Background: an optimization exercise with open tools, aiming at a short achievable clock period and few clock cycles. Do not read the settings as production practice. The RTL was checked by simulation tests, not by an equivalence proof against the original design. The series may have gaps, and a smaller design here may also do less where the tests do not look. Power is estimated from default activity; no workload was simulated.

<file path="flow/config.mk">
export PLATFORM = sky130hd
export DESIGN_NAME = main
export DESIGN_NICKNAME = main
export VERILOG_FILES = /design/flow/design.v
export SDC_FILE = /design/flow/constraint.sdc
export NUM_CORES = 4
export LEC_CHECK = 0
export CAP_MARGIN = 20
export CORE_MARGIN = 2
export CORE_UTILIZATION = 40
export PLACE_DENSITY = 0.6
export SETUP_SLACK_MARGIN = 0.2
export SLEW_MARGIN = 20
</file>
<file path="flow/constraint.sdc">
create_clock -name core_clock -period 11.0 [get_ports {Clock}]
set_input_delay 2.2000 -clock core_clock [delete_from_list [all_inputs] [get_ports {Clock}]]
set_output_delay 2.2000 -clock core_clock [all_outputs]
set_load 0.01 [all_outputs]
</file>
<file path="flow/design.v">
module ADD (a,b,sum);
    input[31:0] a,b;
    output [31:0] sum;
    assign sum = a+b;
endmodule
module ALU (a,b,ctrl,out,zero);
	input[width-1:0] a,b;
	input[3-1:0] ctrl;
	output reg[width-1:0] out;
	output reg zero;
	parameter width=32;
	always @(a or b or ctrl) begin
		case(ctrl)
			3'b000: out=a&b;
			3'b001: out=a|b;
			3'b010: out=a^b;
            3'b111: out=~(a|b);
			3'b100: out=a+b;
            3'b110: out=a-b;
			3'b011: begin
				if (a<b)
					out=1;
				else
					out=0;
			end
			default: out=~a; 
		endcase
		if (out==0)
			zero=1;
		else
			zero=0;
	end
endmodule
module ALUCU(inst,aluop,ctrl,opcode);
	input[5:0] inst;
	input[1:0] aluop;
    input[5:0] opcode;
	output reg[3-1:0] ctrl;
    always @(*) begin
        ctrl = 3'b100;
        casex(aluop) 
            2'b00: ctrl = 3'b100;
            2'b01: ctrl = 3'b110;
            2'b10: begin
                case (inst)
                    6'b100000: ctrl = 3'b100; 
                    6'b100001: ctrl = 3'b101; 
                    6'b100010: ctrl = 3'b110; 
                    6'b100100: ctrl = 3'b000; 
                    6'b100101: ctrl = 3'b001; 
                    6'b101010: ctrl = 3'b011; 
                    6'b100110: ctrl = 3'b010; 
                    6'b100111: ctrl = 3'b111; 
                    default:   ctrl = 3'b100;
                endcase
            end
            2'b11: begin
                case(opcode)
                    6'b001100: ctrl = 3'b000; 
                    6'b001101: ctrl = 3'b001; 
                    6'b001010: ctrl = 3'b011; 
                    6'b001110: ctrl = 3'b010; 
                    default:   ctrl = 3'b100;
                endcase
            end
        endcase
    end
endmodule
module AND(br,aluz,mc);
input br,aluz;
output mc;
assign mc = br & aluz;
endmodule
module CU(op_code, RegDst, regw, alusrc, memr, memw, memtoreg, branch, jump, aluop,branch2);
input [5:0] op_code;
output reg RegDst, regw, alusrc, memr, memw, memtoreg, branch, jump, branch2;
output reg [1:0] aluop;
parameter R_type =  6'b000000,
          lw =      6'b100011,
          sw =      6'b101011,
          beq =     6'b000100,
          j =       6'b000010,
          addiu =   6'b001001,
          andi =    6'b001100,
          ori =     6'b001101,
          slti =    6'b001010,
          bne =     6'b000101;
always @(*) begin
    case(op_code)
        R_type:{RegDst, regw, alusrc, memr, memw, memtoreg, branch, jump, aluop,branch2} =  11'b11000000100;
        lw:{RegDst, regw, alusrc, memr, memw, memtoreg, branch, jump, aluop,branch2} =      11'b01110100000;
        sw:{RegDst, regw, alusrc, memr, memw, memtoreg, branch, jump, aluop,branch2} =      11'b00101000000;
        beq:{RegDst, regw, alusrc, memr, memw, memtoreg, branch, jump, aluop,branch2} =     11'b00000010010;
        j:{RegDst, regw, alusrc, memr, memw, memtoreg, branch, jump, aluop,branch2} =       11'b00000001000;
        addiu:{RegDst, regw, alusrc, memr, memw, memtoreg, branch, jump, aluop,branch2} =   11'b01100000000;
        andi:{RegDst, regw, alusrc, memr, memw, memtoreg, branch, jump, aluop,branch2} =    11'b01100000110;
        ori:{RegDst, regw, alusrc, memr, memw, memtoreg, branch, jump, aluop,branch2} =     11'b01100000110;
        slti:{RegDst, regw, alusrc, memr, memw, memtoreg, branch, jump, aluop,branch2} =    11'b01100000110;
        bne:{RegDst, regw, alusrc, memr, memw, memtoreg, branch, jump, aluop,branch2} =     11'b00000000011;
        default:{RegDst, regw, alusrc, memr, memw, memtoreg, branch, jump, aluop,branch2} = 11'b00000000000;
    endcase
end
endmodule
module DM(R,W,Addr,W_data,R_data,clk);
	input clk;
	input R,W;
	input[addr_width-1:0] Addr;
	input[data_width-1:0] W_data;
	output[data_width-1:0] R_data;
	parameter addr_width=5;
	parameter data_width=32;
	reg[data_width-1:0] mem[(1<<addr_width)-1:0];
	assign R_data=mem[Addr];
	always @(posedge clk) begin
		if (W) begin
			mem[Addr]<=W_data;
		end
	end
endmodule
module MUXTWO (I0,I1,ctrl,out);
	input[width-1:0] I0,I1;
	input ctrl;
	output reg[width-1:0] out;
	parameter width=32;
	always @(I0 or I1 or ctrl) begin
		if (ctrl==0)
			out=I0;
		else
			out=I1;
	end
endmodule
module OR(oa,ob,oc);
input oa,ob;
output oc;
assign oc = oa|ob;
endmodule
module PC(Clock,Reset,Address_in,Pc_reg);
    input Clock;
    input Reset;
    input [31:0] Address_in;
    output reg[31:0] Pc_reg;
    always@(posedge Clock or posedge Reset)
    begin
        if (Reset)
        begin  
            Pc_reg <= 0;  
        end  
        else   
        begin
            Pc_reg <= Address_in;  
        end
    end
endmodule
module RF(wd,rr1,rr2,wr,rd1,rd2,clk,regwr);
    input[31:0]wd;
    input[4:0] rr1,rr2,wr;
    input clk,regwr;
    output[31:0] rd1,rd2;
    reg [31:0]RFReg[31:0];
    assign rd1 = RFReg[rr1];
    assign rd2 = RFReg[rr2];
    always @(posedge clk)begin
        if (regwr)
            RFReg[wr] <= wd;
    end
endmodule
module SHL2(src,dst);
    input [31:0]src;
    output [31:0]dst;
    parameter s2 = 2'b00;
    assign dst = {src[29:0], s2};
endmodule
module SIG16_32(in,sext,out);
	input[16-1:0] in;
	input sext;
	output[32-1:0] out;
	assign out={{16{sext & in[15]}},in};
endmodule
module main(Clock,Reset,imem_addr,imem_data,dmem_we,dmem_addr,dmem_wdata);
    input Clock,Reset;
    output [31:0] imem_addr;
    input  [31:0] imem_data;
    output dmem_we;
    output [31:0] dmem_addr,dmem_wdata;
    wire RegDst,Jump,RegWr,Branch,MemtoReg,MemWr,MemRd,ALUSrc,Branch2,And2Out,MuxNewCtrl;
    wire AluZ,MuxCtrl,SExt;
    wire [1:0] ALUOp;
    wire [2:0]AluCtrl;
    wire [4:0]WRi;
    wire [31:0]ShlOut;
    wire [31:0]PcI,PcAddr,Inst,Add1C,TransAddr;
    wire [31:0]Data,RdO,AluC,WdI,AluA,AluB,Sig32,Add2B,Add2C,MuxOut;
    assign Inst=imem_data;
    assign imem_addr=PcAddr;
    assign dmem_we=MemWr;
    assign dmem_addr=AluC;
    assign dmem_wdata=Data;
    assign TransAddr={Add1C[31:28],ShlOut[27:0]};
    assign SExt=~(Inst[31:28]==4'b0011);
    PC Pc(Clock,Reset,PcI,PcAddr);
    CU Cu(Inst[31:26],RegDst, RegWr, ALUSrc, MemRd, MemWr, MemtoReg, Branch, Jump, ALUOp, Branch2);
    ALUCU Alucu(.inst(Inst[5:0]),.aluop(ALUOp),.ctrl(AluCtrl),.opcode(Inst[31:26]));
    MUXTWO #(5) Mt1(Inst[20:16],Inst[15:11],RegDst,WRi);
    MUXTWO Mt2(Data,Sig32,ALUSrc,AluB);
    MUXTWO MT3(AluC,RdO,MemtoReg,WdI);
    MUXTWO MT4(Add1C,Add2C,MuxNewCtrl,MuxOut);
    MUXTWO MT5(MuxOut,TransAddr,Jump,PcI);
    SHL2 Shl21({6'b0,Inst[25:0]},ShlOut);
    SHL2 SHl22(Sig32,Add2B);
    AND And(Branch,AluZ,MuxCtrl);
    AND And2(Branch2,~AluZ,And2Out);
    OR Or(And2Out,MuxCtrl,MuxNewCtrl);
    SIG16_32 Sig1632(Inst[15:0],SExt,Sig32);
    ADD Add1(.a(32'h4),.b(PcAddr),.sum(Add1C));
    ADD Add2(.a(Add1C),.b(Add2B),.sum(Add2C));
    ALU Alu(AluA,AluB,AluCtrl,AluC,AluZ);
    DM Dm(MemRd,MemWr,AluC[4:0],Data,RdO,Clock);
    RF Rf(WdI,Inst[25:21],Inst[20:16],WRi,AluA,Data,Clock,RegWr);
endmodule
</file>
<file path="flow/run.sh">
#!/bin/bash
# synth_recipe.tcl (not shown) runs the flow's synth.tcl, then flattens the netlist and writes it again
# the make line also repeats each setting of config.mk as NAME=value (left out here)
make -C /OpenROAD-flow-scripts/flow DESIGN_CONFIG=/design/flow/config.mk WORK_HOME=/design/flow/orfs CLKGATE_MAP_FILE= SYNTH_SCRIPT=/design/flow/synth_recipe.tcl finish
</file>
Figure 1. Clock wiring as the flow saved it (run 1).
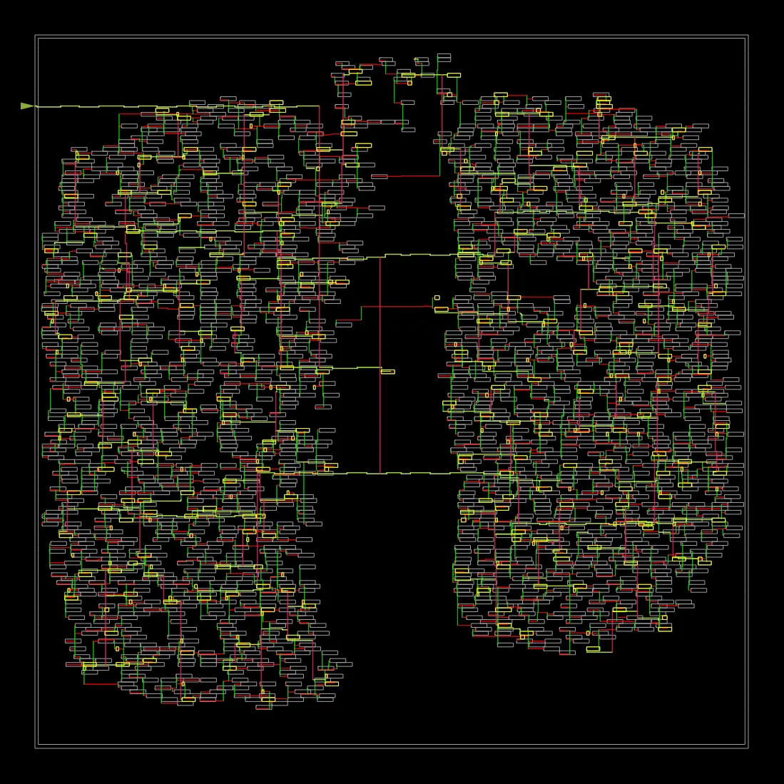
Seq cells: 2078
CTS Sinks: 2078

Figure 2. Metal 1 (run 1).
Supply wires on this layer in grey.
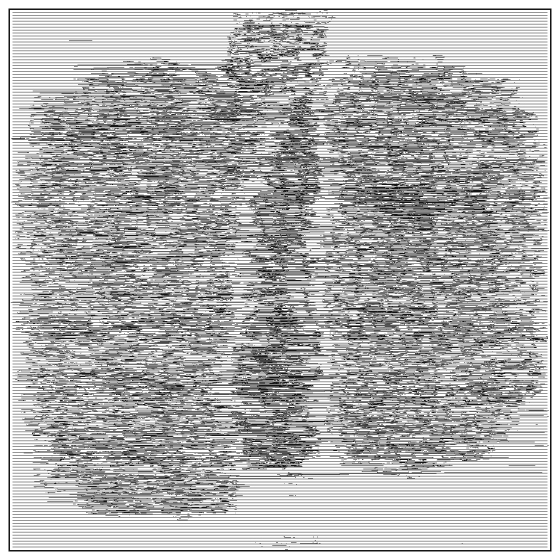
wire length on this layer	126 mm
nets with wire on the layer	6396
share of all routed wire	40%
main direction	horizontal
longest straight run	100 µm

Figure 3. Wires at chosen ports, followed through buffers (run 1).
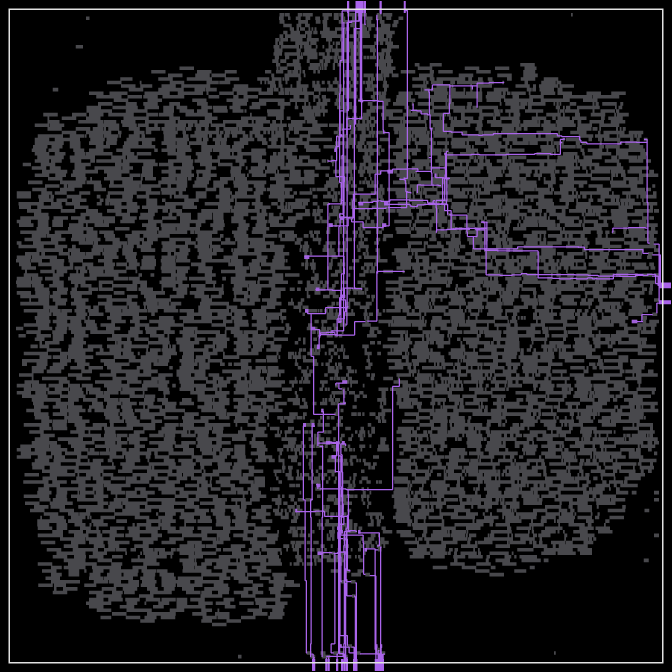
port	colour	bits	direction	end cells	buffers	wire
`dmem_addr`	purple	32	output	32	44	6900 µm

==> flow_metrics.env, run 1 <==
export IMPL_synth_top_area_cell="edfxtp_1"
export IMPL_synthAdderAreaFrac=0.0185
export IMPL_pg_comb_mw=6.02
export IMPL_cts_root_buf="clkbuf_16"
export IMPL_power_mw=22.5
export IMPL_grt_max_degree=160
export IMPL_powerSeq_mw=9.46
export IMPL_cts_clk_slew_worst_paths_ns=0.06
export IMPL_synth_xor_xnor_area_share=0.00648
export IMPL_ctsResizeCount=0
export IMPL_hold_slack_ns=0.632
export IMPL_grt_pass1_vias=59500
export IMPL_place_gp_congestion=0.955
export IMPL_avgSynthCellArea_um2=15.5
export IMPL_vias_per_cell=6.13
export IMPL_power_share_clock=0.312
export IMPL_htreeDepth=4
export IMPL_synth_top_family_by_area="multiplexers"
export IMPL_swShare=0.316
export IMPL_path_cells="clkdlybuf4s50_1, inv_6, mux4_2, nand2_1, nand2_1, mux2_2, ha_1, fa_1, a21oi_1, o22ai_1, or3_1, and2_1, o211ai_1, a311oi_1, or3b_2, a21o_1, o21a_1, a21oi_1, clkdlybuf4s50_1"
export IMPL_fin_util=0.463
export IMPL_status="no timing/DRC/antenna violations"
export IMPL_fmax_ghz=0.0935
export IMPL_worstPathRequired_ns=8.80
export IMPL_fin_setup_tns_ns=0
export IMPL_ant_nets=0
export IMPL_core_area_um2=243000
export IMPL_synth_area_um2=97300
export IMPL_cpLargestDelayFamily="compound AO/OA/AOI/OAI gates"
export IMPL_dieArea_um2=247000
export IMPL_endpoint_kind="primary output"
export IMPL_max_slew_margin_rel=0.255
export IMPL_ios=131
export IMPL_drv_cap=0
export IMPL_synth_compound_area_frac=0.0617
export IMPL_synth_main_ff_cell="edfxtp_1"
export IMPL_routedWlPerCell_um=31.7
export IMPL_cts_path_max_buffers=3
export IMPL_crit_buf_inv=3
export IMPL_stdcell_count=9947
export IMPL_top_power_group="registers"
export IMPL_clock_skew_final_ns=0.0362
export IMPL_cpMaxStageDelayCell="clkdlybuf4s50_1"
export IMPL_finalInstanceArea_um2=112000
export IMPL_hp_class="register to register"
export IMPL_worstSetupStartpointType="input pin"
export IMPL_chipHeight_um=497
export IMPL_ys_seq_elements=2078
export IMPL_cpPeakStageDelay_ns=0.64
export IMPL_async_flop_share=0.0144
export IMPL_hold_viol=0
export IMPL_synthTopCellsByArea="edfxtp_1 (63%), mux4_2 (15%), nand2_1 (3.5%)"
export IMPL_ctsHoldBuffers=0
export IMPL_seqPwrFrac=0.420
export IMPL_rows=181
export IMPL_grt_pass1_wl_um=448000
export IMPL_dr_pass1_iters=6
export IMPL_p_clk_mw=7.02
export IMPL_fin_crit_ns=10.70
export IMPL_fin_crit_sh=0.973
export IMPL_setup_ws_ns=0.302
export IMPL_rsz0062_at_grt="true"
export IMPL_nets=6743
export IMPL_cts_setup_buffers=0
export IMPL_portBuffers=128
export IMPL_dieWidth_um=497
export IMPL_yosysMostFrequentCell="edfxtp_1"
export IMPL_setup_violations=0
export IMPL_drt_total_wl_um=315000
export IMPL_start_util=0.401
export IMPL_drv_slew=0
export IMPL_worstMarginPinSlew_ns=1.12
export IMPL_grt_overflow=0
export IMPL_yosys_area_share_simple=0.0788
export IMPL_dp_slack_ns=0.313
export IMPL_yosys_warnings=8
export IMPL_p_per_area_nw_per_um2=200
export IMPL_layout_common_cells="edfxtp_1 (2048), nand2_1 (895), mux4_2 (634), buf_4 (297), nand3_1 (242)"
export IMPL_hpwl_um=192000
export IMPL_muxShareOfSynthArea=0.170
export IMPL_combPwrFrac=0.267
export IMPL_area_growth_pct=15.3
export IMPL_crit_type="input pin to primary output"
export IMPL_netlist_area_leader_share=0.632
export IMPL_dr_first_iter_drc_count=7544
export IMPL_synthTopCellsByCount="edfxtp_1 (2048), nand2_1 (895), mux4_2 (634)"
export IMPL_yosysSeqAreaShare=0.640
export IMPL_grt_usage=0.251
export IMPL_yosysUniqueCellTypes=102
export IMPL_synth_edf_count=2048
export IMPL_drc=0
export IMPL_p_int_mw=15.4
export IMPL_cts_tree="yes"
export IMPL_placed_cell_area_um2=106000
export IMPL_synthCells=6262
Testbench counts for the RTL of run 1, summed over its fixed seeds: cycles 13,533.
-- run 1: cell type report --
cell class / instances / area [µm²]
Fill cell: 20700 / 130000
Clock inverter: 120 / 1060
Timing Repair Buffer: 510 / 5290
Inverter: 150 / 583
Clock buffer: 269 / 5630
Sequential cell: 2078 / 62200
Multi-Input combinational cell: 3613 / 33400
Antenna cell: 5 / 12.5
Tap cell: 3202 / 4010
-- run 1: metal layers --
metal	global-route usage	up-vias	wire (µm)
li1	-	25600	-
met1	0.344	31900	126000
met2	0.406	2961	151000
met3	0.0373	547	25100
met4	0.0951	0	13000
met5	0	-	0
-- run 1: path summary, 6_finish.rpt --
kind / startpoint / endpoint / slack [ns] / cells after the start
max in group asynchronous: Reset / Pc.Pc_reg[29] / 9.00 / 3
min: Pc.Pc_reg[2] / Pc.Pc_reg[2] / 0.63 / 1
max reg2reg: Rf.RFReg[7][0] / Rf.RFReg[19][23] / 3.05 / 28
max: imem_data[18] / dmem_addr[26] / 0.30 / 19
min reg2reg: Pc.Pc_reg[2] / Pc.Pc_reg[2] / 0.63 / 1
min in group asynchronous: Reset / Pc.Pc_reg[6] / 1.71 / 3
Figure 4. Metal layers overlaid (run 1).
Only two layers are drawn.
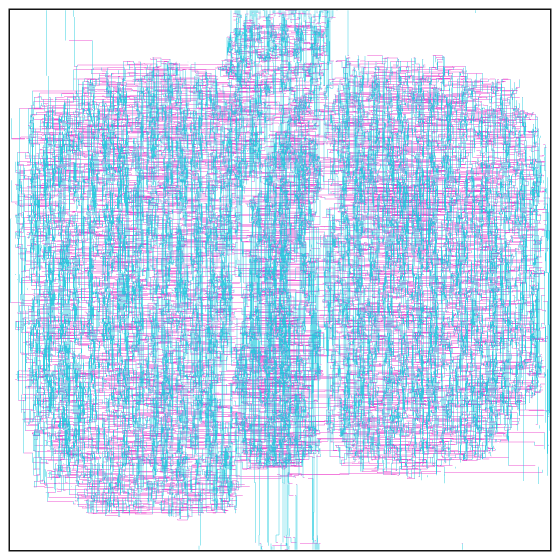

==> run 2: a larger rewrite; changed files in full <==
==> flow/design.v <==
module main(Clock,Reset,imem_addr,imem_data,dmem_we,dmem_addr,dmem_wdata);
    input Clock,Reset;
    output [31:0] imem_addr;
    input  [31:0] imem_data;
    output dmem_we;
    output [31:0] dmem_addr,dmem_wdata;
    reg [31:0] RFReg [0:31];
    reg [31:0] mem   [0:31];
    reg  [29:0] pc;                       
    wire [29:0] pc4 = pc + 30'd1;
    wire [31:0] ins = imem_data;
    wire [5:0] op = ins[31:26];
    wire [4:0] rs = ins[25:21];
    wire [4:0] rt = ins[20:16];
    wire [4:0] rd = ins[15:11];
    wire [5:0] fn = ins[5:0];
    wire [15:0] imm = ins[15:0];
    wire f_r     = (op == 6'h00);
    wire f_addiu = (op == 6'h09);
    wire f_andi  = (op == 6'h0C);
    wire f_ori   = (op == 6'h0D);
    wire f_slti  = (op == 6'h0A);
    wire f_lw    = (op == 6'h23);
    wire f_sw    = (op == 6'h2B);
    wire f_beq   = (op == 6'h04);
    wire f_bne   = (op == 6'h05);
    wire f_j     = (op == 6'h02);
    wire r_add = f_r & ~(fn == 6'h21 | fn == 6'h22 | fn == 6'h24 | fn == 6'h25 |
                         fn == 6'h26 | fn == 6'h27 | fn == 6'h2A);
    wire r_not = f_r & (fn == 6'h21);
    wire r_sub = f_r & (fn == 6'h22);
    wire r_and = f_r & (fn == 6'h24);
    wire r_or  = f_r & (fn == 6'h25);
    wire r_xor = f_r & (fn == 6'h26);
    wire r_nor = f_r & (fn == 6'h27);
    wire r_slt = f_r & (fn == 6'h2A);
    wire        f_zext = f_andi | f_ori;
    wire [31:0] f_imm  = {{16{imm[15] & ~f_zext}}, imm};
    wire        f_we   = f_r | f_addiu | f_andi | f_ori | f_slti | f_lw;
    wire [4:0]  f_dst  = f_r ? rd : rt;
    wire        same   = (rs == rt);
    wire        f_predt = (f_beq & same) | (f_bne & ~same);
    wire [10:0] tlow   = {1'b0, pc4[9:0]} + {1'b0, imm[9:0]};
    wire        f_exact = tlow[10] ? (imm[15:10] == 6'h3F) : (imm[15:10] == 6'h00);
    wire        f_imm0 = (imm == 16'd0);
    reg         x_valid;
    reg  [31:0] x_a, x_b, x_imm;
    reg         x_fa, x_fb;
    reg         x_useimm;
    reg         x_add, x_sub, x_and, x_or, x_xor, x_nor, x_not, x_slt, x_lw;
    reg         x_sw, x_beq, x_bne, x_we;
    reg  [4:0]  x_dst;
    reg         x_predt, x_exact, x_imm0;
    reg  [29:0] x_pc4;
    reg  [31:0] last_res;
    wire [31:0] a  = x_fa ? last_res : x_a;
    wire [31:0] bv = x_fb ? last_res : x_b;
    wire [31:0] b  = x_useimm ? x_imm : bv;
    wire [31:0] sum  = a + b;
    wire [32:0] diff = {1'b0, a} - {1'b0, b};
    wire        ltu  = diff[32];
    wire [4:0]  didx = a[4:0] + x_imm[4:0];
    wire [31:0] ld   = mem[didx];
    wire [31:0] res = ({32{x_add}} & sum)
                    | ({32{x_sub}} & diff[31:0])
                    | ({32{x_and}} & (a & b))
                    | ({32{x_or}}  & (a | b))
                    | ({32{x_xor}} & (a ^ b))
                    | ({32{x_nor}} & ~(a | b))
                    | ({32{x_not}} & ~a)
                    | {31'd0, x_slt & ltu}
                    | ({32{x_lw}}  & ld);
    wire eq    = (a == bv);
    wire taken = (x_beq & eq) | (x_bne & ~eq);
    wire okt   = x_predt ? x_exact : x_imm0;
    wire oknt  = ~x_predt | x_imm0;
    wire mispredict = x_valid & (x_beq | x_bne) & (taken ? ~okt : ~oknt);
    wire [29:0] btgt  = x_pc4 + {{14{x_imm[15]}}, x_imm[15:0]};
    wire [29:0] fixpc = taken ? btgt : x_pc4;
    always @(posedge Clock or posedge Reset) begin
        if (Reset)
            pc <= 30'd0;
        else if (mispredict)
            pc <= fixpc;
        else if (f_j)
            pc <= {pc4[29:26], ins[25:0]};
        else if (f_predt)
            pc <= {pc4[29:10], tlow[9:0]};
        else
            pc <= pc4;
    end
    assign imem_addr = {pc, 2'b00};
    reg dwe;
    always @(posedge Clock or posedge Reset) begin
        if (Reset) begin
            x_valid <= 1'b0;
            dwe     <= 1'b0;
        end else begin
            x_valid <= ~mispredict;
            dwe     <= x_valid & x_sw;
        end
    end
    always @(posedge Clock) begin
        x_a      <= RFReg[rs];
        x_b      <= RFReg[rt];
        x_imm    <= f_imm;
        x_fa     <= x_valid & x_we & (x_dst == rs);
        x_fb     <= x_valid & x_we & (x_dst == rt);
        x_useimm <= ~f_r;
        x_add    <= r_add | f_addiu | f_sw;
        x_sub    <= r_sub;
        x_and    <= r_and | f_andi;
        x_or     <= r_or | f_ori;
        x_xor    <= r_xor;
        x_nor    <= r_nor;
        x_not    <= r_not;
        x_slt    <= r_slt | f_slti;
        x_lw     <= f_lw;
        x_sw     <= f_sw;
        x_beq    <= f_beq;
        x_bne    <= f_bne;
        x_we     <= f_we;
        x_dst    <= f_dst;
        x_predt  <= f_predt;
        x_exact  <= f_exact;
        x_imm0   <= f_imm0;
        x_pc4    <= pc4;
    end
    reg [31:0] daddr, dwdata;
    always @(posedge Clock) begin
        last_res <= res;
        daddr    <= sum;
        dwdata   <= bv;
        if (x_valid & x_we)
            RFReg[x_dst] <= res;
        if (x_valid & x_sw)
            mem[didx] <= bv;
    end
    assign dmem_we    = dwe;
    assign dmem_addr  = daddr;
    assign dmem_wdata = dwdata;
endmodule
Figure 5. Metal layers overlaid (run 2).
Only two layers are drawn.
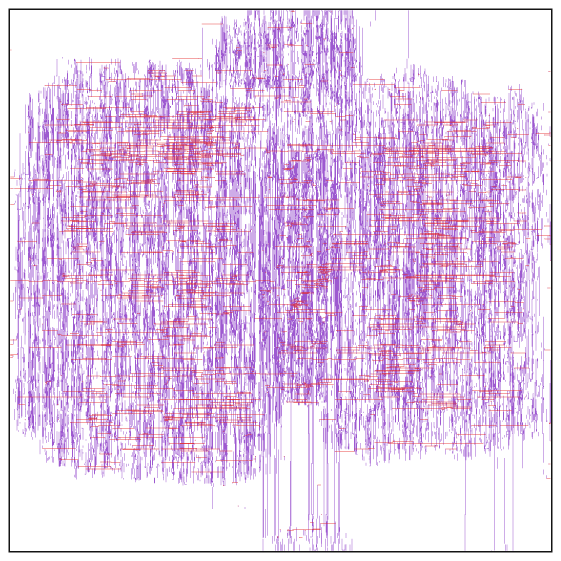
layer	colour	wire length
M3	red	23.3 mm
M2	purple	152 mm

==> run 2 against run 1 <==
Still clean; wire length down 2.2%; final area up 3.8%; critical path depth down 1; critical endpoint is now RFReg[19][24].
==> flow_metrics.env, run 2 <==
export IMPL_status="no timing/DRC/antenna violations"
export IMPL_hold_end="pc[29]"
export IMPL_layout_common_cells="edfxtp_1 (2048), mux4_2 (905), clkbuf_16 (239), nand2_1 (238), dfxtp_1 (227)"
export IMPL_drt_total_wl_um=308000
export IMPL_path_cells="buf_4, mux2i_1, inv_1, ha_4, fa_4, a21o_1, a21oi_1, xnor2_4, buf_4, buf_4, nand3_1, o21ai_0, a31oi_1, a221o_1, a211oi_1, mux2_2, o22ai_2, buf_6"
export IMPL_worstMarginPinSlew_ns=1.23
export IMPL_hp_class="register to register"
export IMPL_synth_edf_count=2048
export IMPL_netlist_area_leader_share=0.601
export IMPL_cts_num_sinks=2311
export IMPL_cp_depth=18
export IMPL_tap_cells=3366
export IMPL_hold_slack_ns=0.481
export IMPL_hpwl_um=182000
export IMPL_core_area_um2=254000
export IMPL_async_flop_share=0.0138
export IMPL_hold_depth=2
export IMPL_multi_input_area_share=0.294
export IMPL_ios=131
export IMPL_cts_tree="yes"
export IMPL_hold_start="x_pc4[29]"
export IMPL_register_area_um2=66900
export IMPL_fin_crit_sh=0.644
export IMPL_crit_path_end="RFReg[19][24]"
export IMPL_largest_cell_class="registers"
export IMPL_drc=0
export IMPL_fin_crit_ns=7.08
export IMPL_multiInputGateArea_um2=34300
export IMPL_yosysSeqAreaShare=0.654
export IMPL_synthAdderAreaFrac=0.0181
export IMPL_r2r_start="x_fa"
export IMPL_p_per_area_nw_per_um2=192
export IMPL_n_all_buffers=283
export IMPL_rows=185
export IMPL_dr_pass1_iters=6
export IMPL_nFillCells=21400
export IMPL_chipHeight_um=510
export IMPL_dieWidth_um=510
export IMPL_r2r_end="RFReg[19][24]"
export IMPL_synthCells=5581
export IMPL_drv_slew=0
export IMPL_dr_first_iter_drc_count=6937
export IMPL_ff2ff_path_depth=18
export IMPL_vias=57300
export IMPL_cts_clk_slew_worst_paths_ns=0.06
export IMPL_fmax_ghz=0.141
export IMPL_grt_overflow=0
export IMPL_rsz0062_at_grt="false"
export IMPL_portBuffers=128
export IMPL_reg2reg_slack_ns=3.92
export IMPL_cpLargestDelayFamily="compound AO/OA/AOI/OAI gates"
export IMPL_crit_buf_inv=5
export IMPL_diodes=16
export IMPL_ys_seq_elements=2311
export IMPL_grt_max_degree=135
export IMPL_multi_input_gates=2804
export IMPL_synth_top_family_by_area="multiplexers"
export IMPL_synth_area_um2=102000
export IMPL_crit_type="register to register"
export IMPL_synthTopCellsByArea="edfxtp_1 (60%), mux4_2 (20%), dfxtp_1 (4.5%)"
export IMPL_grt_pass1_vias=57700
export IMPL_cts_setup_buffers=0
export IMPL_avgSynthCellArea_um2=18.3
export IMPL_final_common_cell="edfxtp_1"
export IMPL_yosysUniqueCellTypes=79
export IMPL_vias_per_cell=6.13
export IMPL_place_gp_congestion=0.921
export IMPL_synth_top_area_cell="edfxtp_1"
export IMPL_area_growth_pct=13.8
export IMPL_dieArea_um2=260000
export IMPL_routedWlPerCell_um=33.0
export IMPL_area_share_nonclk_buffers=0.0220
export IMPL_yosys_warnings=1
export IMPL_htreeDepth=4
export IMPL_grt_pass1_wl_um=436000
export IMPL_start_util=0.402
export IMPL_yosysMostFrequentCell="edfxtp_1"
export IMPL_critPathLaunch="x_fa"
export IMPL_cts_path_max_buffers=3
export IMPL_hold_viol=0
export IMPL_yosys_area_share_simple=0.0322
export IMPL_nClkBuffers=313
export IMPL_worstSetupStartpointType="register"
export IMPL_clock_area_frac=0.0690
export IMPL_endpoint_kind="register"
export IMPL_setup_violations=0
export IMPL_drv_cap=0
export IMPL_cts_root_buf="clkbuf_16"
export IMPL_ctsHoldBuffers=0
export IMPL_worstPathRequired_ns=11.64
export IMPL_seq_cell_count=2311
export IMPL_cpMaxStageDelayCell="a21oi_1"
export IMPL_ctsResizeCount=0
export IMPL_synth_compound_area_frac=0.0383
Testbench counts for the RTL of run 2, summed over its fixed seeds: cycles 13,711.
Figure 6. Clock wiring as the flow saved it (run 2).
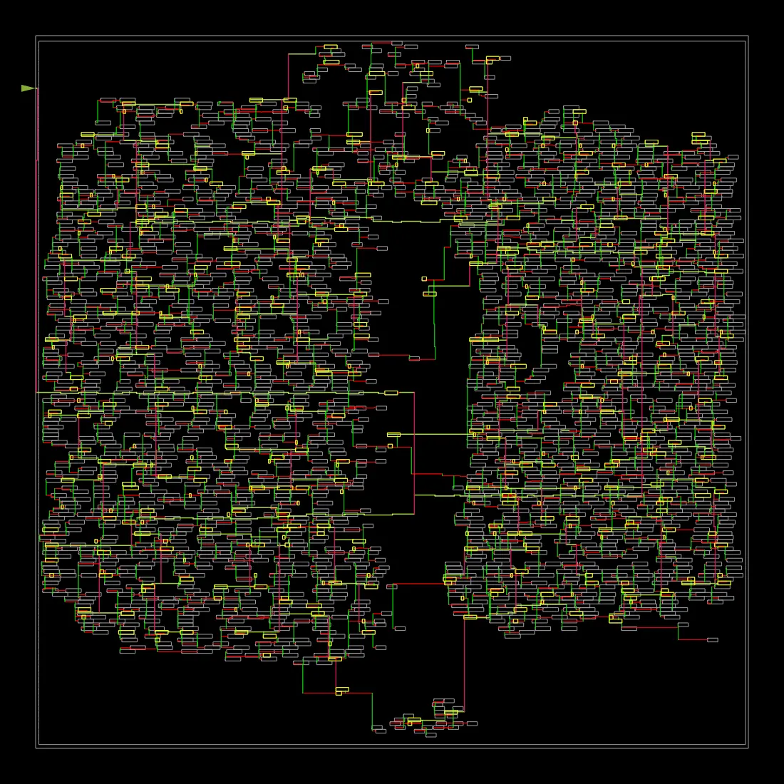
CTS buffer count: 239
P_clk: 8.24 mW
Clock Skew: 0.0658 ns

## run 2: changes by cell type after synthesis, moves of 47 or more
cell      delta
a211oi_1    -90
nand3_1    -190
mux4_2     +271
mux2_2      +86
xnor2_1     +89
a31oi_1     -80
clkbuf_1    -52
and2_1      -82
a32oi_1    -119
dfxtp_1    +231
mux2i_1     -96
xor2_1      +47
nand2_1    -656
## run 2: where the power goes
group | total, mW | internal (mW) | switching [mW]
Combinational | 3.93 | 1.51 | 2.42
Sequential | 10.1 | 9.93 | 0.215
Clock | 8.24 | 4.68 | 3.56
## run 2: stage by stage
step / power (mW) / cells / worst slack, ns / instance area, µm² / util
detailed placement: 14.2 / 8879 / 4.02 / 108000 / 0.426
global route: 23.0 / 9347 / 3.68 / 117000 / 0.458
floorplan: 12.7 / 5582 / 4.85 / 102000 / -
CTS: 22.4 / 9335 / 3.96 / 116000 / 0.458
finish: 22.3 / 9351 / 3.92 / 117000 / 0.458
global placement: 14.2 / 8877 / 4.03 / 108000 / 0.426
## run 2: per-layer routing
layer,track usage,wire length (µm),vias up
li1,-,-,23300
met2,0.389,152000,2637
met5,0,13,-
met3,0.0357,23300,468
met4,0.0877,11800,2
met1,0.319,121000,30800
Figure 7. Metal 1 (run 2).
Supply wires on this layer in grey.
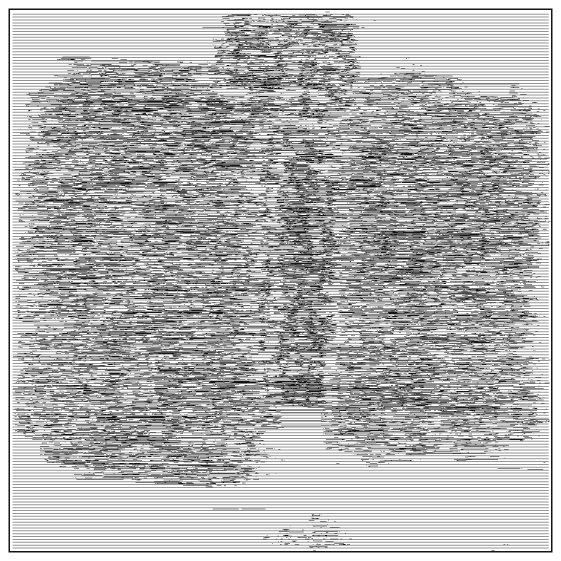

==> run 3: a larger rewrite; changed files in full <==
removed: flow/run.sh
==> flow/design.v <==
module main(Clock,Reset,imem_addr,imem_data,dmem_we,dmem_addr,dmem_wdata);
    input Clock,Reset;
    output [31:0] imem_addr;
    input  [31:0] imem_data;
    output dmem_we;
    output [31:0] dmem_addr,dmem_wdata;
    reg         d_valid;
    reg  [31:0] d_ins;
    reg  [29:0] d_pc4;
    reg  [31:0] d_rs_oh, d_rt_oh;         
    reg         d_predt, d_exact;
    reg         x_valid;
    reg  [31:0] x_a, x_b, x_bi;
    reg  [15:0] x_imm;
    reg  [31:0] x_doh;                    
    reg         x_add, x_sub, x_and, x_or, x_xor, x_nor, x_not, x_slt, x_lw;
    reg         x_sw, x_beq, x_bne, x_we;
    reg  [4:0]  x_dst;
    reg         x_predt, x_exact, x_imm0;
    reg  [29:0] x_pc4;
    wire [31:0] res;
    wire        rf_we = x_valid & x_we;
    wire        dm_we = x_valid & x_sw;
    reg  [31:0] rf [0:31];
    reg  [31:0] dm [0:31];
    wire [31:0] rs_oh, rt_oh;
    reg  [31:0] rf_a, rf_b, ld;
    integer k;
    genvar gi;
    generate
        for (gi = 0; gi < 32; gi = gi + 1) begin : regs
            always @(posedge Clock) begin
                if (rf_we && x_dst == gi)
                    rf[gi] <= res;
                if (dm_we && x_doh[gi])
                    dm[gi] <= x_b;
            end
        end
    endgenerate
    always @(*) begin
        rf_a = 32'd0;
        rf_b = 32'd0;
        ld   = 32'd0;
        for (k = 0; k < 32; k = k + 1) begin
            rf_a = rf_a | ({32{rs_oh[k]}} & rf[k]);
            rf_b = rf_b | ({32{rt_oh[k]}} & rf[k]);
            ld   = ld   | ({32{x_doh[k]}} & dm[k]);
        end
    end
    reg  [29:0] pc;                       
    reg  [29:0] pc_o;                     
    wire [29:0] pc4 = pc + 30'd1;
    wire [31:0] ins = imem_data;
    wire [5:0]  f_op = ins[31:26];
    wire        f_beq = (f_op == 6'h04);
    wire        f_bne = (f_op == 6'h05);
    wire        f_j   = (f_op == 6'h02);
    wire        same    = (ins[25:21] == ins[20:16]);
    wire        f_predt = (f_beq & same) | (f_bne & ~same);
    wire [10:0] tlow;
    wire [9:0]  tg0 = pc4[9:0] & ins[9:0];
    wire [9:0]  tp0 = pc4[9:0] ^ ins[9:0];
    wire [9:0]  tg1, tp1, tg2, tp2, tg3, tp3, tg4;
    genvar ti;
    generate
        for (ti = 0; ti < 10; ti = ti + 1) begin : tks
            if (ti >= 1) begin : l1
                assign tg1[ti] = tg0[ti] | (tp0[ti] & tg0[ti-1]);
                assign tp1[ti] = tp0[ti] & tp0[ti-1];
            end else begin : l1z
                assign tg1[ti] = tg0[ti];
                assign tp1[ti] = tp0[ti];
            end
            if (ti >= 2) begin : l2
                assign tg2[ti] = tg1[ti] | (tp1[ti] & tg1[ti-2]);
                assign tp2[ti] = tp1[ti] & tp1[ti-2];
            end else begin : l2z
                assign tg2[ti] = tg1[ti];
                assign tp2[ti] = tp1[ti];
            end
            if (ti >= 4) begin : l3
                assign tg3[ti] = tg2[ti] | (tp2[ti] & tg2[ti-4]);
                assign tp3[ti] = tp2[ti] & tp2[ti-4];
            end else begin : l3z
                assign tg3[ti] = tg2[ti];
                assign tp3[ti] = tp2[ti];
            end
            if (ti >= 8) begin : l4
                assign tg4[ti] = tg3[ti] | (tp3[ti] & tg3[ti-8]);
            end else begin : l4z
                assign tg4[ti] = tg3[ti];
            end
        end
    endgenerate
    assign tlow = {tg4[9], tp0 ^ {tg4[8:0], 1'b0}};
    wire        f_exact = tlow[10] ? (ins[15:10] == 6'h3F) : (ins[15:10] == 6'h00);
    wire [5:0]  op  = d_ins[31:26];
    wire [4:0]  rs  = d_ins[25:21];
    wire [4:0]  rt  = d_ins[20:16];
    wire [4:0]  rd  = d_ins[15:11];
    wire [5:0]  fn  = d_ins[5:0];
    wire [15:0] imm = d_ins[15:0];
    assign rs_oh = d_rs_oh;
    assign rt_oh = d_rt_oh;
    wire i_r     = (op == 6'h00);
    wire i_addiu = (op == 6'h09);
    wire i_andi  = (op == 6'h0C);
    wire i_ori   = (op == 6'h0D);
    wire i_slti  = (op == 6'h0A);
    wire i_lw    = (op == 6'h23);
    wire i_sw    = (op == 6'h2B);
    wire i_beq   = (op == 6'h04);
    wire i_bne   = (op == 6'h05);
    wire r_add = i_r & ~(fn == 6'h21 | fn == 6'h22 | fn == 6'h24 | fn == 6'h25 |
                         fn == 6'h26 | fn == 6'h27 | fn == 6'h2A);
    wire r_not = i_r & (fn == 6'h21);
    wire r_sub = i_r & (fn == 6'h22);
    wire r_and = i_r & (fn == 6'h24);
    wire r_or  = i_r & (fn == 6'h25);
    wire r_xor = i_r & (fn == 6'h26);
    wire r_nor = i_r & (fn == 6'h27);
    wire r_slt = i_r & (fn == 6'h2A);
    wire        i_zext = i_andi | i_ori;
    wire [31:0] i_imm  = {{16{imm[15] & ~i_zext}}, imm};
    wire        i_we   = i_r | i_addiu | i_andi | i_ori | i_slti | i_lw;
    wire [4:0]  i_dst  = i_r ? rd : rt;
    wire        fwa  = rf_we & (x_dst == rs);
    wire        fwb  = rf_we & (x_dst == rt);
    wire [31:0] opa  = fwa ? res : rf_a;
    wire [31:0] opb  = fwb ? res : rf_b;
    wire [31:0] bi_early = ~i_r ? i_imm : rf_b;
    wire        bi_fwd   = i_r & fwb;
    wire [31:0] base_oh = 32'd1 << rf_a[4:0];
    wire [31:0] rot0 = imm[0] ? {base_oh[30:0], base_oh[31]}    : base_oh;
    wire [31:0] rot1 = imm[1] ? {rot0[29:0], rot0[31:30]}       : rot0;
    wire [31:0] rot2 = imm[2] ? {rot1[27:0], rot1[31:28]}       : rot1;
    wire [31:0] rot3 = imm[3] ? {rot2[23:0], rot2[31:24]}       : rot2;
    wire [31:0] didx_oh = imm[4] ? {rot3[15:0], rot3[31:16]}    : rot3;
    wire        stall = d_valid & (i_lw | i_sw) & fwa;
    wire [31:0] a  = x_a;
    wire [31:0] bv = x_b;                 
    wire [31:0] b  = x_bi;                
    function [32:0] ks_add;
        input [31:0] x, y;
        input        cin;
        reg   [31:0] g, p, p0;
        begin
            p0 = x ^ y;
            g  = x & y;
            g[0] = g[0] | (p0[0] & cin);
            p  = p0;
            g = g | (p & (g << 1));  p = p & ((p << 1) | 32'h1);
            g = g | (p & (g << 2));  p = p & ((p << 2) | 32'h3);
            g = g | (p & (g << 4));  p = p & ((p << 4) | 32'hF);
            g = g | (p & (g << 8));  p = p & ((p << 8) | 32'hFF);
            g = g | (p & (g << 16));
            ks_add = {g[31], p0 ^ {g[30:0], cin}};
        end
    endfunction
    wire [32:0] sumc = ks_add(a, b, 1'b0);
    wire [32:0] difc = ks_add(a, ~b, 1'b1);
    wire [31:0] sum  = sumc[31:0];
    wire [31:0] diff = difc[31:0];
    wire        ltu  = ~difc[32];             
    assign res = ({32{x_add}} & sum)
               | ({32{x_sub}} & diff[31:0])
               | ({32{x_and}} & (a & b))
               | ({32{x_or}}  & (a | b))
               | ({32{x_xor}} & (a ^ b))
               | ({32{x_nor}} & ~(a | b))
               | ({32{x_not}} & ~a)
               | {31'd0, x_slt & ltu}
               | ({32{x_lw}}  & ld);
    wire eq    = (a == bv);
    wire taken = (x_beq & eq) | (x_bne & ~eq);
    wire okt   = x_predt ? x_exact : x_imm0;
    wire oknt  = ~x_predt | x_imm0;
    wire mispredict = x_valid & (x_beq | x_bne) & (taken ? ~okt : ~oknt);
    wire [29:0] btgt  = x_pc4 + {{14{x_imm[15]}}, x_imm[15:0]};
    wire [29:0] fixpc = taken ? btgt : x_pc4;
    wire [29:0] pred_pc  = stall   ? pc :
                           f_j     ? {pc4[29:26], ins[25:0]} :
                           f_predt ? {pc4[29:10], tlow[9:0]} :
                                     pc4;
    wire [29:0] pc_next  = mispredict ? fixpc : pred_pc;
    always @(posedge Clock or posedge Reset) begin
        if (Reset)
            pc <= 30'd0;
        else
            pc <= pc_next;
    end
    always @(posedge Clock)
        pc_o <= Reset ? 30'd0 : pc_next;
    assign imem_addr = {pc_o, 2'b00};
    always @(posedge Clock or posedge Reset) begin
        if (Reset) begin
            d_valid <= 1'b0;
            x_valid <= 1'b0;
        end else begin
            d_valid <= mispredict ? 1'b0 : stall ? d_valid : 1'b1;
            x_valid <= d_valid & ~mispredict & ~stall;
        end
    end
    always @(posedge Clock) begin
        if (~stall) begin    
            d_ins   <= ins;
            d_rs_oh <= 32'd1 << ins[25:21];
            d_rt_oh <= 32'd1 << ins[20:16];
            d_pc4   <= pc4;
            d_predt <= f_predt;
            d_exact <= f_exact;
        end
    end
    always @(posedge Clock) begin
        x_a      <= opa;
        x_b      <= opb;
        x_bi     <= bi_fwd ? res : bi_early;
        x_imm    <= imm;
        x_doh    <= didx_oh;
        x_add    <= r_add | i_addiu | i_sw;
        x_sub    <= r_sub;
        x_and    <= r_and | i_andi;
        x_or     <= r_or | i_ori;
        x_xor    <= r_xor;
        x_nor    <= r_nor;
        x_not    <= r_not;
        x_slt    <= r_slt | i_slti;
        x_lw     <= i_lw;
        x_sw     <= i_sw;
        x_beq    <= i_beq;
        x_bne    <= i_bne;
        x_we     <= i_we;
        x_dst    <= i_dst;
        x_predt  <= d_predt;
        x_exact  <= d_exact;
        x_imm0   <= (imm == 16'd0);
        x_pc4    <= d_pc4;
    end
    reg        dwe;
    reg [31:0] daddr, dwdata;
    always @(posedge Clock) begin
        dwe    <= dm_we;
        daddr  <= sum;
        dwdata <= x_b;
    end
    assign dmem_we    = dwe;
    assign dmem_addr  = daddr;
    assign dmem_wdata = dwdata;
endmodule
==> flow/flow/run.sh <==
#!/bin/bash
# The standard layout (standard.sh: the standard synthesis and the ORFS
# steps, unchanged) run in two parts with a larger setup-repair margin, so
# that repair_timing keeps improving paths well past the 11 ns clock. The SDC
# and the clock period are the design's.
#  1. synthesis to clock tree synthesis, with the full repair after CTS;
#  2. global route to the end, with the post-global-route repair limited to
#     the worst 5% of endpoints (with this margin every endpoint is below it,
#     and a full repair there only iterates without gain).
# Each part's output goes to its own log here; ORFS keeps its per-step logs
# under orfs/logs.
set -euo pipefail
bash standard.sh SETUP_SLACK_MARGIN=8 cts > flow_1_to_cts.log 2>&1
bash standard.sh SETUP_SLACK_MARGIN=8 TNS_END_PERCENT=5 finish > flow_2_to_finish.log 2>&1
==> flow/standard.sh <==
#!/bin/bash
# synth_recipe.tcl (not shown) runs the flow's synth.tcl, then flattens the netlist and writes it again
# the make line also repeats each setting of config.mk as NAME=value (left out here)
make -C /OpenROAD-flow-scripts/flow DESIGN_CONFIG=/design/flow/config.mk WORK_HOME=/design/flow/orfs CLKGATE_MAP_FILE= SYNTH_SCRIPT=/design/flow/synth_recipe.tcl "${@:-finish}"
==> flow/config.mk <==
export PLATFORM = sky130hd
export DESIGN_NAME = main
export DESIGN_NICKNAME = main
export VERILOG_FILES = /design/flow/design.v
export SDC_FILE = /design/flow/constraint.sdc
export NUM_CORES = 4
export LEC_CHECK = 0
export CAP_MARGIN = 20
export CORE_MARGIN = 2
export CORE_UTILIZATION = 60
export PLACE_DENSITY = 0.72
export SETUP_SLACK_MARGIN = 0.2
export SLEW_MARGIN = 20
Figure 8. Metal 1 (run 3).
Supply wires on this layer in grey.
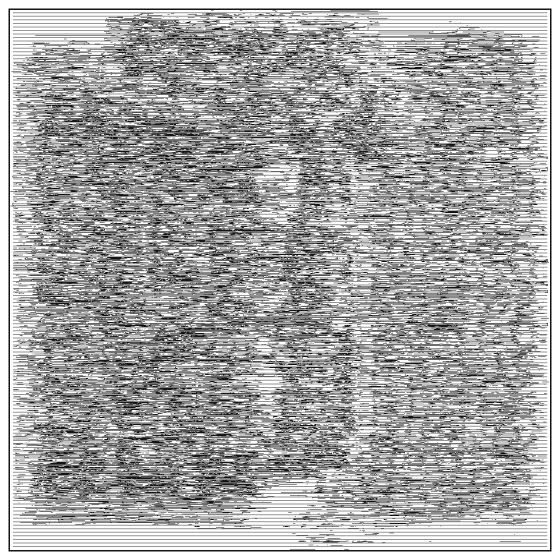
main direction	horizontal
share of all routed wire	30%
longest straight run	93.4 µm
wire length on this layer	131 mm
nets with wire on the layer	7280

Figure 9. Metal layers overlaid (run 3).
Only two layers are drawn.
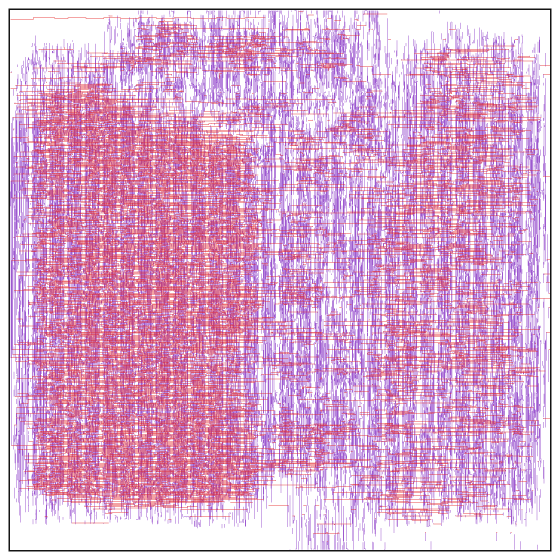
layer	colour	wire length
M3	red	81.1 mm
M2	purple	180 mm

==> run 3 against run 2 <==
Register-to-register slack better by 3.5 ns; final area grew 5.5%; worst hold slack got worse by 0.14 ns; sequential cell count increased by 187; sequential power grew 12%; die area decreased by 34%; power increased by 4.4%; fmax increased by 89%; via count rose by 44%; cell count increased by 6.2%; non-clock buffer count is 446 higher; sequential share of layout area up 1.4 points; critical path type is now input pin to register; critical endpoint is now pc_o[8]; largest power group unchanged; highest routed layer unchanged.
==> flow_metrics.env, run 3 <==
export IMPL_vias_per_cell=8.29
export IMPL_wl_met3_um=81100
export IMPL_highest_layer="met5"
export IMPL_gr_usage_met1=0.575
export IMPL_drt_total_wl_um=442000
export IMPL_multi_input_gates=3850
export IMPL_register_area_um2=72400
export IMPL_hold_viol=0
export IMPL_worstMarginPinSlew_ns=1.40
export IMPL_combPwrFrac=0.166
export IMPL_fin_crit_ns=3.75
export IMPL_synth_edf_count=2176
export IMPL_synthCells=6906
export IMPL_cts_setup_buffers=291
export IMPL_seq_cell_count=2498
export IMPL_grtUsageMet3=0.243
export IMPL_setup_ws_ns=7.25
export IMPL_crit_type="input pin to register"
export IMPL_routedWlPerCell_um=44.5
export IMPL_layout_common_cells="edfxtp_1 (2176), a22oi_1 (970), buf_4 (383), a221oi_1 (281), a22o_1 (279)"
export IMPL_switching_power_mw=6.44
export IMPL_htreeDepth=4
export IMPL_largest_cell_class="registers"
export IMPL_avgSynthCellArea_um2=14.7
export IMPL_finalInstanceArea_um2=123000
export IMPL_reg2reg_slack_ns=7.41
export IMPL_status="no timing/DRC/antenna violations"
export IMPL_grt_busiest_layer="met2"
export IMPL_wl_met1_um=131000
export IMPL_ctsResizeCount=1524
export IMPL_cts_root_buf="clkbuf_16"
export IMPL_dieWidth_um=416
export IMPL_ios=131
export IMPL_grt_pass1_vias=76600
export IMPL_async_flop_share=0.0128
export IMPL_p_int_mw=16.9
export IMPL_cts_num_sinks=2498
export IMPL_grt_pass1_wl_um=592000
export IMPL_grt_max_degree=65
export IMPL_dr_pass1_iters=15
export IMPL_p_clk_mw=8.17
export IMPL_worstPathRequired_ns=11.79
export IMPL_synth_area_um2=102000
export IMPL_yosysSeqAreaShare=0.708
export IMPL_wl_met2_um=180000
export IMPL_placed_cell_area_um2=106000
export IMPL_swShare=0.276
export IMPL_multi_input_area_share=0.254
export IMPL_cts_clk_slew_worst_paths_ns=0.06
export IMPL_hold_start="d_pc4[24]"
export IMPL_yosysUniqueCellTypes=100
export IMPL_pg_comb_mw=3.86
export IMPL_path_cells="buf_8, ha_4, fa_2, a21o_1, a21oi_2, o21bai_2, a2111oi_4, nor3_2, xor2_1, mux2i_1, a211oi_2, a211oi_1, a21oi_1, and2_1"
export IMPL_r2r_start="x_a[8]"
export IMPL_use_met2=0.697
export IMPL_drc=0
export IMPL_stdcell_count=9928
export IMPL_yosys_warnings=3
export IMPL_ff2ff_path_depth=16
Testbench counts for the RTL of run 3, summed over its fixed seeds: cycles 13,933.
run 3: cell types whose count changed after synthesis, moves of 47 or more:
cell and change:
a22oi_1 +963, mux4_2 -901, a22o_1 +278, a221oi_1 +265, nand4_1 +233, clkbuf_1 +135
edfxtp_1 +128, nand3_1 +101, mux2_2 -79, nor2_1 +65, dfxtp_1 +59, nand2_1 -57
xnor2_1 -49, and3_1 +47
run 3: cell families after synthesis:
group | count (synthesis) | synth area share
flops | 2498 | 0.708
compound gates | 2151 | 0.162
simple gates | 1255 | 0.0645
buf+inv | 584 | 0.0219
xor+xnor | 151 | 0.0130
fa+ha+maj | 140 | 0.0175
mux | 126 | 0.0134
other cells | 1 | 0.0000369
run 3: how the worst max path moves through the flow:
| stage | depth (start not counted) | slack [ns] | end |
|---|---|---|---|
| floorplan | 13 | 6.53 | pc_o[8] |
| global placement | 14 | 5.75 | pc_o[8] |
| detailed placement | 14 | 5.76 | pc_o[8] |
| CTS | 14 | 7.19 | pc_o[8] |
| global route | 14 | 7.13 | pc_o[8] |
| finish | 14 | 7.25 | pc_o[8] |
Figure 10. Sequential cells grouped by signal name (run 3).
Other sequential cells in the stronger grey, the rest of the logic in the fainter grey.
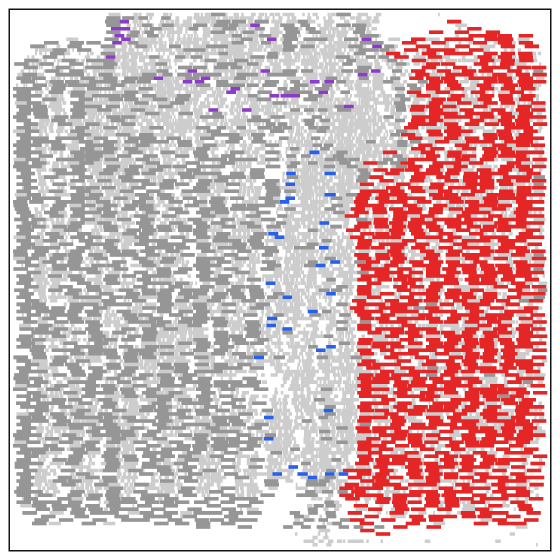

==> run 3 -> run 4 <==
--- a/flow/design.v
+++ b/flow/design.v
@@ -48,7 +48,6 @@
         end
     end
     reg  [29:0] pc;                       
-    reg  [29:0] pc_o;                     
     wire [29:0] pc4 = pc + 30'd1;
     wire [31:0] ins = imem_data;
     wire [5:0]  f_op = ins[31:26];
@@ -57,42 +56,11 @@
     wire        f_j   = (f_op == 6'h02);
     wire        same    = (ins[25:21] == ins[20:16]);
     wire        f_predt = (f_beq & same) | (f_bne & ~same);
-    wire [10:0] tlow;
-    wire [9:0]  tg0 = pc4[9:0] & ins[9:0];
-    wire [9:0]  tp0 = pc4[9:0] ^ ins[9:0];
-    wire [9:0]  tg1, tp1, tg2, tp2, tg3, tp3, tg4;
-    genvar ti;
-    generate
-        for (ti = 0; ti < 10; ti = ti + 1) begin : tks
-            if (ti >= 1) begin : l1
-                assign tg1[ti] = tg0[ti] | (tp0[ti] & tg0[ti-1]);
-                assign tp1[ti] = tp0[ti] & tp0[ti-1];
-            end else begin : l1z
-                assign tg1[ti] = tg0[ti];
-                assign tp1[ti] = tp0[ti];
-            end
-            if (ti >= 2) begin : l2
-                assign tg2[ti] = tg1[ti] | (tp1[ti] & tg1[ti-2]);
-                assign tp2[ti] = tp1[ti] & tp1[ti-2];
-            end else begin : l2z
-                assign tg2[ti] = tg1[ti];
-                assign tp2[ti] = tp1[ti];
-            end
-            if (ti >= 4) begin : l3
-                assign tg3[ti] = tg2[ti] | (tp2[ti] & tg2[ti-4]);
-                assign tp3[ti] = tp2[ti] & tp2[ti-4];
-            end else begin : l3z
-                assign tg3[ti] = tg2[ti];
-                assign tp3[ti] = tp2[ti];
-            end
-            if (ti >= 8) begin : l4
-                assign tg4[ti] = tg3[ti] | (tp3[ti] & tg3[ti-8]);
-            end else begin : l4z
-                assign tg4[ti] = tg3[ti];
-            end
-        end
-    endgenerate
-    assign tlow = {tg4[9], tp0 ^ {tg4[8:0], 1'b0}};
+    wire [5:0]  tlo  = {1'b0, pc4[4:0]} + {1'b0, ins[4:0]};
+    wire [5:0]  thi0 = {1'b0, pc4[9:5]} + {1'b0, ins[9:5]};
+    wire [5:0]  thi1 = {1'b0, pc4[9:5]} + {1'b0, ins[9:5]} + 6'd1;
+    wire [5:0]  thi  = tlo[5] ? thi1 : thi0;
+    wire [10:0] tlow = {thi, tlo[4:0]};
     wire        f_exact = tlow[10] ? (ins[15:10] == 6'h3F) : (ins[15:10] == 6'h00);
     wire [5:0]  op  = d_ins[31:26];
     wire [4:0]  rs  = d_ins[25:21];
@@ -189,9 +157,7 @@
         else
             pc <= pc_next;
     end
-    always @(posedge Clock)
-        pc_o <= Reset ? 30'd0 : pc_next;
-    assign imem_addr = {pc_o, 2'b00};
+    assign imem_addr = {pc, 2'b00};
     always @(posedge Clock or posedge Reset) begin
         if (Reset) begin
             d_valid <= 1'b0;
--- a/flow/config.mk
+++ b/flow/config.mk
@@ -7,7 +7,7 @@
 export LEC_CHECK = 0
 export CAP_MARGIN = 20
 export CORE_MARGIN = 2
-export CORE_UTILIZATION = 60
-export PLACE_DENSITY = 0.72
+export CORE_UTILIZATION = 50
+export PLACE_DENSITY = 0.65
 export SETUP_SLACK_MARGIN = 0.2
 export SLEW_MARGIN = 20
Figure 11. Sequential cells grouped by signal name (run 4).
Other sequential cells in the stronger grey, the rest of the logic in the fainter grey.
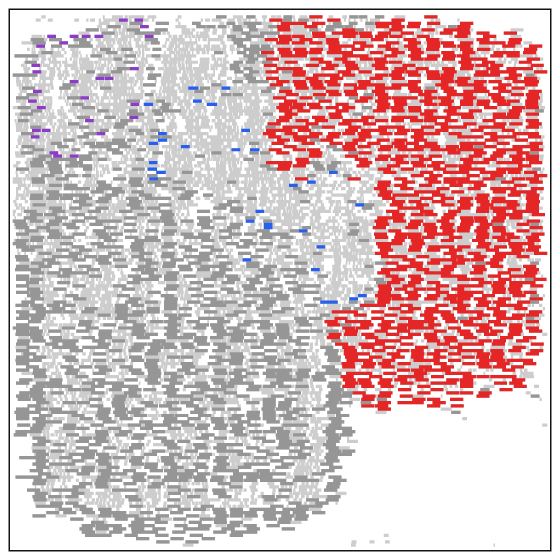
netlist name	colour	placed flops
`x_pc4`	purple	30
`x_bi`	blue	32
`dm`	red	1024
not coloured	1382

==> run 4 against run 3 <==
Sequential power is essentially flat; cell count grew 6.8%; clock-buffer cell count grew 22; first-iteration DRC count shrank 1.9%; via count grew 1.9%; critical path type is now register to primary output; non-clock buffer count grew 263; area after synthesis shrank 0.73%; critical path depth shrank 13.
==> flow_metrics.env, run 4 <==
export IMPL_gr_usage_met1=0.547
export IMPL_routedWlPerCell_um=45.7
export IMPL_switching_power_mw=6.84
export IMPL_grt_busiest_layer="met2"
export IMPL_grt_max_degree=60
export IMPL_cts_setup_buffers=508
export IMPL_cts_clk_slew_worst_paths_ns=0.07
export IMPL_vias_per_cell=7.91
export IMPL_dieArea_um2=205000
export IMPL_yosys_area_share_simple=0.0644
export IMPL_avgSynthCellArea_um2=14.7
export IMPL_yosysUniqueCellTypes=100
export IMPL_muxShareOfSynthArea=0.0124
export IMPL_r2r_end="x_bi[27]"
export IMPL_wl_met2_um=193000
export IMPL_ff2ff_path_depth=6
export IMPL_finalInstanceArea_um2=128000
export IMPL_synth_edf_count=2176
export IMPL_swShare=0.283
export IMPL_cp_depth=1
export IMPL_grt_pass1_wl_um=648000
export IMPL_area_growth_pct=26.9
export IMPL_hold_start="d_pc4[22]"
export IMPL_synth_area_um2=101000
export IMPL_reg2reg_slack_ns=7.33
export IMPL_crit_path_end="imem_addr[11]"
export IMPL_worstMarginPinSlew_ns=1.29
export IMPL_pg_comb_mw=4.64
export IMPL_hold_end="x_pc4[22]"
export IMPL_drt_total_wl_um=485000
export IMPL_layout_common_cells="edfxtp_1 (2176), a22oi_1 (1087), buf_4 (475), clkbuf_16 (245), nand4_1 (239)"
export IMPL_p_clk_mw=8.47
export IMPL_dieWidth_um=453
export IMPL_ir_drop_mv=0.167
export IMPL_status="no timing/DRC/antenna violations"
export IMPL_yosysSeqAreaShare=0.707
export IMPL_drc=0
export IMPL_cts_path_max_buffers=3
export IMPL_placed_cell_area_um2=107000
export IMPL_wl_met1_um=147000
export IMPL_stdcell_count=10600
export IMPL_synthCells=6867
export IMPL_htreeDepth=4
export IMPL_vias=83900
export IMPL_cts_num_sinks=2468
export IMPL_synthAdderAreaFrac=0.0180
export IMPL_crit_type="register to primary output"
export IMPL_grt_pass1_vias=77700
export IMPL_synth_xor_xnor_area_share=0.0131
export IMPL_ios=131
export IMPL_p_int_mw=17.3
export IMPL_yosys_warnings=3
export IMPL_ant_nets=0
export IMPL_cts_buffers=240
export IMPL_fin_crit_ns=3.75
export IMPL_path_cells="buf_6"
export IMPL_grtUsageMet3=0.231
export IMPL_dr_pass1_iters=15
export IMPL_combPwrFrac=0.192
export IMPL_hold_viol=0
export IMPL_highest_layer="met5"
export IMPL_worstPathRequired_ns=8.80
export IMPL_cts_root_buf="clkbuf_16"
export IMPL_async_flop_share=0.0130
export IMPL_ctsResizeCount=1896
export IMPL_wl_met3_um=90500
export IMPL_synth_compound_area_frac=0.163
export IMPL_synth_top_family_by_area="compound AO/OA/AOI/OAI gates"
Testbench counts for the RTL of run 4, summed over its fixed seeds: cycles 13,933.
Figure 12. Metal 1 (run 4).
Supply wires on this layer in grey.
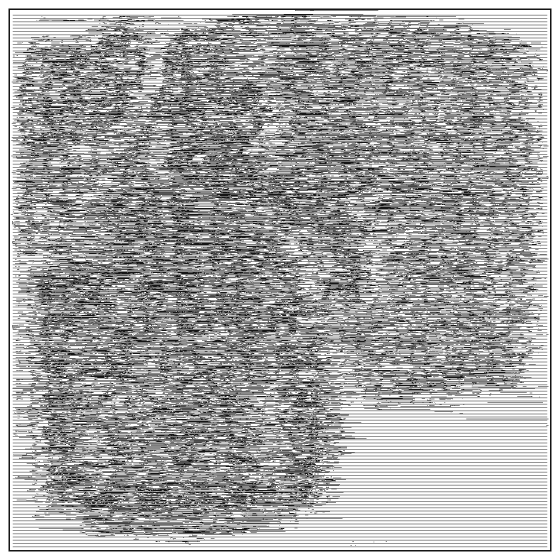
share of all routed wire	30%
longest straight run	148 µm
nets with wire on the layer	7524

[run 4: through the flow]
step | utilization | hold slack [ns]
after CTS | 0.638 | 0.319
after global placement | 0.535 | 0.325
after global routing | 0.639 | 0.342
after floorplan | - | 0.323
final | 0.640 | 0.333
after detailed placement | 0.536 | 0.327
[run 4: area by class of cell]
class | count | area, µm² | share of cell area
well taps | 2656 | 3320 | 0.0260
flip-flops and latches | 2468 | 71800 | 0.561
clock inverters | 138 | 1470 | 0.0115
repair buffers | 992 | 12100 | 0.0945
inverters | 138 | 602 | 0.00470
repair inverters | 9 | 78.8 | 0.000616
multi-input cells | 3848 | 32100 | 0.251
diodes | 32 | 80.1 | 0.000626
clock buffers | 319 | 6530 | 0.0510
[run 4: cell families (layout without fill, tap and decap cells)]
| kind of cell | Yosys count | in the layout |
|---|---|---|
| multiplexers | 116 | 116 |
| AND/OR/NAND/NOR | 1251 | 1258 |
| XOR/XNOR | 151 | 151 |
| flip-flops | 2468 | 2468 |
| AO/OA/AOI/OAI | 2161 | 2179 |
| other | 1 | 34 |
| buffers and inverters | 577 | 1596 |
| adder cells (fa/ha/maj) | 142 | 142 |
Figure 13. Metal layers overlaid (run 4).
Only two layers are drawn.
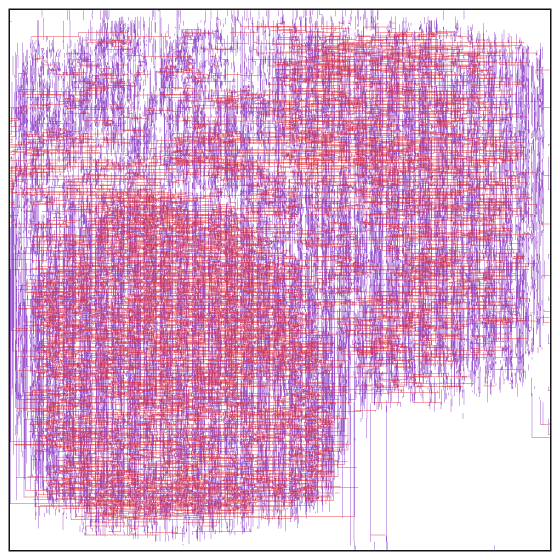

==> run 4 -> run 5 <==
--- a/flow/design.v
+++ b/flow/design.v
@@ -48,6 +48,7 @@
         end
     end
     reg  [29:0] pc;                       
+    reg  [29:0] pc_o;                     
     wire [29:0] pc4 = pc + 30'd1;
     wire [31:0] ins = imem_data;
     wire [5:0]  f_op = ins[31:26];
@@ -146,7 +147,7 @@
     wire mispredict = x_valid & (x_beq | x_bne) & (taken ? ~okt : ~oknt);
     wire [29:0] btgt  = x_pc4 + {{14{x_imm[15]}}, x_imm[15:0]};
     wire [29:0] fixpc = taken ? btgt : x_pc4;
-    wire [29:0] pred_pc  = stall   ? pc :
+    wire [29:0] pred_pc  = (stall | Reset) ? pc :
                            f_j     ? {pc4[29:26], ins[25:0]} :
                            f_predt ? {pc4[29:10], tlow[9:0]} :
                                      pc4;
@@ -157,7 +158,9 @@
         else
             pc <= pc_next;
     end
-    assign imem_addr = {pc, 2'b00};
+    always @(posedge Clock)
+        pc_o <= pc_next;
+    assign imem_addr = {pc_o, 2'b00};
     always @(posedge Clock or posedge Reset) begin
         if (Reset) begin
             d_valid <= 1'b0;
--- a/flow/config.mk
+++ b/flow/config.mk
@@ -5,9 +5,9 @@
 export SDC_FILE = /design/flow/constraint.sdc
 export NUM_CORES = 4
 export LEC_CHECK = 0
-export CAP_MARGIN = 20
+export CAP_MARGIN = 40
 export CORE_MARGIN = 2
 export CORE_UTILIZATION = 50
 export PLACE_DENSITY = 0.65
 export SETUP_SLACK_MARGIN = 0.2
-export SLEW_MARGIN = 20
+export SLEW_MARGIN = 30
Figure 14. Metal layers overlaid (run 5).
Only two layers are drawn.
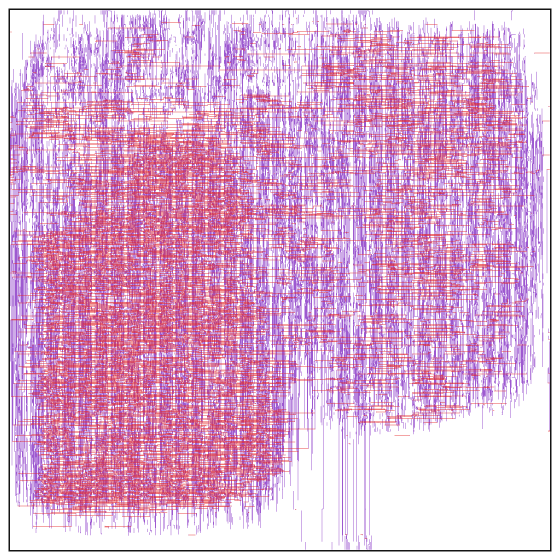
layer	colour	wire length
M3	red	82.5 mm
M2	purple	191 mm

==> run 5 against run 4 <==
Still clean; utilization down 1.3 points; sequential power about the same; worst setup slack worse by 0.14 ns; non-clock buffer count down 141.
==> flow_metrics.env, run 5 <==
export IMPL_status="no timing/DRC/antenna violations"
export IMPL_multi_input_gates=3778
export IMPL_path_cells="inv_4, ha_4, fa_2, o21ba_4, o41a_1, a31oi_4, buf_12, a221oi_4, o221ai_2, nand2_2, o22ai_4, nor4_2, o32ai_2, and2_4, clkinvlp_4, buf_6"
export IMPL_synth_xor_xnor_area_share=0.0143
export IMPL_r2r_end="rf[23][30]"
export IMPL_rsz0062_at_grt="true"
export IMPL_synth_top_family_by_area="compound AO/OA/AOI/OAI gates"
export IMPL_grt_pass1_wl_um=630000
export IMPL_routedWlPerCell_um=44.9
export IMPL_ff2ff_path_depth=16
export IMPL_grt_pass1_vias=76600
export IMPL_hpwl_um=243000
export IMPL_htreeDepth=5
export IMPL_synth_compound_area_frac=0.160
export IMPL_layout_common_cells="edfxtp_1 (2176), a22oi_1 (957), buf_4 (380), a22o_1 (285), clkbuf_16 (284)"
export IMPL_area_growth_pct=24.7
export IMPL_hold_start="d_pc4[14]"
export IMPL_yosys_warnings=3
export IMPL_finalInstanceArea_um2=126000
export IMPL_fin_setup_tns_ns=0
export IMPL_register_area_um2=72400
export IMPL_ios=131
export IMPL_synth_area_um2=101000
export IMPL_largest_cell_class="registers"
export IMPL_avgSynthCellArea_um2=14.8
export IMPL_n_all_buffers=851
export IMPL_placed_cell_area_um2=108000
export IMPL_gr_usage_met1=0.520
export IMPL_p_int_mw=17.4
export IMPL_synthTopCellsByCount="edfxtp_1 (2176), a22oi_1 (983), clkbuf_1 (336)"
export IMPL_cts_root_buf="clkbuf_16"
export IMPL_grt_max_degree=84
export IMPL_worstPathRequired_ns=11.71
export IMPL_vias_per_cell=7.80
export IMPL_fin_crit_ns=3.89
export IMPL_cts_buffers=275
export IMPL_drt_total_wl_um=470000
export IMPL_cts_path_max_buffers=4
export IMPL_ir_drop_mv=0.181
export IMPL_cts_num_sinks=2498
export IMPL_cts_setup_buffers=346
export IMPL_dieArea_um2=206000
export IMPL_cts_clk_slew_worst_paths_ns=0.07
export IMPL_yosys_area_share_simple=0.0620
export IMPL_grtUsageMet3=0.219
export IMPL_async_flop_share=0.0128
export IMPL_multi_input_area_share=0.245
export IMPL_synthAdderAreaFrac=0.0179
export IMPL_yosysSeqAreaShare=0.710
export IMPL_hold_viol=0
export IMPL_combPwrFrac=0.153
export IMPL_ys_seq_elements=2498
export IMPL_ctsResizeCount=1611
export IMPL_tap_cells=2672
export IMPL_fin_util=0.626
export IMPL_clock_area_frac=0.0672
export IMPL_yosysUniqueCellTypes=102
export IMPL_dieWidth_um=454
export IMPL_swShare=0.269
export IMPL_hold_end="x_pc4[14]"
export IMPL_p_clk_mw=8.97
export IMPL_crit_type="register to register"
export IMPL_pg_comb_mw=3.65
export IMPL_worstMarginPinSlew_ns=1.11
export IMPL_muxShareOfSynthArea=0.0134
export IMPL_ant_nets=0
export IMPL_dp_slack_ns=5.57
export IMPL_synthCells=6839
export IMPL_synth_edf_count=2176
export IMPL_vias=81700
export IMPL_nonClockInverterCount=159
export IMPL_reg2reg_slack_ns=7.11
export IMPL_area_share_nonclk_buffers=0.0819
export IMPL_stdcell_count=10500
Testbench counts for the RTL of run 5, summed over its fixed seeds: cycles 13,933.
Figure 15. Clock wiring as the flow saved it (run 5).
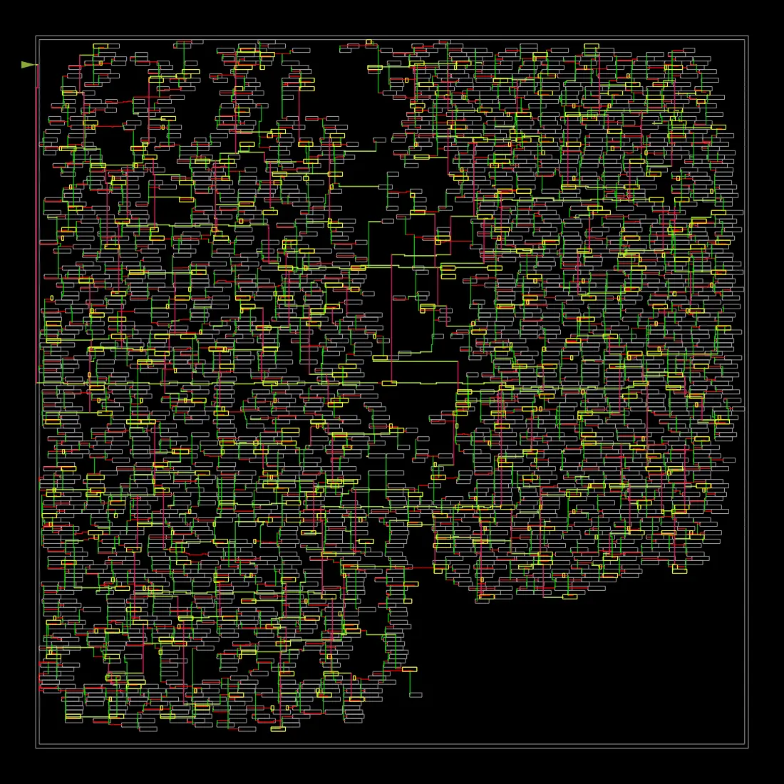
Seq cells: 2498
clock buffers: 352

==> run 5: cell count changes in the layout (fill, tap and decap cells not counted), moves of 41 or more <==
cell / before / now
a22o_1: 220 / 285
nand3_1: 193 / 152
a221oi_1: 204 / 279
a22oi_1: 1087 / 957
buf_4: 475 / 380
buf_12: 158 / 112
==> run 5: cells by family (layout without fill, tap and decap cells) <==
kind of cell	Yosys count	in the layout
flops	2498	2498
compound gates	2110	2116
simple gates	1214	1227
buf+inv	583	1476
xor+xnor	165	165
fa+ha+maj	142	142
mux	126	126
other cells	1	45
==> run 5: routing by layer <==
metal / up-vias / share of wire
li1: 29700 / -
met1: 39500 / 0.31
met2: 9318 / 0.41
met3: 3069 / 0.18
met4: 54 / 0.11
met5: - / 0.0029
==> run 5: how the worst max path moves through the flow <==
stage | from | end | depth (start not counted)
final | x_a[0] | rf[23][30] | 16
after global routing | x_a[0] | rf[13][30] | 16
after CTS | x_a[0] | rf[19][30] | 16
after detailed placement | imem_data[24] | pc[6] | 13
after global placement | x_b[22] | pc[7] | 13
after floorplan | imem_data[24] | pc[5] | 11

==> what the ideal ports hide <==
The results above use ideal ports. As a check the final layouts listed here were re-extracted and re-timed, cells and wires unchanged. Step 1, drivers: a clkbuf_16 drives Clock and a buf_2 each remaining input, both assumed. Step 2 moves the port delays by t, midway between the first and last clock arrival at a register: inputs arrive t later, outputs are due t later. That takes back most of the time a late clock gives input paths. a / b / c = ideal ports / drivers / drivers and shift; a / b = the first two.
run | t (ns) | slack for setup (ns) | hold WS [ns] | worst register clock-pin slew, ns | cell pins on the clock port's net
run 1 | 0.960 | 0.302 / 0.267 / 0.267 | 0.632 / 0.632 / 0.632 | 0.07 / 0.07 | 1
run 2 | 0.976 | 3.917 / 3.917 / 3.917 | 0.481 / 0.481 / 0.481 | 0.07 / 0.07 | 1
run 3 | 0.990 | 7.248 / 7.276 / 6.307 | 0.340 / 0.340 / 0.340 | 0.08 / 0.08 | 1
run 4 | 1.016 | 7.251 / 7.152 / 6.654 | 0.333 / 0.333 / 0.333 | 0.07 / 0.07 | 1
run 5 | 1.046 | 7.113 / 7.113 / 6.551 | 0.329 / 0.329 / 0.329 | 0.07 / 0.07 | 1
After both steps every run listed still meets setup and hold. The setup slack of run 3, which loses most, moves by +0.028 ns with the drivers and by -0.941 ns with both steps.
